This design comes from an exercise in tuning for small area on the open sky130 flow, not from production work.
Only simulation tests tie the RTL to the original design; equivalence was not proved.
Some runs may be left out. An edit can pass the tests and still lose a function that they never use.
In runs 6 to 9 the design's own scripts or RTL, not TritonCTS, make the clock network.
No driver is modelled on the clock port, so clock power and skew are understated where the tree is cut down; a real chip needs a root buffer or a tree.
Power and IR drop assume default switching activity.

==> run_1/m1.png <==
Drawn at 3 px/µm. Supply wires on this layer in gray.
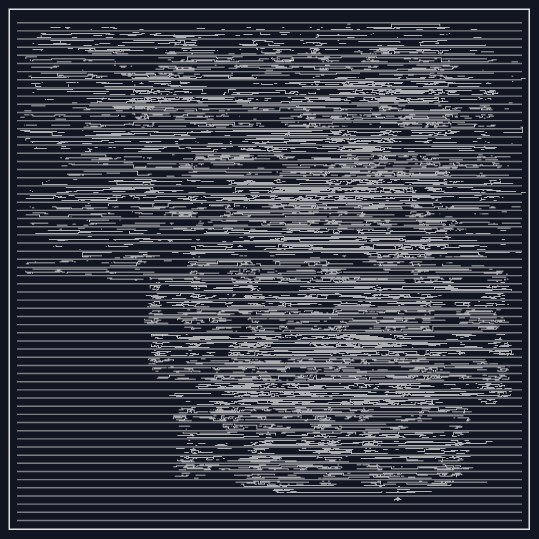
==> run_1/m2.png <==
Drawn at 3 px/µm.
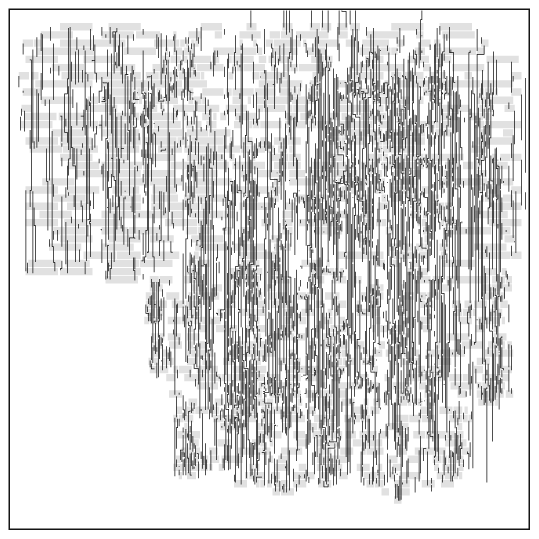
==> run_1/m4.png <==
Drawn at 3 px/µm. Supply wires on this layer in gray.
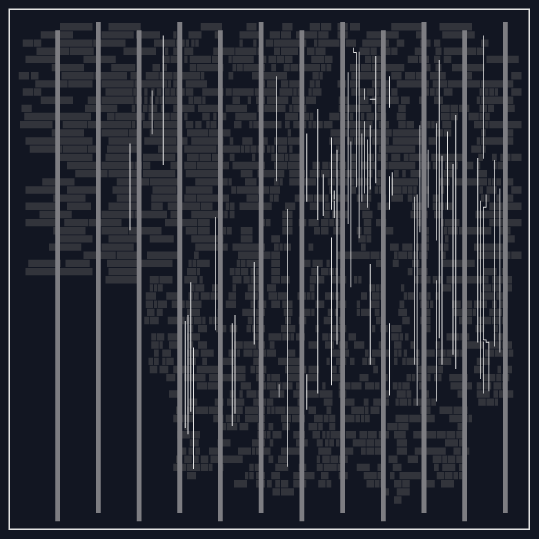
==> run_1/clock_wires.png <==
Drawn at 2 px/µm.
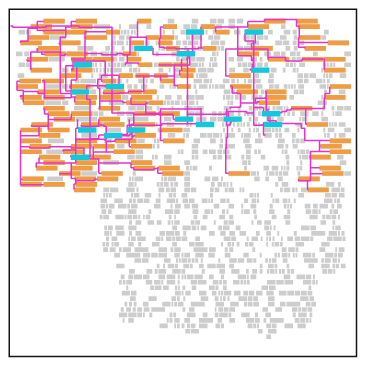
[flow/run.sh]
#!/bin/bash
# synth_recipe.tcl (not shown) runs the flow's synth.tcl, then flattens the netlist and writes it again
# the make line also repeats each setting of config.mk as NAME=value (left out here)
make -C /OpenROAD-flow-scripts/flow DESIGN_CONFIG=/design/flow/config.mk WORK_HOME=/design/flow/orfs CLKGATE_MAP_FILE= SYNTH_SCRIPT=/design/flow/synth_recipe.tcl finish
[flow/config.mk]
export PLATFORM = sky130hd
export DESIGN_NAME = processor
export DESIGN_NICKNAME = processor
export VERILOG_FILES = /design/flow/design.v
export SDC_FILE = /design/flow/constraint.sdc
export NUM_CORES = 4
export LEC_CHECK = 0
export CAP_MARGIN = 20
export CORE_MARGIN = 2
export CORE_UTILIZATION = 40
export SLEW_MARGIN = 20
[flow/constraint.sdc]
create_clock -name core_clock -period 5.0 [get_ports {clk}]
set_input_delay 1.0000 -clock core_clock [delete_from_list [all_inputs] [get_ports {clk}]]
set_output_delay 1.0000 -clock core_clock [all_outputs]
set_load 0.01 [all_outputs]
[flow/design.v]
`timescale 1ns / 1ps
module processor(control_mem, enable, clk, reset_b, data_in, data_out, memory_assign , error , control_out);
input [2:0] control_mem;
input [2:0] control_out;
input clk;
input reset_b;
input [7:0] data_in;
input enable;
output [7:0] data_out;
output memory_assign;
output [2:0] error;
wire [2:0] control_mem;  
wire [2:0] control_out;
wire clk;
wire reset_b;
wire enable;  
wire [7:0] data_in;
reg [7:0] data_out;
reg memory_assign;
reg [2:0] error;  
reg [7:0] control;  
reg [7:0] program_mem [7:0];  
reg [7:0] a;
reg [7:0] b;
reg [7:0] c;
reg [7:0] memory [1:0];  
reg [2:0] count;  
reg [2:0] count_assign;  
reg count_mem;  
reg [1:0] opcode;
reg [1:0] operand_1;
reg [1:0] operand_2;
reg mem_0;
reg mem_1;
always @(posedge clk)
	begin
	if (reset_b == 0)
		begin
		count <= 3'b000;
		count_assign <= 3'b000;
		count_mem <= 1'b0;
		memory_assign<=0;
		error <= 3'b000;
		control <= 8'h40;
		opcode <= 2'b01;
		operand_1 <= 2'b00;
		operand_2 <= 2'b00;
		mem_0 <= 1'b0;
		mem_1 <= 1'b0;
		end
	else
	begin
		case (control_mem)
			3'b000:
				begin
					a<=data_in;
					memory_assign<=1;
				end
			3'b001:
				begin
					b<=data_in;
					memory_assign<=1;
				end
			3'b010:
				begin
					c<=data_in;
					memory_assign<=1;
				end
			3'b011:
				begin
					memory[count_mem]<=data_in;
					if (count_mem < 1'b1)
						begin
						count_mem <= count_mem + 1'b1;
						end
					memory_assign<=1;
				end
			3'b100:
				begin
					program_mem[count_assign]<=data_in;
					if (count_assign < 3'b111)
						begin
						count_assign <= count_assign + 3'b001;
						end
					memory_assign<=1;
				end
			default:memory_assign<=0;   
		endcase
		case (control_out)
			3'b000:
				begin
					data_out<=a;
				end
			3'b001:
				begin
					data_out<=b;
				end
			3'b010:
				begin
					data_out<=c;
				end
			default:data_out<=8'h00;
		endcase
		if (enable == 1)
			begin
				control <= program_mem[count];
				if (count < count_assign)
					begin
					count <= count + 3'b001;
					end
			end
		opcode <= control[7:6];
		operand_1 <= control[5:4];
      operand_2 <= control[3:2];
		mem_0 <= control[1];
		mem_1 <= control[0];
	if (enable == 1)
		begin
		case (opcode)
			2'b00:    
				begin
					case (operand_1)
						2'b00:
							begin
								case (operand_2)
									2'b00:
										begin
											a <= a + a;
										end
									2'b01:
										begin
											a <= a + b;
										end
									2'b10:
										begin
											a <= a + c;
										end
									2'b11:
										begin
											case (mem_1)
												1'b0:  
													begin
														a <= a + memory[0];
													end
												1'b1:  
													begin
														a <= a + memory[1];
													end
											endcase	 
										end
								endcase	 
							end
						2'b01:
							begin
								case (operand_2)
									2'b00:
										begin
											a <= b + a;
										end
									2'b01:
										begin
											a <= b + b;
										end
									2'b10:
										begin
											a <= b + c;
										end
									2'b11:
										begin
											case (mem_1)
												1'b0:
													begin
														a <= b + memory[0];
													end
												1'b1:
													begin
														a <= b + memory[1];
													end
											endcase	 
										end
								endcase  
							end
						2'b10:
							begin
								case (operand_2)
									2'b00:
										begin
											a <= c + a;
										end
									2'b01:
										begin
											a <= c + b;
										end
									2'b10:
										begin
											a <= c + c;
										end
									2'b11:
										begin
											case (mem_1)
												1'b0:
													begin
														a <= c + memory[0];
													end
												1'b1:
													begin
														a <= c + memory[1];
													end
											endcase	 
										end
								endcase  
							end
						2'b11:
							begin
								case (operand_2)
									2'b00:
										begin
											case (mem_0)
												1'b0:
													begin
														a <= memory[0] + a;
													end
												1'b1:
													begin
														a <= memory[1] + a;
													end
											endcase	 
										end
									2'b01:
										begin
											case (mem_0)
												1'b0:
													begin
														a <= memory[0] + b;
													end
												1'b1:
													begin
														a <= memory[1] + b;
													end
											endcase	 
										end
									2'b10:
										begin
											case (mem_0)
												1'b0:
													begin
														a <= memory[0] + c;
													end
												1'b1:
													begin
														a <= memory[1] + c;
													end
											endcase	 
										end
									2'b11:
										begin
											case (mem_0)
												1'b0:
													begin
														case (mem_1)
															1'b0:
																begin
																	a <= memory[0] + memory[0];
																end
															1'b1:
																begin
																	a <= memory[0] + memory[1];
																end
														endcase	 
													end
												1'b1:
													begin
														case (mem_1)
															1'b0:
																begin
																	a <= memory[0] + memory[1];
																end
															1'b1:
																begin
																	a <= memory[1] + memory[1];
																end
														endcase	 
													end
											endcase	 
										end
								endcase  
							end
					endcase	 
				end   
			2'b01:    
				begin
					case (operand_1)
						2'b00:
							begin
								case (operand_2)
									2'b00:
										begin
											a <= a;
										end
									2'b01:
										begin
											a <= b;
										end
									2'b10:
										begin
											a <= c;
										end
									2'b11:
										begin
											error <= error + 3'b001;  
										end
								endcase  
							end
						2'b01:
							begin
								case (operand_2)
									2'b00:
										begin
											b <= a;
										end
									2'b01:
										begin
											b <= b;
										end
									2'b10:
										begin
											b <= c;
										end
									2'b11:
										begin
											error <= error + 3'b001;  
										end
								endcase  
							end
						2'b10:
							begin
								case (operand_2)
									2'b00:
										begin
											c <= a;
										end
									2'b01:
										begin
											c <= b;
										end
									2'b10:
										begin
											c <= c;
										end
									2'b11:
										begin
											error <= error + 3'b001;  
										end
								endcase  
							end
						2'b11:
							begin
								error <= error + 3'b001; 
								if (operand_2 == 2'b11)
									begin
										error <= error + 3'b001; 
									end
							end
					endcase  
				end  
			2'b10:    
				begin
					case (operand_1)
						2'b00:
							begin
								case (operand_2)
									2'b00:
										begin
											error <= error + 3'b001;   
										end
									2'b01:
										begin
											error <= error + 3'b001;   
										end
									2'b10:
										begin
											error <= error + 3'b001;   
										end
									2'b11:
										begin
											case (mem_1)
												1'b0:
													begin
														a <= memory[0];
													end
												1'b1:
													begin
														a <= memory[1];
													end
											endcase	 
										end
								endcase  
							end
						2'b01:
							begin
								case (operand_2)
									2'b00:
										begin
											error <= error + 3'b001;   
										end
									2'b01:
										begin
											error <= error + 3'b001;   
										end
									2'b10:
										begin
											error <= error + 3'b001;   
										end
									2'b11:
										begin
											case (mem_1)
												1'b0:
													begin
														b <= memory[0];
													end
												1'b1:
													begin
														b <= memory[1];
													end
											endcase	 
										end
								endcase  
							end
						2'b10:
							begin
								case (operand_2)
									2'b00:
										begin
											error <= error + 3'b001;   
										end
									2'b01:
										begin
											error <= error + 3'b001;   
										end
									2'b10:
										begin
											error <= error + 3'b001;   
										end
									2'b11:
										begin
											case (mem_1)
												1'b0:
													begin
														c <= memory[0];
													end
												1'b1:
													begin
														c <= memory[1];
													end
											endcase	 
										end
								endcase  
							end
						2'b11:
							begin
								case (operand_2)
									2'b00:
										begin
											error <= error + 3'b001;   
										end
									2'b01:
										begin
											error <= error + 3'b001;   
										end
									2'b10:
										begin
											error <= error + 3'b001;   
										end
									2'b11:
										begin
											error <= error + 3'b001;   
										end
								endcase  
							end
					endcase  
				end  
			2'b11:    
				begin
					case (operand_1)
						2'b00:
							begin
								error <= error + 3'b001;   
							end
						2'b01:
							begin
								error <= error + 3'b001;   
							end
						2'b10:
							begin
								error <= error + 3'b001;   
							end
						2'b11:
							begin
								case (operand_2)
									2'b00:
										begin
											case (mem_0)
												1'b0:
													begin
														memory[0] <= a;
													end
												1'b1:
													begin
														memory[1] <= a;
													end
											endcase	 
										end
									2'b01:
										begin
											case (mem_0)
												1'b0:
													begin
														memory[0] <= b;
													end
												1'b1:
													begin
														memory[1] <= b;
													end
											endcase	 
										end
									2'b10:
										begin
											case (mem_0)
												1'b0:
													begin
														memory[0] <= c;
													end
												1'b1:
													begin
														memory[1] <= c;
													end
											endcase	 
										end
									2'b11:
										begin
											error <= error + 3'b001;   
										end
								endcase  
							end
					endcase  
				end  
		endcase	 
		end  
	end 
	end  
endmodule
==> summary.md, run 1 <==
| Metric | Value |
|---|---|
| Worst R2R Path Depth | `10` |
| Synth area leaders | `edfxtp_1 (29%), ha_1 (9.5%), mux2i_1 (6.7%)` |
| VDD IR max | `between 0.0002 and 0.00025 V` |
| Leading cell kind | `multi-input combinational cells` |
| Core Box Area | `approximately 28,000 µm²` |
| Final setup violation count | `0` |
| CTS Buffer Depth | `2` |
| Gr usage total | `26.6%` |
| Leading area contributor after synthesis | `edfxtp_1` |
| Seq pwr share | `37.4%` |
| Xor/xnor cell area share of the yosys netlist | `under 10%` |
| Met1 GRT Util | `between 30% and 40%` |
| Pre-Repair DR Iteration Count | `8` |
| Hold Violations, Final | `0` |
| # IOs | `29` |
| Multi-input logic area | `between 7000 and 8000 µm²` |
| FFs w/ async S/R, synth | `0%` |
| Clock network fraction of total power | `a little over a third` |
| Simple-Gate Fraction of Synth Area | `11.7%` |
| Met3 Usage GRT | `roughly 6.2%` |
| Met3 wire length | `roughly 4 mm` |
| Initial antenna violation count | `0` |
| Reg-to-reg critical path endpoint | `a[1]$_DFFE_PP_` |
| Smallest hold slack | `0.451 ns` |
| Multi-input combinational area share | `between 50% and 60%` |
| Top cells by count, synth | `edfxtp_1 (112), nor2_1 (109), a21oi_1 (97)` |
| Biggest regs | `program_mem (64), memory (16)` |
| CP Launch Type | `flop` |
| Status | `no timing/DRC/antenna violations` |
| Max cap viols | `0` |
| Die height | `about 170 µm` |
| Seq pwr | `1.41 mW` |
| Nets | `approximately 1,300` |
| Worst Setup EP | `a[1]$_DFFE_PP_` |
| Latest clock arrival within the worst-skew pair | `0.43 ns` |
| Crit-path most repeated cell | `nor2_1` |
| Max incr delay on CP | `slightly below 0.6 ns` |
| Average vias per placed instance | `between 6 and 7` |
| Met1 WL | `roughly 16 mm` |
| Setup slack, reg-to-reg | `around 1.6 ns` |
| Die area | `roughly 30,000 µm²` |
| Critical Path Fanout Max | `6` |
| Worst-margin pin slew | `1.11 ns` |
| Comb power | `approximately 1.0 mW` |
| Clock root buffer | `clkbuf_16` |
| Non-Clock Buffer Count | `66` |
| Tot Pwr | `about 3.8 mW` |
| Critical Path Start | `memory[0][0]$_DFFE_PP_` |
| Setup CP Type | `reg -> reg` |
| Most common cell after layout, fill and taps aside | `edfxtp_1` |
| Ant. Diodes | `0` |
| CP Cell Sequence | `ha_1 -> fa_1 -> mux2_2 -> a222oi_1 -> nor2_1 -> a21oi_1 -> nor2_1 -> a221oi_1 -> o21ai_0 -> a221o_1` |
| Post-synth EDFFs | `112` |
| Worst-path clk slew | `0.07 ns` |
| CTS Sinks | `around 140` |
| Placed cells | `around 1,600` |
| Pre-CTS setup slack | `~1.2 ns` |
| Sequential area share after synthesis | `approximately a third` |
| Finished Cell Area | `~13,000 µm²` |
| Grt total ovfl | `0` |
| Internal | `around 2.5 mW` |
| 1st-iter DRT viols | `1,086` |
| Mux contribution to synthesized area | `12.5%` |
| Period utilisation layout | `68.9%` |
| Cell Rows | `61` |
| Critical Path AT | `3.62 ns` |
| CTS buffer count | `17` |
| TNS Setup | `0 ns` |
| Largest net degree at the start of global routing | `32` |
| Fmax | `between 200 and 300 MHz` |
| Fin cells | `approximately 1,600` |
| Min-delay src | `control[6]$_SDFFE_PN1P_` |
| Most common cell in the netlist | `edfxtp_1` |
| ANT nets after route | `0` |
| Synth Net Count | `around 1,300` |
| CTS tree | `yes` |
| Leakage | `roughly 4.6 nW` |
| Worst path bufs/invs | `0` |
| Unrepaired setup endpoints after global routing | `false` |
| Post-Route WL | `40.2 mm` |
| Layout cells sized above 1 | `9.89%` |
| Critical Path Slowest Stage Cell | `edfxtp_1` |
| Seq_cells | `approximately 140` |
| Top Consumer | `sequential cells` |
| Clock-cell share | `under 10%` |
| Synth warn | `1` |
| Register area | `around 3900 µm²` |
## Picture notes: m1.png
share of all routed wire: 41%
nets with wire on the layer: 1,228
longest straight run: 40.5 µm
wire length on this layer: 16,300 µm

## Picture notes: m2.png
share of all routed wire: 44%
nets with wire on the layer: 1,092
main direction: vertical
longest straight run: 72.4 µm

## Picture notes: m4.png
share of all routed wire: 5.4%
main direction: vertical
longest straight run: 92.5 µm
nets with wire on the layer: 44
wire length on this layer: 2,160 µm

## Picture notes: clock_wires.png
[flip-flops] orange | count: 139
[clock wires] magenta | length: 1,940 µm
[clock-net drivers] cyan | count: 17
routed clock nets: 18

==> run_1/top_view.png <==
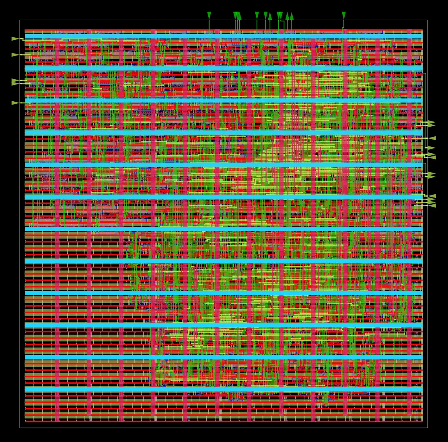

--- run 2 (diff from run 1) ---
==> flow/design.v (replaced) <==
module processor(control_mem, enable, clk, reset_b, data_in, data_out, memory_assign, error, control_out);
input [2:0] control_mem;
input [2:0] control_out;
input clk;
input reset_b;
input [7:0] data_in;
input enable;
output [7:0] data_out;
output memory_assign;
output [2:0] error;
reg [7:0] data_out;
reg memory_assign;
reg [2:0] error;
localparam [5:0] NOP = 6'b011_000;  
reg [7:0] a, b, c, r0, r1;
reg [5:0] prog [0:7];
reg [5:0] ir;
reg [5:0] dec;
reg [2:0] count;
reg [2:0] count_assign;
reg count_mem;
wire [1:0] e_op = data_in[7:6];
wire [1:0] e_x  = data_in[5:4];
wire [1:0] e_y  = data_in[3:2];
wire e_m0 = data_in[1];
wire e_m1 = data_in[0];
wire e_xm = (e_x == 2'b11);
wire e_ym = (e_y == 2'b11);
wire [2:0] e_xc = e_xm ? {2'b10, e_m0} : {1'b0, e_x};
wire [2:0] e_yc = e_ym ? {2'b10, e_m1} : {1'b0, e_y};
wire [2:0] e_dc = (e_x == 2'b00) ? 3'b011 : {2'b11, e_x[1]};
reg [5:0] enc;
always @(*) begin
	case (e_op)
	2'b00: enc = (e_xm & ~e_ym) ? {e_yc, e_xc} : {e_xc, e_yc};
	2'b01: enc = (~e_xm & ~e_ym) ? {e_dc, e_yc} : {e_dc, 3'b111};
	2'b10: enc = (~e_xm & e_ym) ? {e_dc, e_yc} : {e_dc, 3'b111};
	default: enc = (e_xm & ~e_ym) ? {e_xc, e_yc} : {e_xc, 3'b111};
	endcase
end
wire [2:0] P = dec[5:3];
wire [2:0] Y = dec[2:0];
wire ill = Y[1] & (Y[0] | Y[2]);
wire ya = ~Y[2] & ~Y[1] & ~Y[0];
wire yb = ~Y[2] & ~Y[1] &  Y[0];
wire yc = ~Y[2] &  Y[1];
wire y0 =  Y[2] & ~Y[0];
wire y1 =  Y[2] &  Y[0];
wire [7:0] ybus = ({8{ya}} & a) | ({8{yb}} & b) | ({8{yc}} & c) | ({8{y0}} & r0) | ({8{y1}} & r1);
wire xa = ~P[2] & ~P[1] & ~P[0];
wire xb = ~P[2] & ~P[1] &  P[0];
wire xc = ~P[2] &  P[1] & ~P[0];
wire x0 =  P[2] & ~P[0];
wire x1 =  P[2] &  P[0];
wire [7:0] xbus = ({8{xa}} & a) | ({8{xb}} & b) | ({8{xc}} & c) | ({8{x0}} & r0) | ({8{x1}} & r1);
wire [8:0] cy;
wire [7:0] sum;
assign cy[0] = 1'b0;
genvar gi;
generate for (gi = 0; gi < 8; gi = gi + 1) begin : add
	assign sum[gi] = xbus[gi] ^ ybus[gi] ^ cy[gi];
	assign cy[gi+1] = (xbus[gi] & ybus[gi]) | (cy[gi] & (xbus[gi] ^ ybus[gi]));
end endgenerate
wire ex = enable & ~ill;
wire we_a  = ex & (~P[2] | (~P[1] & Y[2]));
wire we_b  = ex & (P == 3'b110);
wire we_c  = ex & (P == 3'b111);
wire we_r0 = ex & (P == 3'b100) & ~Y[2];
wire we_r1 = ex & (P == 3'b101) & ~Y[2];
wire ld_a  = (control_mem == 3'd0);
wire ld_b  = (control_mem == 3'd1);
wire ld_c  = (control_mem == 3'd2);
wire ld_m  = (control_mem == 3'd3);
wire ld_p  = (control_mem == 3'd4);
always @(posedge clk) begin
	if (!reset_b) begin
		count <= 3'b000;
		count_assign <= 3'b000;
		count_mem <= 1'b0;
		memory_assign <= 1'b0;
		error <= 3'b000;
		ir <= NOP;
		dec <= NOP;
	end else begin
		memory_assign <= ~control_mem[2] | (control_mem[1:0] == 2'b00);
		if (we_a) a <= sum;
		else if (ld_a) a <= data_in;
		if (we_b) b <= ybus;
		else if (ld_b) b <= data_in;
		if (we_c) c <= ybus;
		else if (ld_c) c <= data_in;
		if (we_r0) r0 <= ybus;
		else if (ld_m & ~count_mem) r0 <= data_in;
		if (we_r1) r1 <= ybus;
		else if (ld_m & count_mem) r1 <= data_in;
		if (ld_m) count_mem <= 1'b1;
		if (ld_p) begin
			prog[count_assign] <= enc;
			if (count_assign != 3'b111) count_assign <= count_assign + 3'b001;
		end
		case (control_out)
		3'd0: data_out <= a;
		3'd1: data_out <= b;
		3'd2: data_out <= c;
		default: data_out <= 8'h00;
		endcase
		if (enable) begin
			ir <= prog[count];
			if (count != count_assign) count <= count + 3'b001;
		end
		dec <= ir;
		if (enable & ill) error <= error + 3'b001;
	end
end
endmodule
--- a/flow/config.mk
+++ b/flow/config.mk
@@ -6,4 +6,5 @@
 export NUM_CORES = 4
 export LEC_CHECK = 0
+export ABC_AREA = 1
 export CAP_MARGIN = 20
 export CORE_MARGIN = 2
==> run_2/top_view.png <==
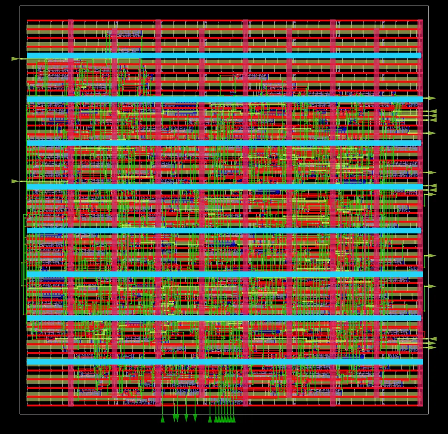
Cell Rows: 44
Post-Route WL: 16.2 mm
die height: 127 µm

==> run_2/m2.png <==
Drawn at 4 px/µm.
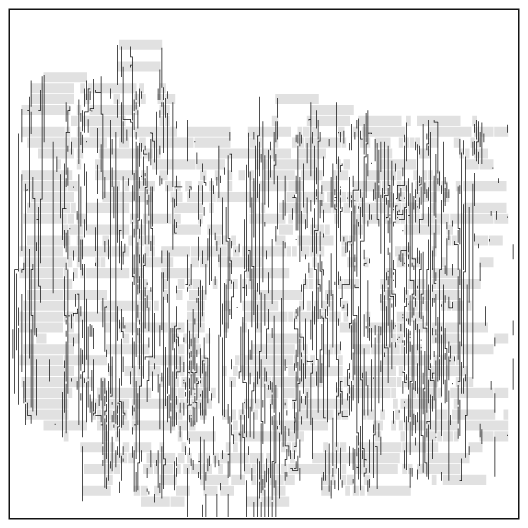
wire length on this layer: 7,920 µm
longest straight run: 72.8 µm
share of all routed wire: 49%
nets with wire on the layer: 578
main direction: vertical

==> run_2/m4.png <==
Drawn at 4 px/µm. Supply wires on this layer in gray.
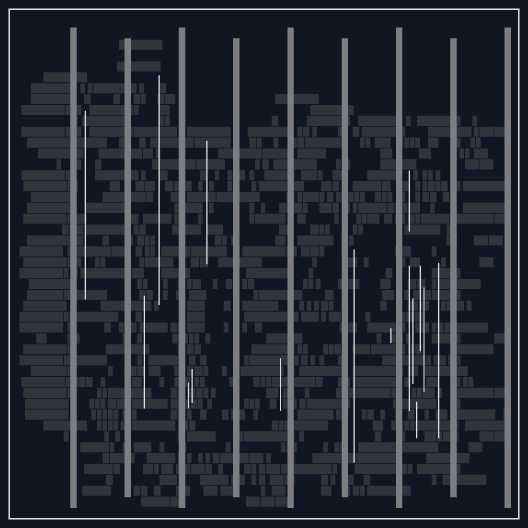
nets with wire on the layer: 13
main direction: vertical
share of all routed wire: 2.6%

==> summary.md, run 2 <==
| Metric | Value |
|---|---|
| Critical Path AT | `between 4 and 5 ns` |
| Clock root buffer | `clkbuf_16` |
| Reg-to-reg critical path endpoint | `a[7]$_DFFE_PP_` |
| Status | `no timing/DRC/antenna violations` |
| Fin cells | `a little under 900` |
| Average vias per placed instance | `between 5 and 6` |
| Met1 GRT Util | `25.8%` |
| Initial antenna violation count | `0` |
| Seq_cells | `roughly 120` |
| Leakage | `about 2.7 nW` |
| Met3 Usage GRT | `approximately 5.2%` |
| Clock-cell share | `about 8.4%` |
| Tot Pwr | `2.71 mW` |
| Crit-path most repeated cell | `fa_1` |
| Grt total ovfl | `0` |
| Non-Clock Buffer Count | `34` |
| Max incr delay on CP | `about 0.54 ns` |
| Slew margin rel. | `32.4%` |
| Non-CTS inverters | `between 90 and 100` |
| Layout cells sized above 1 | `under 10%` |
| Leading cell kind | `sequential cells` |
| Finished Cell Area | `~7000 µm²` |
| Nets | `just over 700` |
| Tmin final | `~4.4 ns` |
| Multi-input combinational area share | `between 30% and 40%` |
| Highest metal used | `met4` |
| Core Box Area | `14,600 µm²` |
| Placed cells | `between 800 and 900` |
| Smallest hold slack | `about 0.44 ns` |
| Gr usage total | `approximately a fifth` |
| Mux contribution to synthesized area | `0%` |
| Post-synth EDFFs | `96` |
| Most common cell after layout, fill and taps aside | `nand2_1` |
| Setup CP Type | `reg -> reg` |
| CP Cell Sequence | `inv_2 -> nand2_4 -> inv_1 -> a21oi_2 -> o211ai_2 -> ha_1 -> fa_1 -> fa_1 -> fa_1 -> inv_1 -> fa_1 -> inv_1 -> fa_1 -> inv_1 -> fa_1 -> inv_1 -> nand3_1 -> nand3_1 -> nand3_1 -> nand2_1` |
| CTS Sinks | `119` |
| Ant. Diodes | `0` |
| Worst-path clk slew | `around 0.06 ns` |
| Leading area contributor after synthesis | `edfxtp_1` |
| Top Consumer | `clock` |
| Sequential area share after synthesis | `55.3%` |
| Largest net degree at the start of global routing | `29` |
| FFs w/ async S/R, synth | `0%` |
| Setup slack, reg-to-reg | `approximately 0.59 ns` |
| Pre-CTS setup slack | `roughly 0.6 ns` |
| Critical Path Start | `dec[2]$_SDFF_PN0_` |
| Worst Path Required | `a little over 5 ns` |
| Critical Path Fanout Max | `8` |
| Synth Net Count | `just under 700` |
| Multi-input logic area | `roughly 2200 µm²` |
| Hold Violations, Final | `0` |
| Final setup violation count | `0` |
| CTS H-Tree Depth | `4` |
| Fmax | `roughly 230 MHz` |
| CLK BUF | `17` |
| Top cells by count, synth | `nand2_1 (124), edfxtp_1 (96), inv_1 (82)` |
| GRT Max-Usage Layer | `met2` |
| Max-slew violation count | `0` |
| Internal | `approximately 2.0 mW` |
| Most common cell in the netlist | `nand2_1` |
| Clock network fraction of total power | `between 40 and 50%` |
| Met3 wire length | `approximately 900 µm` |
| Worst Setup EP | `a[7]$_DFFE_PP_` |
| 1st-iter DRT viols | `412` |
| Worst Hold Path Cells | `2` |
| Worst R2R Path Depth | `20` |
| Simple-Gate Fraction of Synth Area | `17.5%` |
| Worst-margin pin slew | `roughly 1 ns` |
| Latest clock arrival within the worst-skew pair | `between 0.4 and 0.5 ns` |
| Hold crit path type | `reg -> reg` |
| Seq pwr | `1.15 mW` |
| Area Overhead vs Synth | `17.0%` |
| Min-delay src | `ir[1]$_SDFFE_PN0P_` |
| Critical Path Slowest Stage Cell | `dfxtp_1` |
| CTS buffer count | `17` |
| Die area | `around 16,000 µm²` |
| Register area | `around 3300 µm²` |
| Synth warn | `1` |
| Seq pwr share | `42.5%` |
| CTS tree | `yes` |
| Flops & latches, synth | `between 100 and 150` |
| Unrepaired setup endpoints after global routing | `false` |
| VDD IR max | `0.000426 V` |
| ANT nets after route | `0` |
| Xor/xnor cell area share of the yosys netlist | `0.434%` |
| Synth area leaders | `edfxtp_1 (48%), nand2_1 (7.7%), dfxtp_1 (7.6%)` |
| Pre-Repair DR Iteration Count | `5` |
| CP Launch Type | `flop` |
| Period utilisation layout | `a little under 90%` |
| Max cap viols | `0` |
| TNS Setup | `0 ns` |
| Final setup margin | `about 0.59 ns` |
| CTS Buffer Depth | `2` |
| # IOs | `29` |
| Worst path bufs/invs | `6` |
| Comb power | `approximately 340 µW` |
| Met1 WL | `7.01 mm` |
==> run_2/m1.png <==
Drawn at 4 px/µm. Supply wires on this layer in gray.
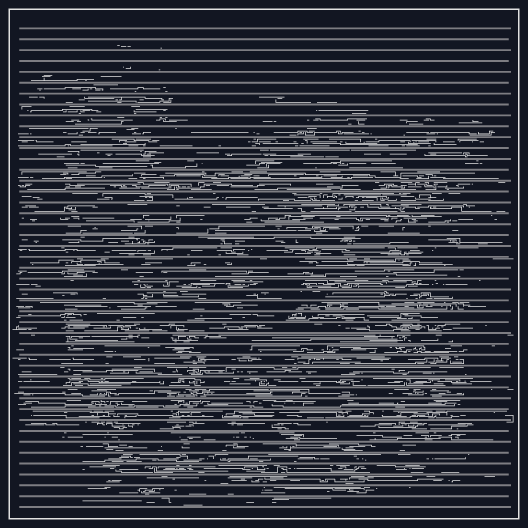

--- run 3 (diff from run 2) ---
==> flow/flow/run.sh (new file) <==
#!/bin/bash
# Layout flow: the standard ORFS flow with three changes.
#  1. Synthesis is synth_recipe.tcl, but ORFS's synth.tcl is sourced from a copy whose
#     ABC call uses flow/abc_area_nf.script (area-oriented &nf mapping) in place of ORFS's
#     script. Everything before ABC (including flip-flop mapping) is unchanged, so the
#     registers are the standard synthesis's.
#  2. Port buffers are sky130_fd_sc_hd__buf_1.
#  3. CTS uses clkbuf_4 and inserts no dummy loads.
set -euo pipefail
W=$PWD
sed 's|log_cmd abc {\*}$abc_args|lset abc_args 1 $::env(MY_ABC_SCRIPT)\n  log_cmd abc {*}$abc_args|' \
  "$FLOW_HOME/scripts/synth.tcl" > "$W/my_orfs_synth.tcl"
grep -q 'lset abc_args 1' "$W/my_orfs_synth.tcl"
sed "s|source \$::env(SCRIPTS_DIR)/synth.tcl|source $W/my_orfs_synth.tcl|" \
  "$W/synth_recipe.tcl" > "$W/my_synth.tcl"
grep -q "source $W/my_orfs_synth.tcl" "$W/my_synth.tcl"
export MY_ABC_SCRIPT="$W/flow/abc_area_nf.script"
bash "$W/standard.sh" finish \
  SYNTH_SCRIPT="$W/my_synth.tcl" \
  "BUFFER_PORTS_ARGS=-buffer_cell sky130_fd_sc_hd__buf_1" \
  "CTS_ARGS=-sink_clustering_enable -repair_clock_nets -sink_clustering_size 30 -sink_clustering_max_diameter 100 -buf_list sky130_fd_sc_hd__clkbuf_4 -dont_use_dummy_load" \
  > "$W/flow_make.log" 2>&1
==> flow/flow/abc_area_nf.script (new file) <==
&get -n
&st
&dch -f
&nf -a
&put
==> flow/standard.sh (new file) <==
#!/bin/bash
# synth_recipe.tcl (not shown) runs the flow's synth.tcl, then flattens the netlist and writes it again
# the make line also repeats each setting of config.mk as NAME=value (left out here)
make -C /OpenROAD-flow-scripts/flow DESIGN_CONFIG=/design/flow/config.mk WORK_HOME=/design/flow/orfs CLKGATE_MAP_FILE= SYNTH_SCRIPT=/design/flow/synth_recipe.tcl "${@:-finish}"
--- a/flow/config.mk
+++ b/flow/config.mk
@@ -7,6 +7,6 @@
 export LEC_CHECK = 0
 export ABC_AREA = 1
-export CAP_MARGIN = 20
+export CAP_MARGIN = 0
 export CORE_MARGIN = 2
 export CORE_UTILIZATION = 40
-export SLEW_MARGIN = 20
+export SLEW_MARGIN = 0
removed: flow/run.sh
==> run_3/m1.png <==
Drawn at 4 px/µm. Supply wires on this layer in gray.
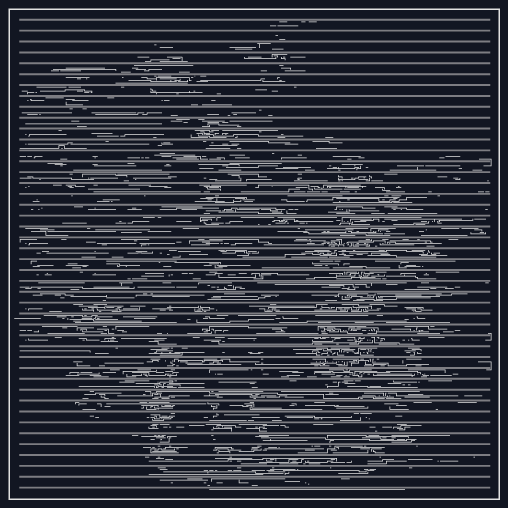
main direction: horizontal
share of all routed wire: 42%
longest straight run: 48.8 µm
wire length on this layer: 5,630 µm
nets with wire on the layer: 505

==> run_3/clock_nets.png <==
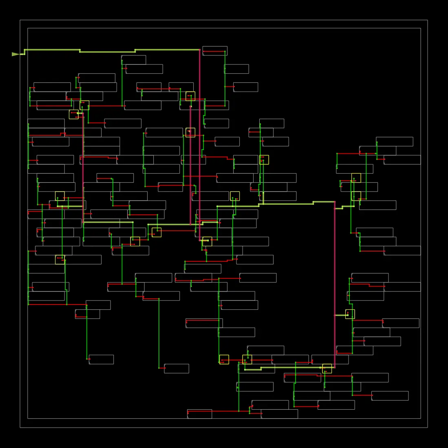
Clock group: 444 µW
seq_cells: 119

==> run_3/m4.png <==
Drawn at 4 px/µm. Supply wires on this layer in gray.
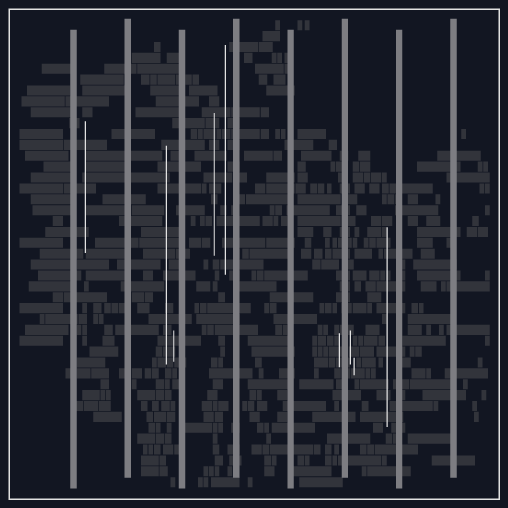
main direction: vertical
nets with wire on the layer: 7
longest straight run: 57.1 µm
share of all routed wire: 1.9%

==> summary.md, run 3 <==
| Metric | Value |
|---|---|
| Status | `no timing/DRC/antenna violations` |
| Most common cell after layout, fill and taps aside | `edfxtp_1` |
| Die height | `around 120 µm` |
| CP Launch Type | `flop` |
| Register area | `between 3000 and 4000 µm²` |
| Hold crit path type | `reg -> reg` |
| Sequential area share after synthesis | `about three fifths` |
| 1st-iter DRT viols | `489` |
| Crit-path most repeated cell | `fa_1` |
| Starting density of the core | `a little over 40%` |
| Largest family of logic cells by synthesized area | `compound AO/OA/AOI/OAI gates` |
| Vias | `between 3,000 and 4,000` |
| Die area | `about 15,000 µm²` |
| Seq pwr | `around 1.1 mW` |
| Mux contribution to synthesized area | `7.29%` |
| CTS Sinks | `about 120` |
| Tmin final | `4.70 ns` |
| VDD IR max | `0.000186 V` |
| Most common cell in the netlist | `edfxtp_1` |
| Post-Route WL | `13.2 mm` |
| Area Overhead vs Synth | `10.4%` |
| Internal | `around 1.4 mW` |
| Ant. Diodes | `1` |
| GRT Max-Usage Layer | `met2` |
| Non-Clock Buffer Count | `between 40 and 50` |
| Non-CTS inverters | `21` |
| Clock-cell share | `under 10%` |
| Synth area leaders | `edfxtp_1 (52%), dfxtp_1 (8.2%), mux4_2 (4.8%)` |
| CTS tree | `yes` |
| Grt total ovfl | `0` |
| Core Box Area | `13,800 µm²` |
| Period utilisation layout | `a little over nine tenths` |
| Multi-input logic area | `roughly 2200 µm²` |
| Clock network fraction of total power | `24.5%` |
| Average vias per placed instance | `5.72` |
| Max-slew violation count | `0` |
| Leading cell kind | `sequential cells` |
| Xor/xnor cell area share of the yosys netlist | `around 1.2%` |
| Synth warn | `1` |
| Worst R2R Path Depth | `17` |
| Slew margin rel. | `roughly a fifth` |
| Reg-to-reg critical path endpoint | `a[7]$_DFFE_PP_` |
| Setup slack, reg-to-reg | `0.30 ns` |
| Fin cells | `just under 700` |
| Seq pwr share | `62.6%` |
| Largest net degree at the start of global routing | `20` |
| Worst Hold Path Cells | `1` |
| TNS Setup | `0 ns` |
| Pre-CTS setup slack | `0.212 ns` |
| Multi-input combinational area share | `about a third` |
| Met1 GRT Util | `a little under a quarter` |
| CTS Buffer Depth | `2` |
| Critical Path Fanout Max | `8` |
| Top FF cell, synth | `edfxtp_1` |
| Placed cells | `670` |
| Worst path bufs/invs | `4` |
| Flops & latches, synth | `between 100 and 150` |
| Hold Violations, Final | `0` |
| Final setup violation count | `0` |
| Final setup margin | `roughly 0.3 ns` |
| Top Consumer | `sequential cells` |
| Pre-Repair DR Iteration Count | `9` |
| CLK BUF | `17` |
| CP endpoint kind | `flop` |
| Layout cells sized above 1 | `slightly above 9%` |
| Critical Path AT | `slightly below 5 ns` |
| Post-synth EDFFs | `96` |
| Finished Cell Area | `just over 6000 µm²` |
| Fmax | `roughly 210 MHz` |
| Setup CP Type | `reg -> reg` |
| Met1 WL | `between 5 and 6 mm` |
| Cell Rows | `between 40 and 50` |
| Worst-path clk slew | `~0.11 ns` |
| FFs w/ async S/R, synth | `0%` |
| Unrepaired setup endpoints after global routing | `false` |
| Max incr delay on CP | `~0.46 ns` |
| Highest metal used | `met4` |
| Critical Path Slowest Stage Cell | `fa_1` |
| Top cells by count, synth | `edfxtp_1 (96), nand2_1 (70), o21ai_0 (45)` |
| Worst Setup EP | `a[7]$_DFFE_PP_` |
| Comb power | `about 240 µW` |
| Nets | `around 540` |
| CP Cell Sequence | `nor3b_2 -> a222oi_1 -> nand2_1 -> a21oi_2 -> clkinv_1 -> ha_1 -> fa_1 -> fa_1 -> fa_1 -> clkinv_1 -> fa_1 -> clkinv_1 -> fa_1 -> clkinv_1 -> fa_1 -> xor3_1 -> mux2_1` |
| ANT nets after route | `0` |
| Worst Path Required | `roughly 5.3 ns` |
| Max cap viols | `0` |
| Clock root buffer | `clkbuf_4` |
| Min-delay src | `ir[4]$_SDFFE_PN1P_` |
| Worst-margin pin slew | `1.21 ns` |
| Leakage | `2.12 nW` |
| Gr usage total | `around a fifth` |
| Latest clock arrival within the worst-skew pair | `between 0.5 and 0.6 ns` |
| Leading area contributor after synthesis | `edfxtp_1` |
| CTS buffer count | `17` |
| Met3 Usage GRT | `4.68%` |
| # IOs | `29` |
| Initial antenna violation count | `1` |
| Synth Net Count | `around 480` |
| Tot Pwr | `1.82 mW` |
| Smallest hold slack | `0.466 ns` |
| Simple-Gate Fraction of Synth Area | `12.3%` |
| Critical Path Start | `dec[0]$_SDFF_PN0_` |
==> run_3/clock_wires.png <==
Drawn at 3 px/µm.
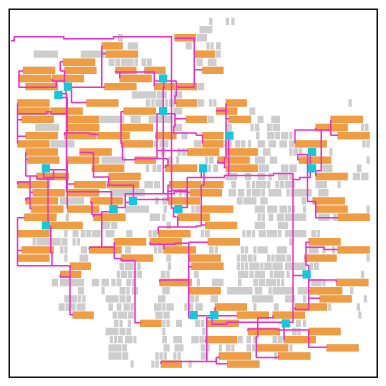

## Run 4: files that changed since run 3, shown whole
==> flow/design.v <==
module processor(control_mem, enable, clk, reset_b, data_in, data_out, memory_assign, error, control_out);
input [2:0] control_mem;
input [2:0] control_out;
input clk;
input reset_b;
input [7:0] data_in;
input enable;
output [7:0] data_out;
output memory_assign;
output [2:0] error;
reg [7:0] data_out;
reg memory_assign;
reg [2:0] error;
localparam [5:0] NOP = 6'b001_000;  
reg [7:0] a, b, c, r0, r1;
reg [5:0] prog [0:7];
reg [5:0] ir;
reg [5:0] dec;
reg [2:0] count;
reg [2:0] count_assign;
reg count_mem;
wire [1:0] e_op = data_in[7:6];
wire [1:0] e_x  = data_in[5:4];
wire [1:0] e_y  = data_in[3:2];
wire e_m0 = data_in[1];
wire e_m1 = data_in[0];
wire e_xm = e_x[1] & e_x[0];
wire e_ym = e_y[1] & e_y[0];
wire e_mov = e_op[1] | e_op[0];
wire e_legal = (e_xm == (e_op[1] & e_op[0])) & (e_ym == (e_op[1] & ~e_op[0]));
wire e_err = e_mov & ~e_legal;
wire e_fx = e_err | (e_xm ? e_m0 : e_mov);
wire e_fy = e_err | (e_ym ? e_m1 : (e_xm & e_mov));
wire [5:0] enc = {e_x & {2{~e_err}}, e_fx, e_y & {2{~e_err}}, e_fy};
wire [1:0] dx = dec[5:4];
wire fx = dec[3];
wire [1:0] dy = dec[2:1];
wire fy = dec[0];
wire xm = dx[1] & dx[0];
wire ym = dy[1] & dy[0];
wire ill = ~xm & ~ym & fy;
wire mov = ~ill & ((~xm & fx) | (xm & ~ym & fy));
wire add = ~ill & ~mov;
wire ya = ~dy[1] & ~dy[0];
wire yb = ~dy[1] &  dy[0];
wire yc =  dy[1] & ~dy[0];
wire y0 = ym & ~fy;
wire y1 = ym &  fy;
wire [7:0] ybus = ({8{ya}} & a) | ({8{yb}} & b) | ({8{yc}} & c) | ({8{y0}} & r0) | ({8{y1}} & r1);
wire xa = ~dx[1] & ~dx[0];
wire xb = ~dx[1] &  dx[0];
wire xc =  dx[1] & ~dx[0];
wire x0 = xm & ~fx;
wire x1 = xm &  fx;
wire [7:0] xbus = {8{add}} & (({8{xa}} & a) | ({8{xb}} & b) | ({8{xc}} & c) | ({8{x0}} & r0) | ({8{x1}} & r1));
wire [8:0] cy;
wire [7:0] sum;
assign cy[0] = 1'b0;
genvar gi;
generate for (gi = 0; gi < 8; gi = gi + 1) begin : add_bit
	assign sum[gi] = xbus[gi] ^ ybus[gi] ^ cy[gi];
	assign cy[gi+1] = (xbus[gi] & ybus[gi]) | (cy[gi] & (xbus[gi] ^ ybus[gi]));
end endgenerate
wire we_a  = enable & (add | (mov & xa));
wire we_b  = enable & mov & xb;
wire we_c  = enable & mov & xc;
wire we_r0 = enable & mov & x0;
wire we_r1 = enable & mov & x1;
wire [7:0] cnt_oh = 8'b1 << count;
reg [5:0] prog_rd;
integer pi;
always @(*) begin
	prog_rd = 6'b0;
	for (pi = 0; pi < 8; pi = pi + 1) prog_rd = prog_rd | ({6{cnt_oh[pi]}} & prog[pi]);
end
wire ld_a  = (control_mem == 3'd0);
wire ld_b  = (control_mem == 3'd1);
wire ld_c  = (control_mem == 3'd2);
wire ld_m  = (control_mem == 3'd3);
wire ld_p  = (control_mem == 3'd4);
function [7:0] nxt;
	input w, l;
	input [7:0] wv, q;
	nxt = ({8{w}} & wv) | ({8{~w & l}} & data_in) | ({8{~w & ~l}} & q);
endfunction
wire rw = reset_b;
always @(posedge clk) begin
	a  <= nxt(rw & we_a,  rw & ld_a, sum, a);
	b  <= nxt(rw & we_b,  rw & ld_b, ybus, b);
	c  <= nxt(rw & we_c,  rw & ld_c, ybus, c);
	r0 <= nxt(rw & we_r0, rw & ld_m & ~count_mem, ybus, r0);
	r1 <= nxt(rw & we_r1, rw & ld_m & count_mem, ybus, r1);
end
wire so_a = rw & (control_out == 3'd0);
wire so_b = rw & (control_out == 3'd1);
wire so_c = rw & (control_out == 3'd2);
always @(posedge clk)
	data_out <= ({8{so_a}} & a) | ({8{so_b}} & b) | ({8{so_c}} & c) | ({8{~rw}} & data_out);
always @(posedge clk) begin
	if (!reset_b) begin
		count <= 3'b000;
		count_assign <= 3'b000;
		count_mem <= 1'b0;
		memory_assign <= 1'b0;
		error <= 3'b000;
		ir <= NOP;
		dec <= NOP;
	end else begin
		memory_assign <= ~control_mem[2] | (control_mem[1:0] == 2'b00);
		if (ld_m) count_mem <= 1'b1;
		if (ld_p) begin
			prog[count_assign] <= enc;
			if (count_assign != 3'b100) count_assign <= {count_assign[1:0], count_assign[2] ^ (count_assign[1] | ~count_assign[0])};
		end
		if (enable) begin
			ir <= prog_rd;
			if (count != count_assign) count <= {count[1:0], count[2] ^ (count[1] | ~count[0])};
		end
		dec <= ir;
		if (enable & ill) error <= error + 3'b001;
	end
end
endmodule
==> flow/config.mk <==
export PLATFORM = sky130hd
export DESIGN_NAME = processor
export DESIGN_NICKNAME = processor
export VERILOG_FILES = /design/flow/design.v
export SDC_FILE = /design/flow/constraint.sdc
export NUM_CORES = 4
export LEC_CHECK = 0
export ABC_AREA = 1
export CAP_MARGIN = 0
export CORE_MARGIN = 2
export CORE_UTILIZATION = 40
export GPL_TIMING_DRIVEN = 0
export SLEW_MARGIN = 0
==> run_4/clock_wires.png <==
Drawn at 3 px/µm.
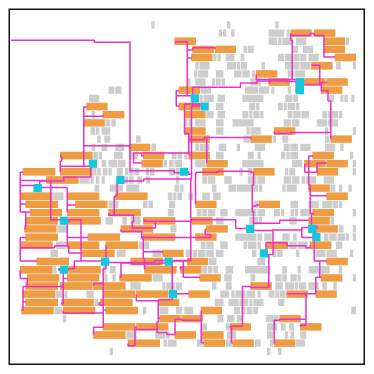
[flip-flops] orange | count: 119
[clock wires] magenta | length: 1,440 µm
[clock-net drivers] cyan | count: 17
routed clock nets: 18
flops lie: all over the die

==> run_4/ff_map.png <==
Drawn at 4 px/µm.
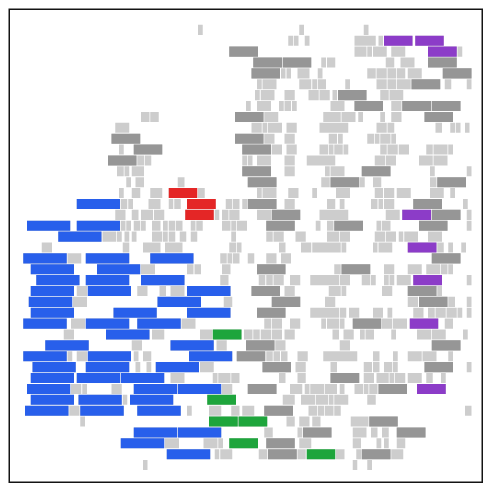
| name in the netlist | color | placed flops |
|---|---|---|
| ir | green | 6 |
| count | red | 3 |
| prog | blue | 48 |
| b | purple | 8 |

==> summary.md, run 4 <==
| Metric | Value |
|---|---|
| ANT nets after route | `0` |
| Area Overhead vs Synth | `8.78%` |
| Grt total ovfl | `0` |
| Worst Hold Path Cells | `2` |
| Multi-input combinational area share | `39.5%` |
| Reg-to-reg critical path endpoint | `a[7]$_DFF_P_` |
| Top FF cell, synth | `dfxtp_1` |
| Worst Setup EP | `a[7]$_DFF_P_` |
| Met3 wire length | `736 µm` |
| Min-delay src | `data_out[6]$_DFF_P_` |
| CTS Sinks | `about 120` |
| Mux contribution to synthesized area | `less than 1%` |
| Layout cells sized above 1 | `between 3 and 4%` |
| Synth Net Count | `494` |
| Clock root buffer | `clkbuf_4` |
| Starting density of the core | `between 40 and 50%` |
| Critical Path Fanout Max | `10` |
| CP Cell Sequence | `nor2b_1 -> a22oi_1 -> a31oi_1 -> ha_1 -> fa_1 -> fa_1 -> clkinv_1 -> fa_1 -> fa_1 -> fa_1 -> clkinv_1 -> fa_1 -> xor3_1 -> o21ai_0` |
| Gr usage total | `roughly a fifth` |
| Synth warn | `1` |
| Crit-path most repeated cell | `fa_1` |
| # IOs | `29` |
| Hold crit path type | `reg -> reg` |
| Ant. Diodes | `0` |
| Worst path bufs/invs | `2` |
| Worst Path Required | `roughly 5.4 ns` |
| Xor/xnor cell area share of the yosys netlist | `under 10%` |
| Nets | `~540` |
| Vias | `between 4,000 and 5,000` |
| Top cells by count, synth | `dfxtp_1 (71), a22oi_1 (50), edfxtp_1 (48)` |
| Worst-path clk slew | `between 0.1 and 0.15 ns` |
| Clock-cell share | `2.26%` |
| Largest family of logic cells by synthesized area | `compound AO/OA/AOI/OAI gates` |
| Pre-Repair DR Iteration Count | `6` |
| Tmin final | `about 4.6 ns` |
| Leading area contributor after synthesis | `edfxtp_1` |
| Status | `no timing/DRC/antenna violations` |
| Final setup margin | `~0.43 ns` |
| Register area | `around 2900 µm²` |
| Clock group | `approximately 450 µW` |
| Finished Cell Area | `~5600 µm²` |
| Largest net degree at the start of global routing | `34` |
| Fmax | `about 220 MHz` |
==> run_4/m2.png <==
Drawn at 4 px/µm.
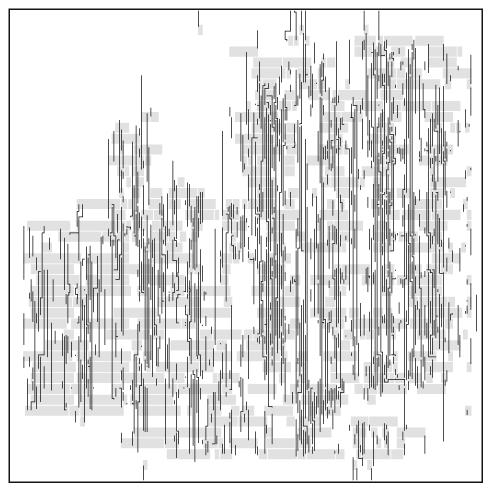
nets with wire on the layer: 435
main direction: vertical
wire length on this layer: 6,820 µm
longest straight run: 78.9 µm
share of all routed wire: 51%

==> run_4/top_view.png <==
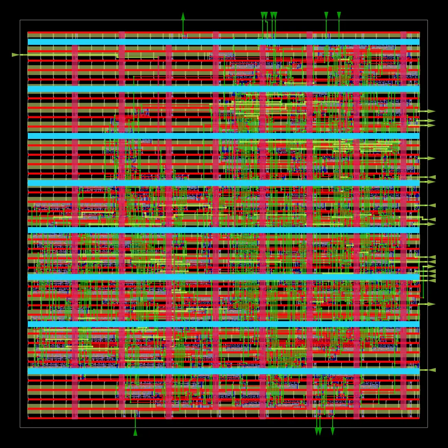

--- run 5 (diff from run 4) ---
==> flow/flow/abc_area_nf.script (replaced) <==
&get -n
&st
&dc2
&dc2
&st
&dch -f
&nf -a -R 1000 -C 32
&st
&dc2
&dch -f
&nf -a -R 1000 -C 32
&put
==> run_5/top_view.png <==
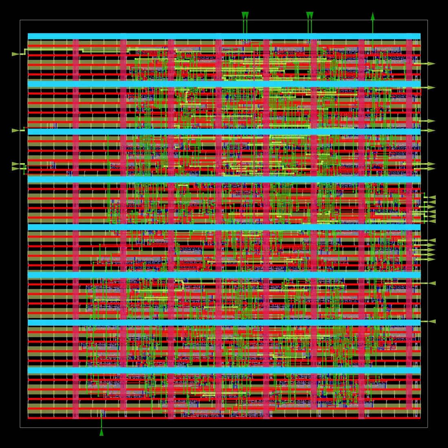
die extent in x: 116 µm
fin cells: 676

==> run_5/clock_wires.png <==
Drawn at 3 px/µm.
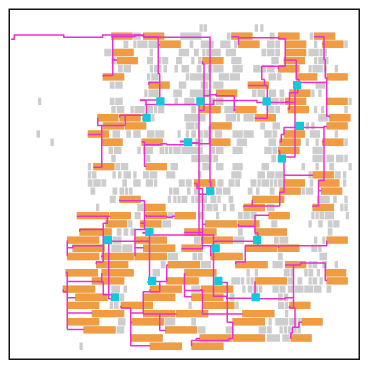
[flip-flops] orange | count: 119
[clock wires] magenta | length: 1,320 µm
[clock-net drivers] cyan | count: 17
routed clock nets: 18

==> run_5/m2.png <==
Drawn at 4 px/µm.
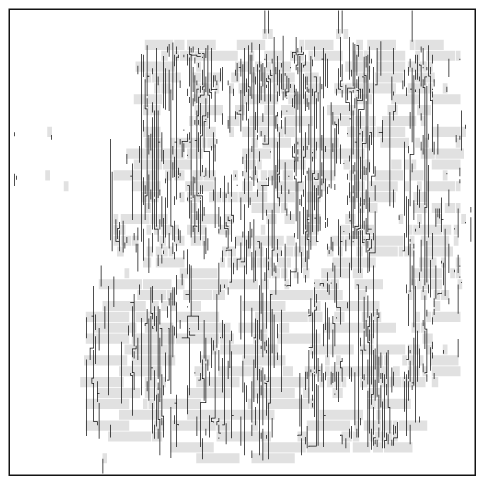
share of all routed wire: 43%
nets with wire on the layer: 434

==> summary.md, run 5 <==
| Metric | Value |
|---|---|
| Status | `no timing/DRC/antenna violations` |
| Synth area leaders | `edfxtp_1 (29%), dfxtp_1 (28%), a22oi_1 (7.0%)` |
| Setup slack, reg-to-reg | `around 0.33 ns` |
| Tot Pwr | `2.09 mW` |
| Pre-CTS setup slack | `0.413 ns` |
| Internal | `between 1 and 1.5 mW` |
| Register area | `roughly 2900 µm²` |
| CTS Sinks | `between 100 and 150` |
| Seq pwr share | `around three fifths` |
| Max cap viols | `0` |
| Top cells by count, synth | `dfxtp_1 (71), nand2_1 (56), edfxtp_1 (48)` |
| Leading area contributor after synthesis | `edfxtp_1` |
| CP endpoint kind | `flop` |
| Simple-Gate Fraction of Synth Area | `between 10% and 20%` |
| CTS Buffer Depth | `2` |
| Setup CP Type | `reg -> reg` |
| Non-CTS inverters | `19` |
| Final setup violation count | `0` |
| Gr usage total | `between 20% and 30%` |
| Max incr delay on CP | `a little under 0.6 ns` |
| Worst Setup EP | `a[6]$_DFF_P_` |
| Ant. Diodes | `0` |
| Xor/xnor cell area share of the yosys netlist | `less than 1%` |
| # IOs | `29` |
| Core Box Area | `about 12,000 µm²` |
| Sequential area share after synthesis | `a little under three fifths` |
| Tmin final | `about 4.7 ns` |
| Worst-margin pin slew | `slightly below 1 ns` |
| CTS buffer count | `17` |
| Top FF cell, synth | `dfxtp_1` |
| Smallest hold slack | `0.447 ns` |
| FFs w/ async S/R, synth | `0%` |
| Critical Path Slowest Stage Cell | `nor2b_1` |
| Mux contribution to synthesized area | `0%` |
| Clock root buffer | `clkbuf_4` |
| Highest metal used | `met4` |
| Layout cells sized above 1 | `approximately 3.5%` |
| Hold Violations, Final | `0` |
| VDD IR max | `between 0.0001 and 0.00015 V` |
| Worst Path Required | `approximately 5.4 ns` |
| Post-Route WL | `roughly 13 mm` |
| Critical Path AT | `between 5 and 6 ns` |
| Met1 GRT Util | `between 20% and 30%` |
| Met3 wire length | `~1 mm` |
| Die area | `around 13,000 µm²` |
| CTS H-Tree Depth | `4` |
| Worst R2R Path Depth | `15` |
| Worst Hold Path Cells | `1` |
| Worst-path clk slew | `around 0.08 ns` |
| Largest family of logic cells by synthesized area | `compound AO/OA/AOI/OAI gates` |
| Seq_cells | `between 100 and 150` |
| Reg-to-reg critical path endpoint | `a[6]$_DFF_P_` |
| CTS tree | `yes` |
| Worst path bufs/invs | `4` |
| Flops & latches, synth | `between 100 and 150` |
| Met3 Usage GRT | `4.98%` |
| Placed cells | `between 600 and 700` |
==> run_5/m1.png <==
Drawn at 4 px/µm. Supply wires on this layer in gray.
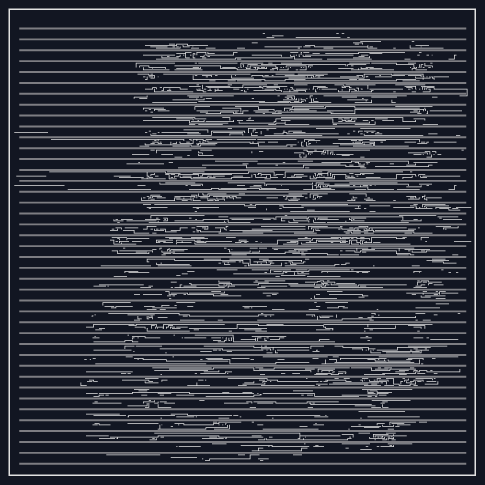

--- run 6 (diff from run 5) ---
--- a/flow/flow/run.sh
+++ b/flow/flow/run.sh
@@ -1,4 +1,4 @@
 #!/bin/bash
-# Layout flow: the standard ORFS flow with three changes.
+# Layout flow: the standard ORFS flow with these changes.
 #  1. Synthesis is synth_recipe.tcl, but ORFS's synth.tcl is sourced from a copy whose
 #     ABC call uses flow/abc_area_nf.script (area-oriented &nf mapping) in place of ORFS's
@@ -6,5 +6,8 @@
 #     registers are the standard synthesis's.
 #  2. Port buffers are sky130_fd_sc_hd__buf_1.
-#  3. CTS uses clkbuf_4 and inserts no dummy loads.
+#  3. The clock tree is built by flow/manual_cts.tcl (ORFS's PRE_CTS_TCL hook):
+#     clk port -> one clkbuf_4 -> 14 clkbuf_4, each driving a balanced k-means
+#     cluster of flip-flops. The rest of ORFS's CTS step (legalisation, timing
+#     repair) runs as usual.
 set -euo pipefail
 W=$PWD
@@ -16,7 +19,10 @@
 grep -q "source $W/my_orfs_synth.tcl" "$W/my_synth.tcl"
 export MY_ABC_SCRIPT="$W/flow/abc_area_nf.script"
+export MCTS_LEAVES=14
+export MCTS_LEAF_BUF=sky130_fd_sc_hd__clkbuf_4
+export MCTS_ROOT_BUF=sky130_fd_sc_hd__clkbuf_4
 bash "$W/standard.sh" finish \
   SYNTH_SCRIPT="$W/my_synth.tcl" \
   "BUFFER_PORTS_ARGS=-buffer_cell sky130_fd_sc_hd__buf_1" \
-  "CTS_ARGS=-sink_clustering_enable -repair_clock_nets -sink_clustering_size 30 -sink_clustering_max_diameter 100 -buf_list sky130_fd_sc_hd__clkbuf_4 -dont_use_dummy_load" \
+  PRE_CTS_TCL="$W/flow/manual_cts.tcl" \
   > "$W/flow_make.log" 2>&1
==> flow/flow/manual_cts.tcl (new file) <==
# PRE_CTS_TCL hook: builds the clock tree by hand and turns the following
# clock_tree_synthesis call into a no-op. Tree: clk port -> one root buffer
# -> MCTS_LEAVES leaf buffers, each driving one k-means cluster of flip-flops.
set K $::env(MCTS_LEAVES)
set leaf_master $::env(MCTS_LEAF_BUF)
set root_master $::env(MCTS_ROOT_BUF)

set db [ord::get_db]
set block [ord::get_db_block]
set clk_net [$block findNet clk]
set sinks {}
foreach it [$clk_net getITerms] {
  lappend sinks $it
}
puts "manual_cts: [llength $sinks] clock sinks, $K leaves"

# sink positions (instance centre)
set pts {}
foreach it $sinks {
  set b [[$it getInst] getBBox]
  lappend pts [list [expr {([$b xMin] + [$b xMax]) / 2.0}] [expr {([$b yMin] + [$b yMax]) / 2.0}]]
}
# k-means, seeded along the sorted x (then y) order
set n [llength $pts]
set order [lsort -real -index 0 [lmap p $pts {set p}]]
set cent {}
for {set k 0} {$k < $K} {incr k} {
  lappend cent [lindex $order [expr {int(($k + 0.5) * $n / $K)}]]
}
set cap [expr {int(ceil(double($n) / $K))}]
for {set iter 0} {$iter < 50} {incr iter} {
  # capacity-limited assignment: points with the largest regret first
  set items {}
  set i 0
  foreach p $pts {
    set ds {}
    for {set k 0} {$k < $K} {incr k} {
      set c [lindex $cent $k]
      lappend ds [list $k [expr {abs([lindex $p 0] - [lindex $c 0]) + abs([lindex $p 1] - [lindex $c 1])}]]
    }
    set ds [lsort -real -index 1 $ds]
    set regret [expr {[lindex $ds end 1] - [lindex $ds 0 1]}]
    lappend items [list $i $regret $ds]
    incr i
  }
  set items [lsort -real -decreasing -index 1 $items]
  set asg [lrepeat $n 0]
  set fill [lrepeat $K 0]
  foreach item $items {
    foreach kd [lindex $item 2] {
      set k [lindex $kd 0]
      if {[lindex $fill $k] < $cap} {
        lset asg [lindex $item 0] $k
        lset fill $k [expr {[lindex $fill $k] + 1}]
        break
      }
    }
  }
  set newc {}
  for {set k 0} {$k < $K} {incr k} {
    set sx 0; set sy 0; set m 0
    foreach p $pts a $asg {
      if {$a == $k} { set sx [expr {$sx + [lindex $p 0]}]; set sy [expr {$sy + [lindex $p 1]}]; incr m }
    }
    if {$m > 0} { lappend newc [list [expr {$sx / $m}] [expr {$sy / $m}]] } else { lappend newc [lindex $cent $k] }
  }
  set cent $newc
}

proc mk_buf {block master name x y} {
  set m [[ord::get_db] findMaster $master]
  set inst [odb::dbInst_create $block $m $name]
  $inst setLocation [expr {int($x)}] [expr {int($y)}]
  $inst setPlacementStatus PLACED
  return $inst
}

# root buffer at the centre of the leaf buffers
set rx 0; set ry 0
foreach c $cent { set rx [expr {$rx + [lindex $c 0]}]; set ry [expr {$ry + [lindex $c 1]}] }
set rx [expr {$rx / $K}]; set ry [expr {$ry / $K}]
set root [mk_buf $block $root_master clkbuf_root $rx $ry]
set root_net [odb::dbNet_create $block clk_root]
$root_net setSigType CLOCK
[$root findITerm A] connect $clk_net
[$root findITerm X] connect $root_net

for {set k 0} {$k < $K} {incr k} {
  set c [lindex $cent $k]
  set lb [mk_buf $block $leaf_master clkbuf_leaf_$k [lindex $c 0] [lindex $c 1]]
  set ln [odb::dbNet_create $block clk_leaf_$k]
  $ln setSigType CLOCK
  [$lb findITerm A] connect $root_net
  [$lb findITerm X] connect $ln
  set cnt 0
  foreach it $sinks a $asg {
    if {$a == $k} { $it disconnect; $it connect $ln; incr cnt }
  }
  puts "manual_cts: leaf $k at $c drives $cnt sinks"
}

set_propagated_clock [all_clocks]
rename clock_tree_synthesis orig_clock_tree_synthesis
proc clock_tree_synthesis {args} { puts "manual_cts: clock tree built by hand, clock_tree_synthesis skipped" }
==> run_6/m1.png <==
Drawn at 4 px/µm. Supply wires on this layer in gray.
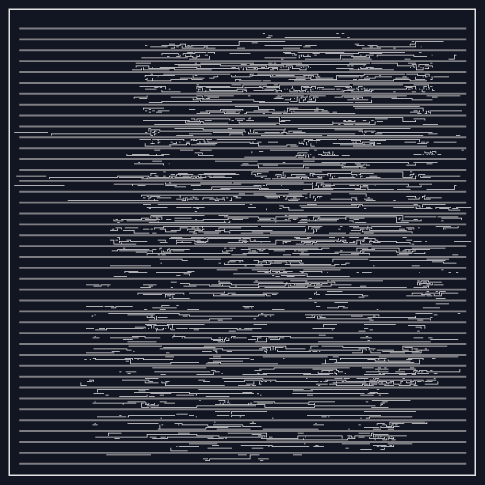
share of all routed wire: 48%
wire length on this layer: 6,190 µm
longest straight run: 40.0 µm

==> run_6/m4.png <==
Drawn at 4 px/µm. Supply wires on this layer in gray.
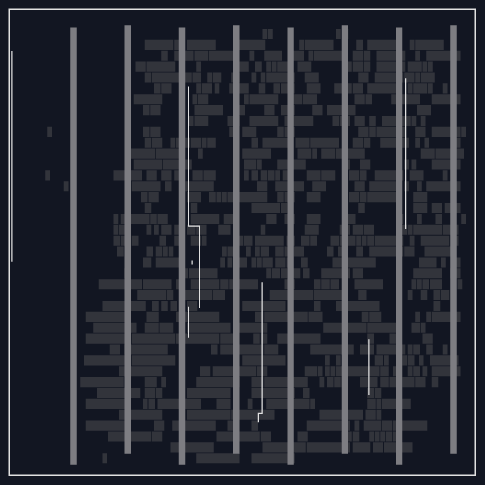
main direction: vertical
share of all routed wire: 1.6%
nets with wire on the layer: 2

==> summary.md, run 6 <==
| Metric | Value |
|---|---|
| Hold Violations, Final | `0` |
| Max-slew violation count | `0` |
| GRT Max-Usage Layer | `met2` |
| Nets | `between 500 and 600` |
| Top FF cell, synth | `dfxtp_1` |
| Multi-input combinational area share | `between 30% and 40%` |
| Gr usage total | `about a fifth` |
| Tmin final | `around 4.7 ns` |
| Layout cells sized above 1 | `between 2 and 3%` |
| Seq_cells | `about 120` |
| Status | `no timing/DRC/antenna violations` |
| Critical Path AT | `just over 5 ns` |
| Critical Path Start | `dec[1]$_SDFF_PN0_` |
| Internal | `1.42 mW` |
| Initial antenna violation count | `1` |
| Multi-input logic area | `2100 µm²` |
| Worst-margin pin slew | `0.976 ns` |
| Most common cell after layout, fill and taps aside | `dfxtp_1` |
| Mux contribution to synthesized area | `0%` |
| Critical Path Fanout Max | `8` |
| Leakage | `approximately 1.8 nW` |
| CP endpoint kind | `flop` |
| Setup CP Type | `reg -> reg` |
| Clock network fraction of total power | `between 20% and 30%` |
| Worst-path clk slew | `~0.11 ns` |
| Pre-CTS setup slack | `roughly 0.41 ns` |
| 1st-iter DRT viols | `between 500 and 600` |
| Finished Cell Area | `~5500 µm²` |
| Period utilisation layout | `approximately 93%` |
| Unrepaired setup endpoints after global routing | `false` |
| Min-delay src | `ir[3]$_SDFFE_PN1P_` |
| Core Box Area | `12,200 µm²` |
| Area Overhead vs Synth | `8.51%` |
| Starting density of the core | `41.4%` |
| Fmax | `215 MHz` |
| CP Launch Type | `flop` |
| Reg-to-reg critical path endpoint | `a[6]$_DFF_P_` |
| Met1 GRT Util | `29.8%` |
| Worst Setup EP | `a[6]$_DFF_P_` |
| Ant. Diodes | `0` |
| Critical Path Slowest Stage Cell | `nor2b_1` |
| Leading area contributor after synthesis | `edfxtp_1` |
| VDD IR max | `around 0.00012 V` |
| TNS Setup | `0 ns` |
| Placed cells | `659` |
| Worst path bufs/invs | `4` |
| Slew margin rel. | `34.6%` |
| Clock group | `429 µW` |
==> run_6/top_view.png <==
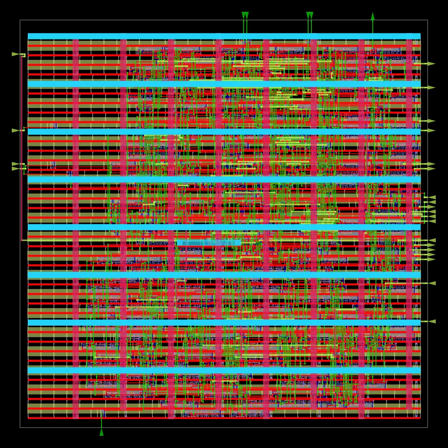
Post-Route WL: 12.8 mm
fin util: 44.9%
die area: 13,500 µm²
fin cells: 674
# IOs: 29

==> run_6/m2.png <==
Drawn at 4 px/µm.
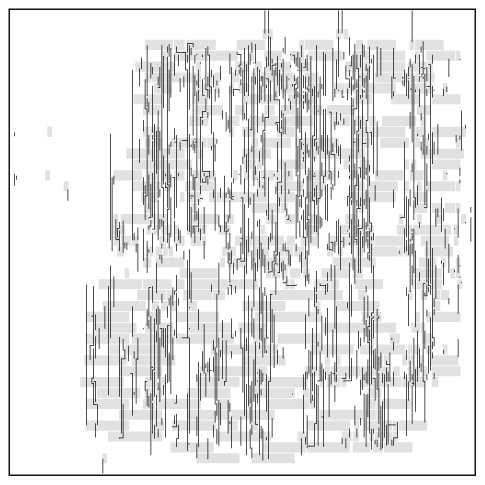

--- run 7 (diff from run 6) ---
--- a/flow/flow/run.sh
+++ b/flow/flow/run.sh
@@ -7,5 +7,5 @@
 #  2. Port buffers are sky130_fd_sc_hd__buf_1.
 #  3. The clock tree is built by flow/manual_cts.tcl (ORFS's PRE_CTS_TCL hook):
-#     clk port -> one clkbuf_4 -> 14 clkbuf_4, each driving a balanced k-means
+#     clk port -> one clkbuf_4 -> 13 clkbuf_4, each driving a balanced k-means
 #     cluster of flip-flops. The rest of ORFS's CTS step (legalisation, timing
 #     repair) runs as usual.
@@ -19,5 +19,5 @@
 grep -q "source $W/my_orfs_synth.tcl" "$W/my_synth.tcl"
 export MY_ABC_SCRIPT="$W/flow/abc_area_nf.script"
-export MCTS_LEAVES=14
+export MCTS_LEAVES=13
 export MCTS_LEAF_BUF=sky130_fd_sc_hd__clkbuf_4
 export MCTS_ROOT_BUF=sky130_fd_sc_hd__clkbuf_4
==> run_7/m2.png <==
Drawn at 4 px/µm.
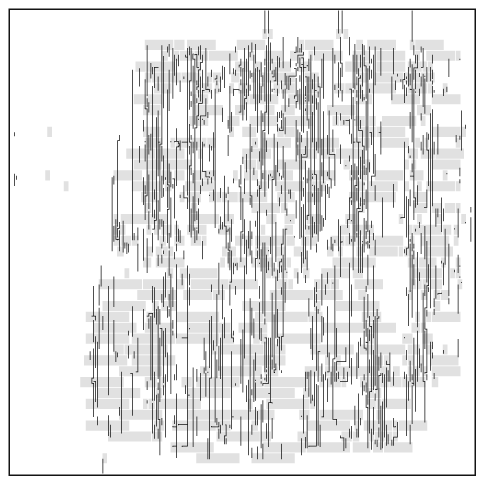
wire length on this layer: 5,460 µm
longest straight run: 48.6 µm
share of all routed wire: 43%
main direction: vertical

==> run_7/m4.png <==
Drawn at 4 px/µm. Supply wires on this layer in gray.
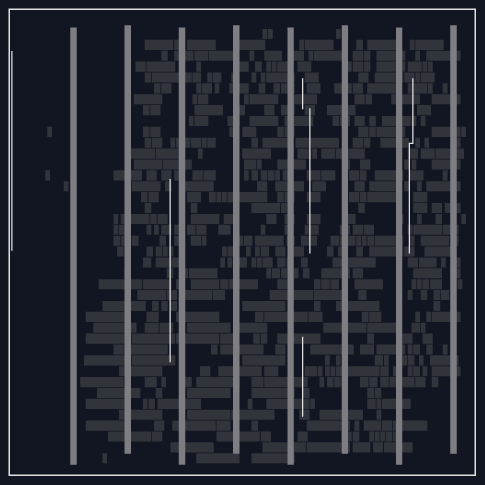
nets with wire on the layer: 2
longest straight run: 49.6 µm
share of all routed wire: 1.6%
wire length on this layer: 203 µm

==> run_7/clock_wires.png <==
Drawn at 3 px/µm.
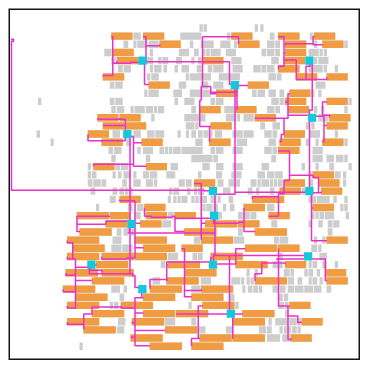
[clock wires] magenta | length: 1,360 µm
[flip-flops] orange | count: 119
[clock-net drivers] cyan | count: 14
flops lie: all over the die

==> summary.md, run 7 <==
| Metric | Value |
|---|---|
| Status | `no timing/DRC/antenna violations` |
| Gr usage total | `19.4%` |
| Max incr delay on CP | `approximately 0.61 ns` |
| Top cells by count, synth | `dfxtp_1 (71), nand2_1 (56), edfxtp_1 (48)` |
| Pre-Repair DR Iteration Count | `6` |
| Critical Path Start | `dec[1]$_SDFF_PN0_` |
| ANT nets after route | `0` |
| Register area | `between 2000 and 3000 µm²` |
| Clock group | `between 400 and 500 µW` |
| Placed cells | `approximately 660` |
| Synth area leaders | `edfxtp_1 (29%), dfxtp_1 (28%), a22oi_1 (7.0%)` |
| Area Overhead vs Synth | `8.41%` |
| TNS Setup | `0 ns` |
| Cell Rows | `40` |
| Tot Pwr | `between 2 and 2.5 mW` |
| Synth warn | `1` |
| Final setup violation count | `0` |
| Seq pwr | `1.25 mW` |
| Fin util | `44.8%` |
| Min-delay src | `ir[3]$_SDFFE_PN1P_` |
| Worst-path clk slew | `about 0.11 ns` |
| Setup CP Type | `reg -> reg` |
| Tmin final | `4.65 ns` |
| Max-slew violation count | `0` |
| Hold crit path type | `reg -> reg` |
| Starting density of the core | `approximately two fifths` |
| Leakage | `approximately 1.8 nW` |
| Worst Setup EP | `a[6]$_DFF_P_` |
| Max cap viols | `0` |
| Flops & latches, synth | `approximately 120` |
| Internal | `between 1 and 1.5 mW` |
| Grt total ovfl | `0` |
| Top FF cell, synth | `dfxtp_1` |
| Met3 Usage GRT | `under 10%` |
| Worst Hold Path Cells | `1` |
| Pre-CTS setup slack | `between 0.4 and 0.5 ns` |
| Smallest hold slack | `between 0.4 and 0.5 ns` |
| Most common cell in the netlist | `dfxtp_1` |
| 1st-iter DRT viols | `about 570` |
| Met3 wire length | `about 930 µm` |
| Period utilisation layout | `93.1%` |
| Finished Cell Area | `5450 µm²` |
| CP Cell Sequence | `nor2b_1 -> a222oi_1 -> and3_1 -> clkinv_1 -> ha_1 -> fa_1 -> fa_1 -> clkinv_1 -> fa_1 -> fa_1 -> fa_1 -> clkinv_1 -> fa_1 -> a222oi_1 -> clkinv_1` |
| Latest clock arrival within the worst-skew pair | `about 0.54 ns` |
| Critical Path AT | `5.08 ns` |
| # IOs | `29` |
| VDD IR max | `between 0.0001 and 0.00015 V` |
| Mux contribution to synthesized area | `0%` |
| Fmax | `approximately 210 MHz` |
| Simple-Gate Fraction of Synth Area | `between 10% and 20%` |
| Post-Route WL | `12.8 mm` |
| Highest metal used | `met4` |
| Post-synth EDFFs | `48` |
| GRT Max-Usage Layer | `met1` |
| Average vias per placed instance | `just over 6` |
| Critical Path Slowest Stage Cell | `nor2b_1` |
| Slew margin rel. | `between 30% and 40%` |
| Reg-to-reg critical path endpoint | `a[6]$_DFF_P_` |
| Clock network fraction of total power | `roughly a fifth` |
| Leading area contributor after synthesis | `edfxtp_1` |
==> run_7/top_view.png <==
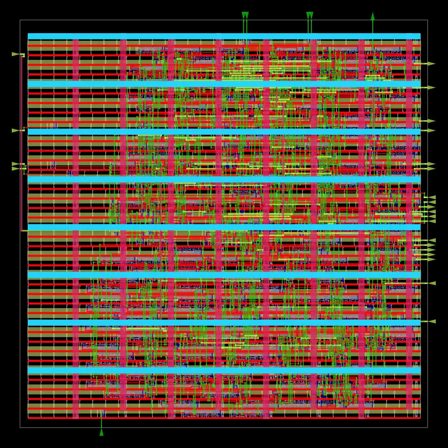

--- run 8 (diff from run 7) ---
--- a/flow/design.v
+++ b/flow/design.v
@@ -13,5 +13,6 @@
 reg [2:0] error;
 localparam [5:0] NOP = 6'b001_000;  
-reg [7:0] a, b, c, r0, r1;
+reg [7:0] a_n, b_n, c_n, r0_n, r1_n;  
+wire [7:0] a = ~a_n, b = ~b_n, c = ~c_n, r0 = ~r0_n, r1 = ~r1_n;
 reg [5:0] prog [0:7];
 reg [5:0] ir;
@@ -86,9 +87,9 @@
 wire rw = reset_b;
 always @(posedge clk) begin
-	a  <= nxt(rw & we_a,  rw & ld_a, sum, a);
-	b  <= nxt(rw & we_b,  rw & ld_b, ybus, b);
-	c  <= nxt(rw & we_c,  rw & ld_c, ybus, c);
-	r0 <= nxt(rw & we_r0, rw & ld_m & ~count_mem, ybus, r0);
-	r1 <= nxt(rw & we_r1, rw & ld_m & count_mem, ybus, r1);
+	a_n <= ~nxt(rw & we_a,  rw & ld_a, sum, a);
+	b_n <= ~nxt(rw & we_b,  rw & ld_b, ybus, b);
+	c_n <= ~nxt(rw & we_c,  rw & ld_c, ybus, c);
+	r0_n <= ~nxt(rw & we_r0, rw & ld_m & ~count_mem, ybus, r0);
+	r1_n <= ~nxt(rw & we_r1, rw & ld_m & count_mem, ybus, r1);
 end
 wire so_a = rw & (control_out == 3'd0);
==> run_8/top_view.png <==
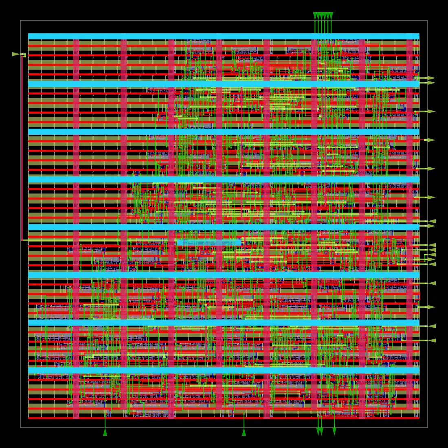
die extent in x: 116 µm
fin cells: 689
fin util: 44.9%
Post-Route WL: 12.8 mm

==> run_8/m2.png <==
Drawn at 4 px/µm.
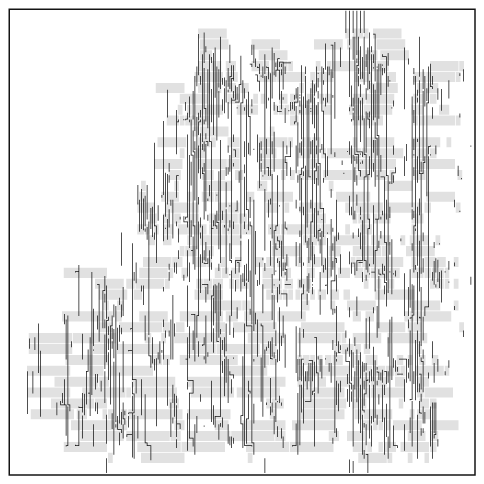
longest straight run: 40.1 µm
nets with wire on the layer: 452

==> summary.md, run 8 <==
| Metric | Value |
|---|---|
| Status | `no timing/DRC/antenna violations` |
| # IOs | `29` |
| GRT Max-Usage Layer | `met2` |
| Nets | `550` |
| Clock network fraction of total power | `between 15 and 20%` |
| Final setup violation count | `0` |
| Multi-input logic area | `approximately 2100 µm²` |
| Met1 GRT Util | `28.4%` |
| Max-slew violation count | `0` |
| Placed cells | `just under 700` |
| Mux contribution to synthesized area | `less than 1%` |
| Synth area leaders | `edfxtp_1 (29%), dfxtp_1 (28%), a221oi_1 (8.0%)` |
| Latest clock arrival within the worst-skew pair | `about 0.53 ns` |
| ANT nets after route | `0` |
| Internal | `1.55 mW` |
| Final setup margin | `between 0.3 and 0.4 ns` |
| Met3 Usage GRT | `2.14%` |
| Grt met2 use | `between 30% and 40%` |
| Max cap viols | `0` |
| Worst Skew | `between 0.02 and 0.03 ns` |
| Vias | `just over 4,000` |
| Worst path bufs/invs | `1` |
| 1st-iter DRT viols | `between 300 and 400` |
| Largest net degree at the start of global routing | `21` |
| Core Box Area | `around 12,000 µm²` |
| First-pass GRT wire length | `between 20 and 25 mm` |
| Synth Net Count | `506` |
| Simple-Gate Fraction of Synth Area | `~17%` |
| CP endpoint kind | `flop` |
| Worst Path Required | `5.44 ns` |
| Max incr delay on CP | `around 0.48 ns` |
| Flops & latches, synth | `roughly 120` |
| Metal2 WL | `approximately 5.7 mm` |
| Worst R2R Path Depth | `15` |
| Worst Hold Path Cells | `1` |
| Most common cell in the netlist | `nor2_1` |
| Leading area contributor after synthesis | `edfxtp_1` |
| Seq_cells | `between 100 and 150` |
| Worst-margin pin slew | `roughly 1.1 ns` |
| Non-CTS inverters | `10` |
| Xor/xnor cell area share of the yosys netlist | `0.698%` |
| Total net switching power | `~840 µW` |
| CP Cell Sequence | `or2_0 -> o22ai_1 -> nor2_1 -> o221ai_1 -> ha_1 -> fa_1 -> fa_1 -> fa_1 -> fa_1 -> clkinv_1 -> fa_1 -> fa_1 -> xnor2_1 -> xnor2_1 -> a221oi_1` |
| Ant. Diodes | `0` |
| Area share of the largest cell type after synthesis | `between 20% and 30%` |
| Met3 wire length | `1.21 mm` |
| Met1 WL | `~5.7 mm` |
| Average vias per placed instance | `5.97` |
| Leakage | `roughly 1.8 nW` |
| Top cells by count, synth | `nor2_1 (98), dfxtp_1 (71), edfxtp_1 (48)` |
| Area Overhead vs Synth | `8.37%` |
| Smallest hold slack | `0.446 ns` |
| FFs w/ async S/R, synth | `0%` |
| Multi-input combinational area share | `between 30% and 40%` |
| Hold Violations, Final | `0` |
| Post-synth EDFFs | `48` |
| Fmax | `around 210 MHz` |
| Seq pwr share | `between 50% and 60%` |
| Pre-CTS setup slack | `approximately 0.37 ns` |
| CP Launch Type | `flop` |
| Critical Path Fanout Max | `8` |
| Highest metal used | `met5` |
| Starting density of the core | `41.5%` |
| Setup slack, reg-to-reg | `0.33 ns` |
| Post-DP HPWL | `slightly below 10 mm` |
| Synth warn | `1` |
| Leading cell kind | `sequential cells` |
| Register area | `around 2900 µm²` |
| Largest family of logic cells by synthesized area | `compound AO/OA/AOI/OAI gates` |
| Initial antenna violation count | `1` |
| Worst-path clk slew | `roughly 0.11 ns` |
| Gr usage total | `between 10% and 20%` |
| Crit-path most repeated cell | `fa_1` |
| TNS Setup | `0 ns` |
| Clock group | `slightly above 400 µW` |
| Comb power | `around 650 µW` |
| Worst Setup EP | `a_n[7]$_DFF_P_` |
| Min-delay src | `ir[3]$_SDFFE_PN1P_` |
| Unrepaired setup endpoints after global routing | `false` |
| Reg-to-reg critical path endpoint | `a_n[7]$_DFF_P_` |
| Grt total ovfl | `0` |
| Seq pwr | `around 1.3 mW` |
| Most common cell after layout, fill and taps aside | `nor2_1` |
| Slew margin rel. | `between 20 and 30%` |
| Top Consumer | `sequential cells` |
| Top FF cell, synth | `dfxtp_1` |
| Sequential area share after synthesis | `a little under three fifths` |
| Period utilisation layout | `slightly above 90%` |
| Cell Rows | `40` |
| Tmin final | `4.67 ns` |
| Die area | `13,500 µm²` |
| Layout cells sized above 1 | `~2.7%` |
| Comb pwr share | `27.1%` |
| Register share of the cell area | `between 50% and 60%` |
| Finished Cell Area | `roughly 5400 µm²` |
| Critical Path AT | `5.11 ns` |
| Setup CP Type | `reg -> reg` |
| VDD IR max | `between 0.00015 and 0.0002 V` |
| Tot Pwr | `between 2 and 2.5 mW` |
| Critical Path Start | `dec[1]$_SDFF_PN0_` |
| Critical Path Slowest Stage Cell | `fa_1` |
| Pre-Repair DR Iteration Count | `5` |
| Hold crit path type | `reg -> reg` |
==> run_8/m4.png <==
Drawn at 4 px/µm. Supply wires on this layer in gray.
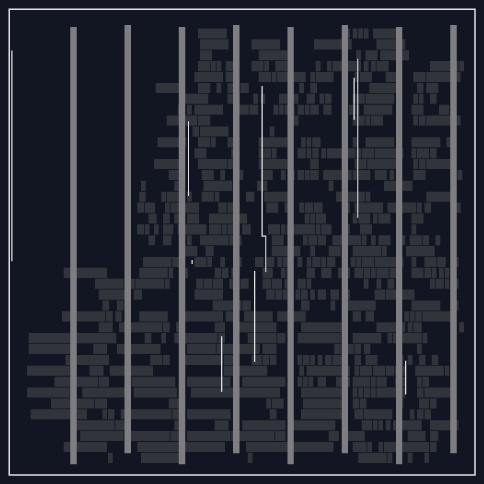
longest straight run: 52.4 µm
share of all routed wire: 1.7%
wire length on this layer: 212 µm
nets with wire on the layer: 5
main direction: vertical

==> run_8/m1.png <==
Drawn at 4 px/µm. Supply wires on this layer in gray.
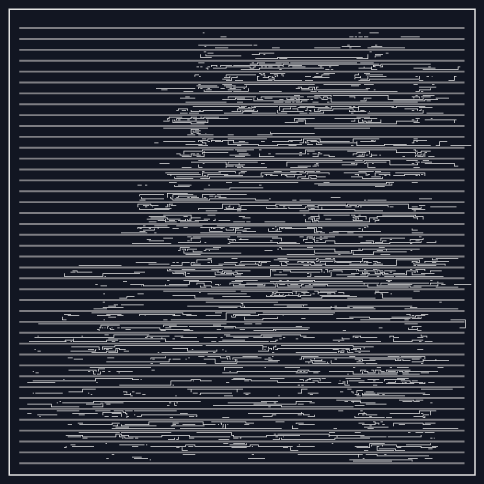

--- run 9 (diff from run 8) ---
--- a/flow/flow/run.sh
+++ b/flow/flow/run.sh
@@ -7,5 +7,5 @@
 #  2. Port buffers are sky130_fd_sc_hd__buf_1.
 #  3. The clock tree is built by flow/manual_cts.tcl (ORFS's PRE_CTS_TCL hook):
-#     clk port -> one clkbuf_4 -> 13 clkbuf_4, each driving a balanced k-means
+#     clk port -> one clkbuf_4 -> 11 clkbuf_4, each driving a balanced k-means
 #     cluster of flip-flops. The rest of ORFS's CTS step (legalisation, timing
 #     repair) runs as usual.
@@ -19,5 +19,5 @@
 grep -q "source $W/my_orfs_synth.tcl" "$W/my_synth.tcl"
 export MY_ABC_SCRIPT="$W/flow/abc_area_nf.script"
-export MCTS_LEAVES=13
+export MCTS_LEAVES=11
 export MCTS_LEAF_BUF=sky130_fd_sc_hd__clkbuf_4
 export MCTS_ROOT_BUF=sky130_fd_sc_hd__clkbuf_4
==> run_9/m1.png <==
Drawn at 4 px/µm. Supply wires on this layer in gray.
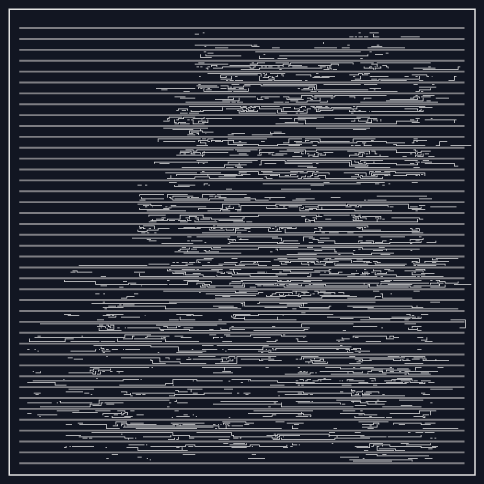
main direction: horizontal
wire length on this layer: 5,930 µm
share of all routed wire: 46%
nets with wire on the layer: 509
longest straight run: 46.5 µm

==> run_9/clock_nets.png <==
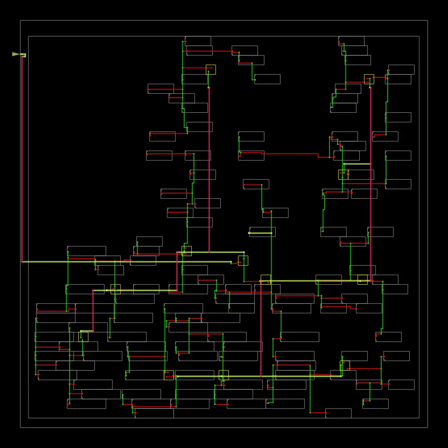
Worst Skew: 0.0207 ns
latest clock arrival within the worst-skew pair: 0.52 ns
Clock group: 397 µW

==> summary.md, run 9 <==
| Metric | Value |
|---|---|
| Gr usage total | `between 10% and 20%` |
| Core Box Area | `~12,000 µm²` |
| Most common cell after layout, fill and taps aside | `nor2_1` |
| Starting density of the core | `about two fifths` |
| Top Consumer | `sequential cells` |
| Worst-path clk slew | `0.12 ns` |
| CP Launch Type | `flop` |
| Slew margin rel. | `28.2%` |
| TNS Setup | `0 ns` |
| Largest family of logic cells by synthesized area | `compound AO/OA/AOI/OAI gates` |
| Initial antenna violation count | `1` |
| Top FF cell, synth | `dfxtp_1` |
| First-pass GRT wire length | `between 20 and 25 mm` |
| Highest metal used | `met4` |
| Critical Path Fanout Max | `8` |
| Final setup margin | `between 0.3 and 0.4 ns` |
| Xor/xnor cell area share of the yosys netlist | `less than 1%` |
| Most common cell in the netlist | `nor2_1` |
| Status | `no timing/DRC/antenna violations` |
| Smallest hold slack | `around 0.45 ns` |
| Reg-to-reg critical path endpoint | `a_n[7]$_DFF_P_` |
| Vias | `roughly 4,100` |
| Hold crit path type | `reg -> reg` |
| Worst path bufs/invs | `1` |
| Worst R2R Path Depth | `15` |
| Met3 Usage GRT | `under 10%` |
| ANT nets after route | `0` |
| # IOs | `29` |
| 1st-iter DRT viols | `roughly 420` |
| Post-synth EDFFs | `48` |
| Register share of the cell area | `around 53%` |
| Post-Route WL | `approximately 13 mm` |
| Fin cells | `around 700` |
| Non-CTS inverters | `10` |
| Area share of the largest cell type after synthesis | `around 29%` |
| Critical Path AT | `between 5 and 6 ns` |
| Setup slack, reg-to-reg | `0.33 ns` |
| Fin util | `~45%` |
| Crit-path most repeated cell | `fa_1` |
| Tmin final | `4.67 ns` |
| CP endpoint kind | `flop` |
| DRC viols | `0` |
| Pre-CTS setup slack | `~0.37 ns` |
| Largest net degree at the start of global routing | `21` |
| Post-DP HPWL | `around 9.7 mm` |
| Critical Path Slowest Stage Cell | `fa_1` |
| Top cells by count, synth | `nor2_1 (98), dfxtp_1 (71), edfxtp_1 (48)` |
| Synth warn | `1` |
| Finished Cell Area | `approximately 5400 µm²` |
| Multi-input logic area | `between 2000 and 2500 µm²` |
| Placed cells | `slightly below 700` |
| CP Cell Sequence | `or2_0 -> o22ai_1 -> nor2_1 -> o221ai_1 -> ha_1 -> fa_1 -> fa_1 -> fa_1 -> fa_1 -> clkinv_1 -> fa_1 -> fa_1 -> xnor2_1 -> xnor2_1 -> a221oi_1` |
| Nets | `roughly 550` |
| Worst-margin pin slew | `1.07 ns` |
| FFs w/ async S/R, synth | `0%` |
| Final setup violation count | `0` |
| Tot Pwr | `~2.4 mW` |
| Critical Path Start | `dec[1]$_SDFF_PN0_` |
| Die height | `~120 µm` |
| Leading area contributor after synthesis | `edfxtp_1` |
| Pre-Repair DR Iteration Count | `5` |
| Leakage | `1.80 nW` |
| Met3 wire length | `approximately 1000 µm` |
| Setup CP Type | `reg -> reg` |
| Seq pwr share | `56.1%` |
| Synth Net Count | `just over 500` |
| Clock network fraction of total power | `16.7%` |
| Multi-input combinational area share | `39.1%` |
| Average vias per placed instance | `about 6` |
| Fmax | `roughly 210 MHz` |
| Max cap viols | `0` |
| Flops & latches, synth | `about 120` |
| Max incr delay on CP | `approximately 0.48 ns` |
| Comb pwr share | `27.2%` |
| Worst Hold Path Cells | `1` |
| Min-delay src | `ir[3]$_SDFFE_PN1P_` |
| Cell Rows | `40` |
| Internal | `around 1.5 mW` |
| Metal2 WL | `roughly 5.7 mm` |
| Simple-Gate Fraction of Synth Area | `16.8%` |
| Worst Path Required | `~5.4 ns` |
| Layout cells sized above 1 | `2.31%` |
| Grt met2 use | `31.3%` |
| Die area | `13,500 µm²` |
| Period utilisation layout | `between 90% and 100%` |
| Unrepaired setup endpoints after global routing | `false` |
| Hold Violations, Final | `0` |
| Num tapcells | `roughly 170` |
| Max-slew violation count | `0` |
| VDD IR max | `between 0.00015 and 0.0002 V` |
| Met1 WL | `roughly 5.9 mm` |
| Comb power | `between 600 and 700 µW` |
| Seq pwr | `approximately 1.3 mW` |
| Leading cell kind | `sequential cells` |
| GRT Max-Usage Layer | `met2` |
| Grt total ovfl | `0` |
| Mux contribution to synthesized area | `less than 1%` |
| Synth area leaders | `edfxtp_1 (29%), dfxtp_1 (28%), a221oi_1 (8.0%)` |
| Die extent in x | `roughly 120 µm` |
| Sequential area share after synthesis | `around 57%` |
| Ant. Diodes | `1` |
| Seq_cells | `119` |
| Area Overhead vs Synth | `8.12%` |
==> run_9/clock_wires.png <==
Drawn at 3 px/µm.
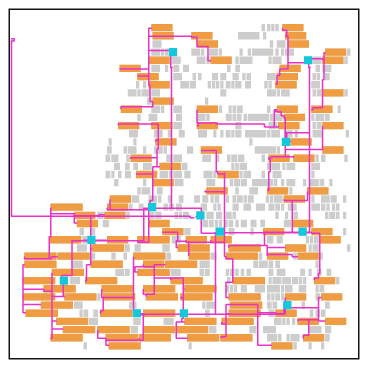
[clock wires] magenta | length: 1,380 µm
[clock-net drivers] cyan | count: 12
[flip-flops] orange | count: 119
routed clock nets: 13

-- port drivers added, routing unchanged --
No port has a modelled driver above. Below, the same layouts with a new extraction and two added sets of constraints. Step 1, drivers: a clkbuf_16 drives clk and a buf_2 each remaining input, both assumed. Step 2 also shifts input and output timing later by t, the mid clock arrival at the registers, as if the neighbouring blocks saw the same clock. Slacks: ideal / step 1 / step 2; pairs: ideal / step 1.
run | t (ns) | setup slack, ns | hold slack, ns | worst setup path at the end
run 1 | 0.468 | 1.557 / 1.557 / 1.145 | 0.451 / 0.451 / 0.451 | input to register
run 2 | 0.461 | 0.593 / 0.593 / 0.593 | 0.443 / 0.443 / 0.443 | register to register
run 3 | 0.549 | 0.300 / 0.300 / 0.300 | 0.466 / 0.466 / 0.466 | register to register
run 4 | 0.537 | 0.428 / 0.428 / 0.428 | 0.447 / 0.447 / 0.447 | register to register
run 5 | 0.522 | 0.326 / 0.326 / 0.326 | 0.447 / 0.447 / 0.447 | register to register
run 6 | 0.568 | 0.343 / 0.343 / 0.343 | 0.432 / 0.432 / 0.432 | register to register
run 7 | 0.556 | 0.347 / 0.347 / 0.347 | 0.446 / 0.446 / 0.446 | register to register
run 8 | 0.551 | 0.334 / 0.334 / 0.334 | 0.446 / 0.446 / 0.446 | register to register
run 9 | 0.546 | 0.332 / 0.332 / 0.332 | 0.451 / 0.451 / 0.451 | register to register
After both steps every run listed still meets setup and hold. The setup slack of run 1, which loses most, moves by 0.000 ns with the drivers and by -0.412 ns with both steps.
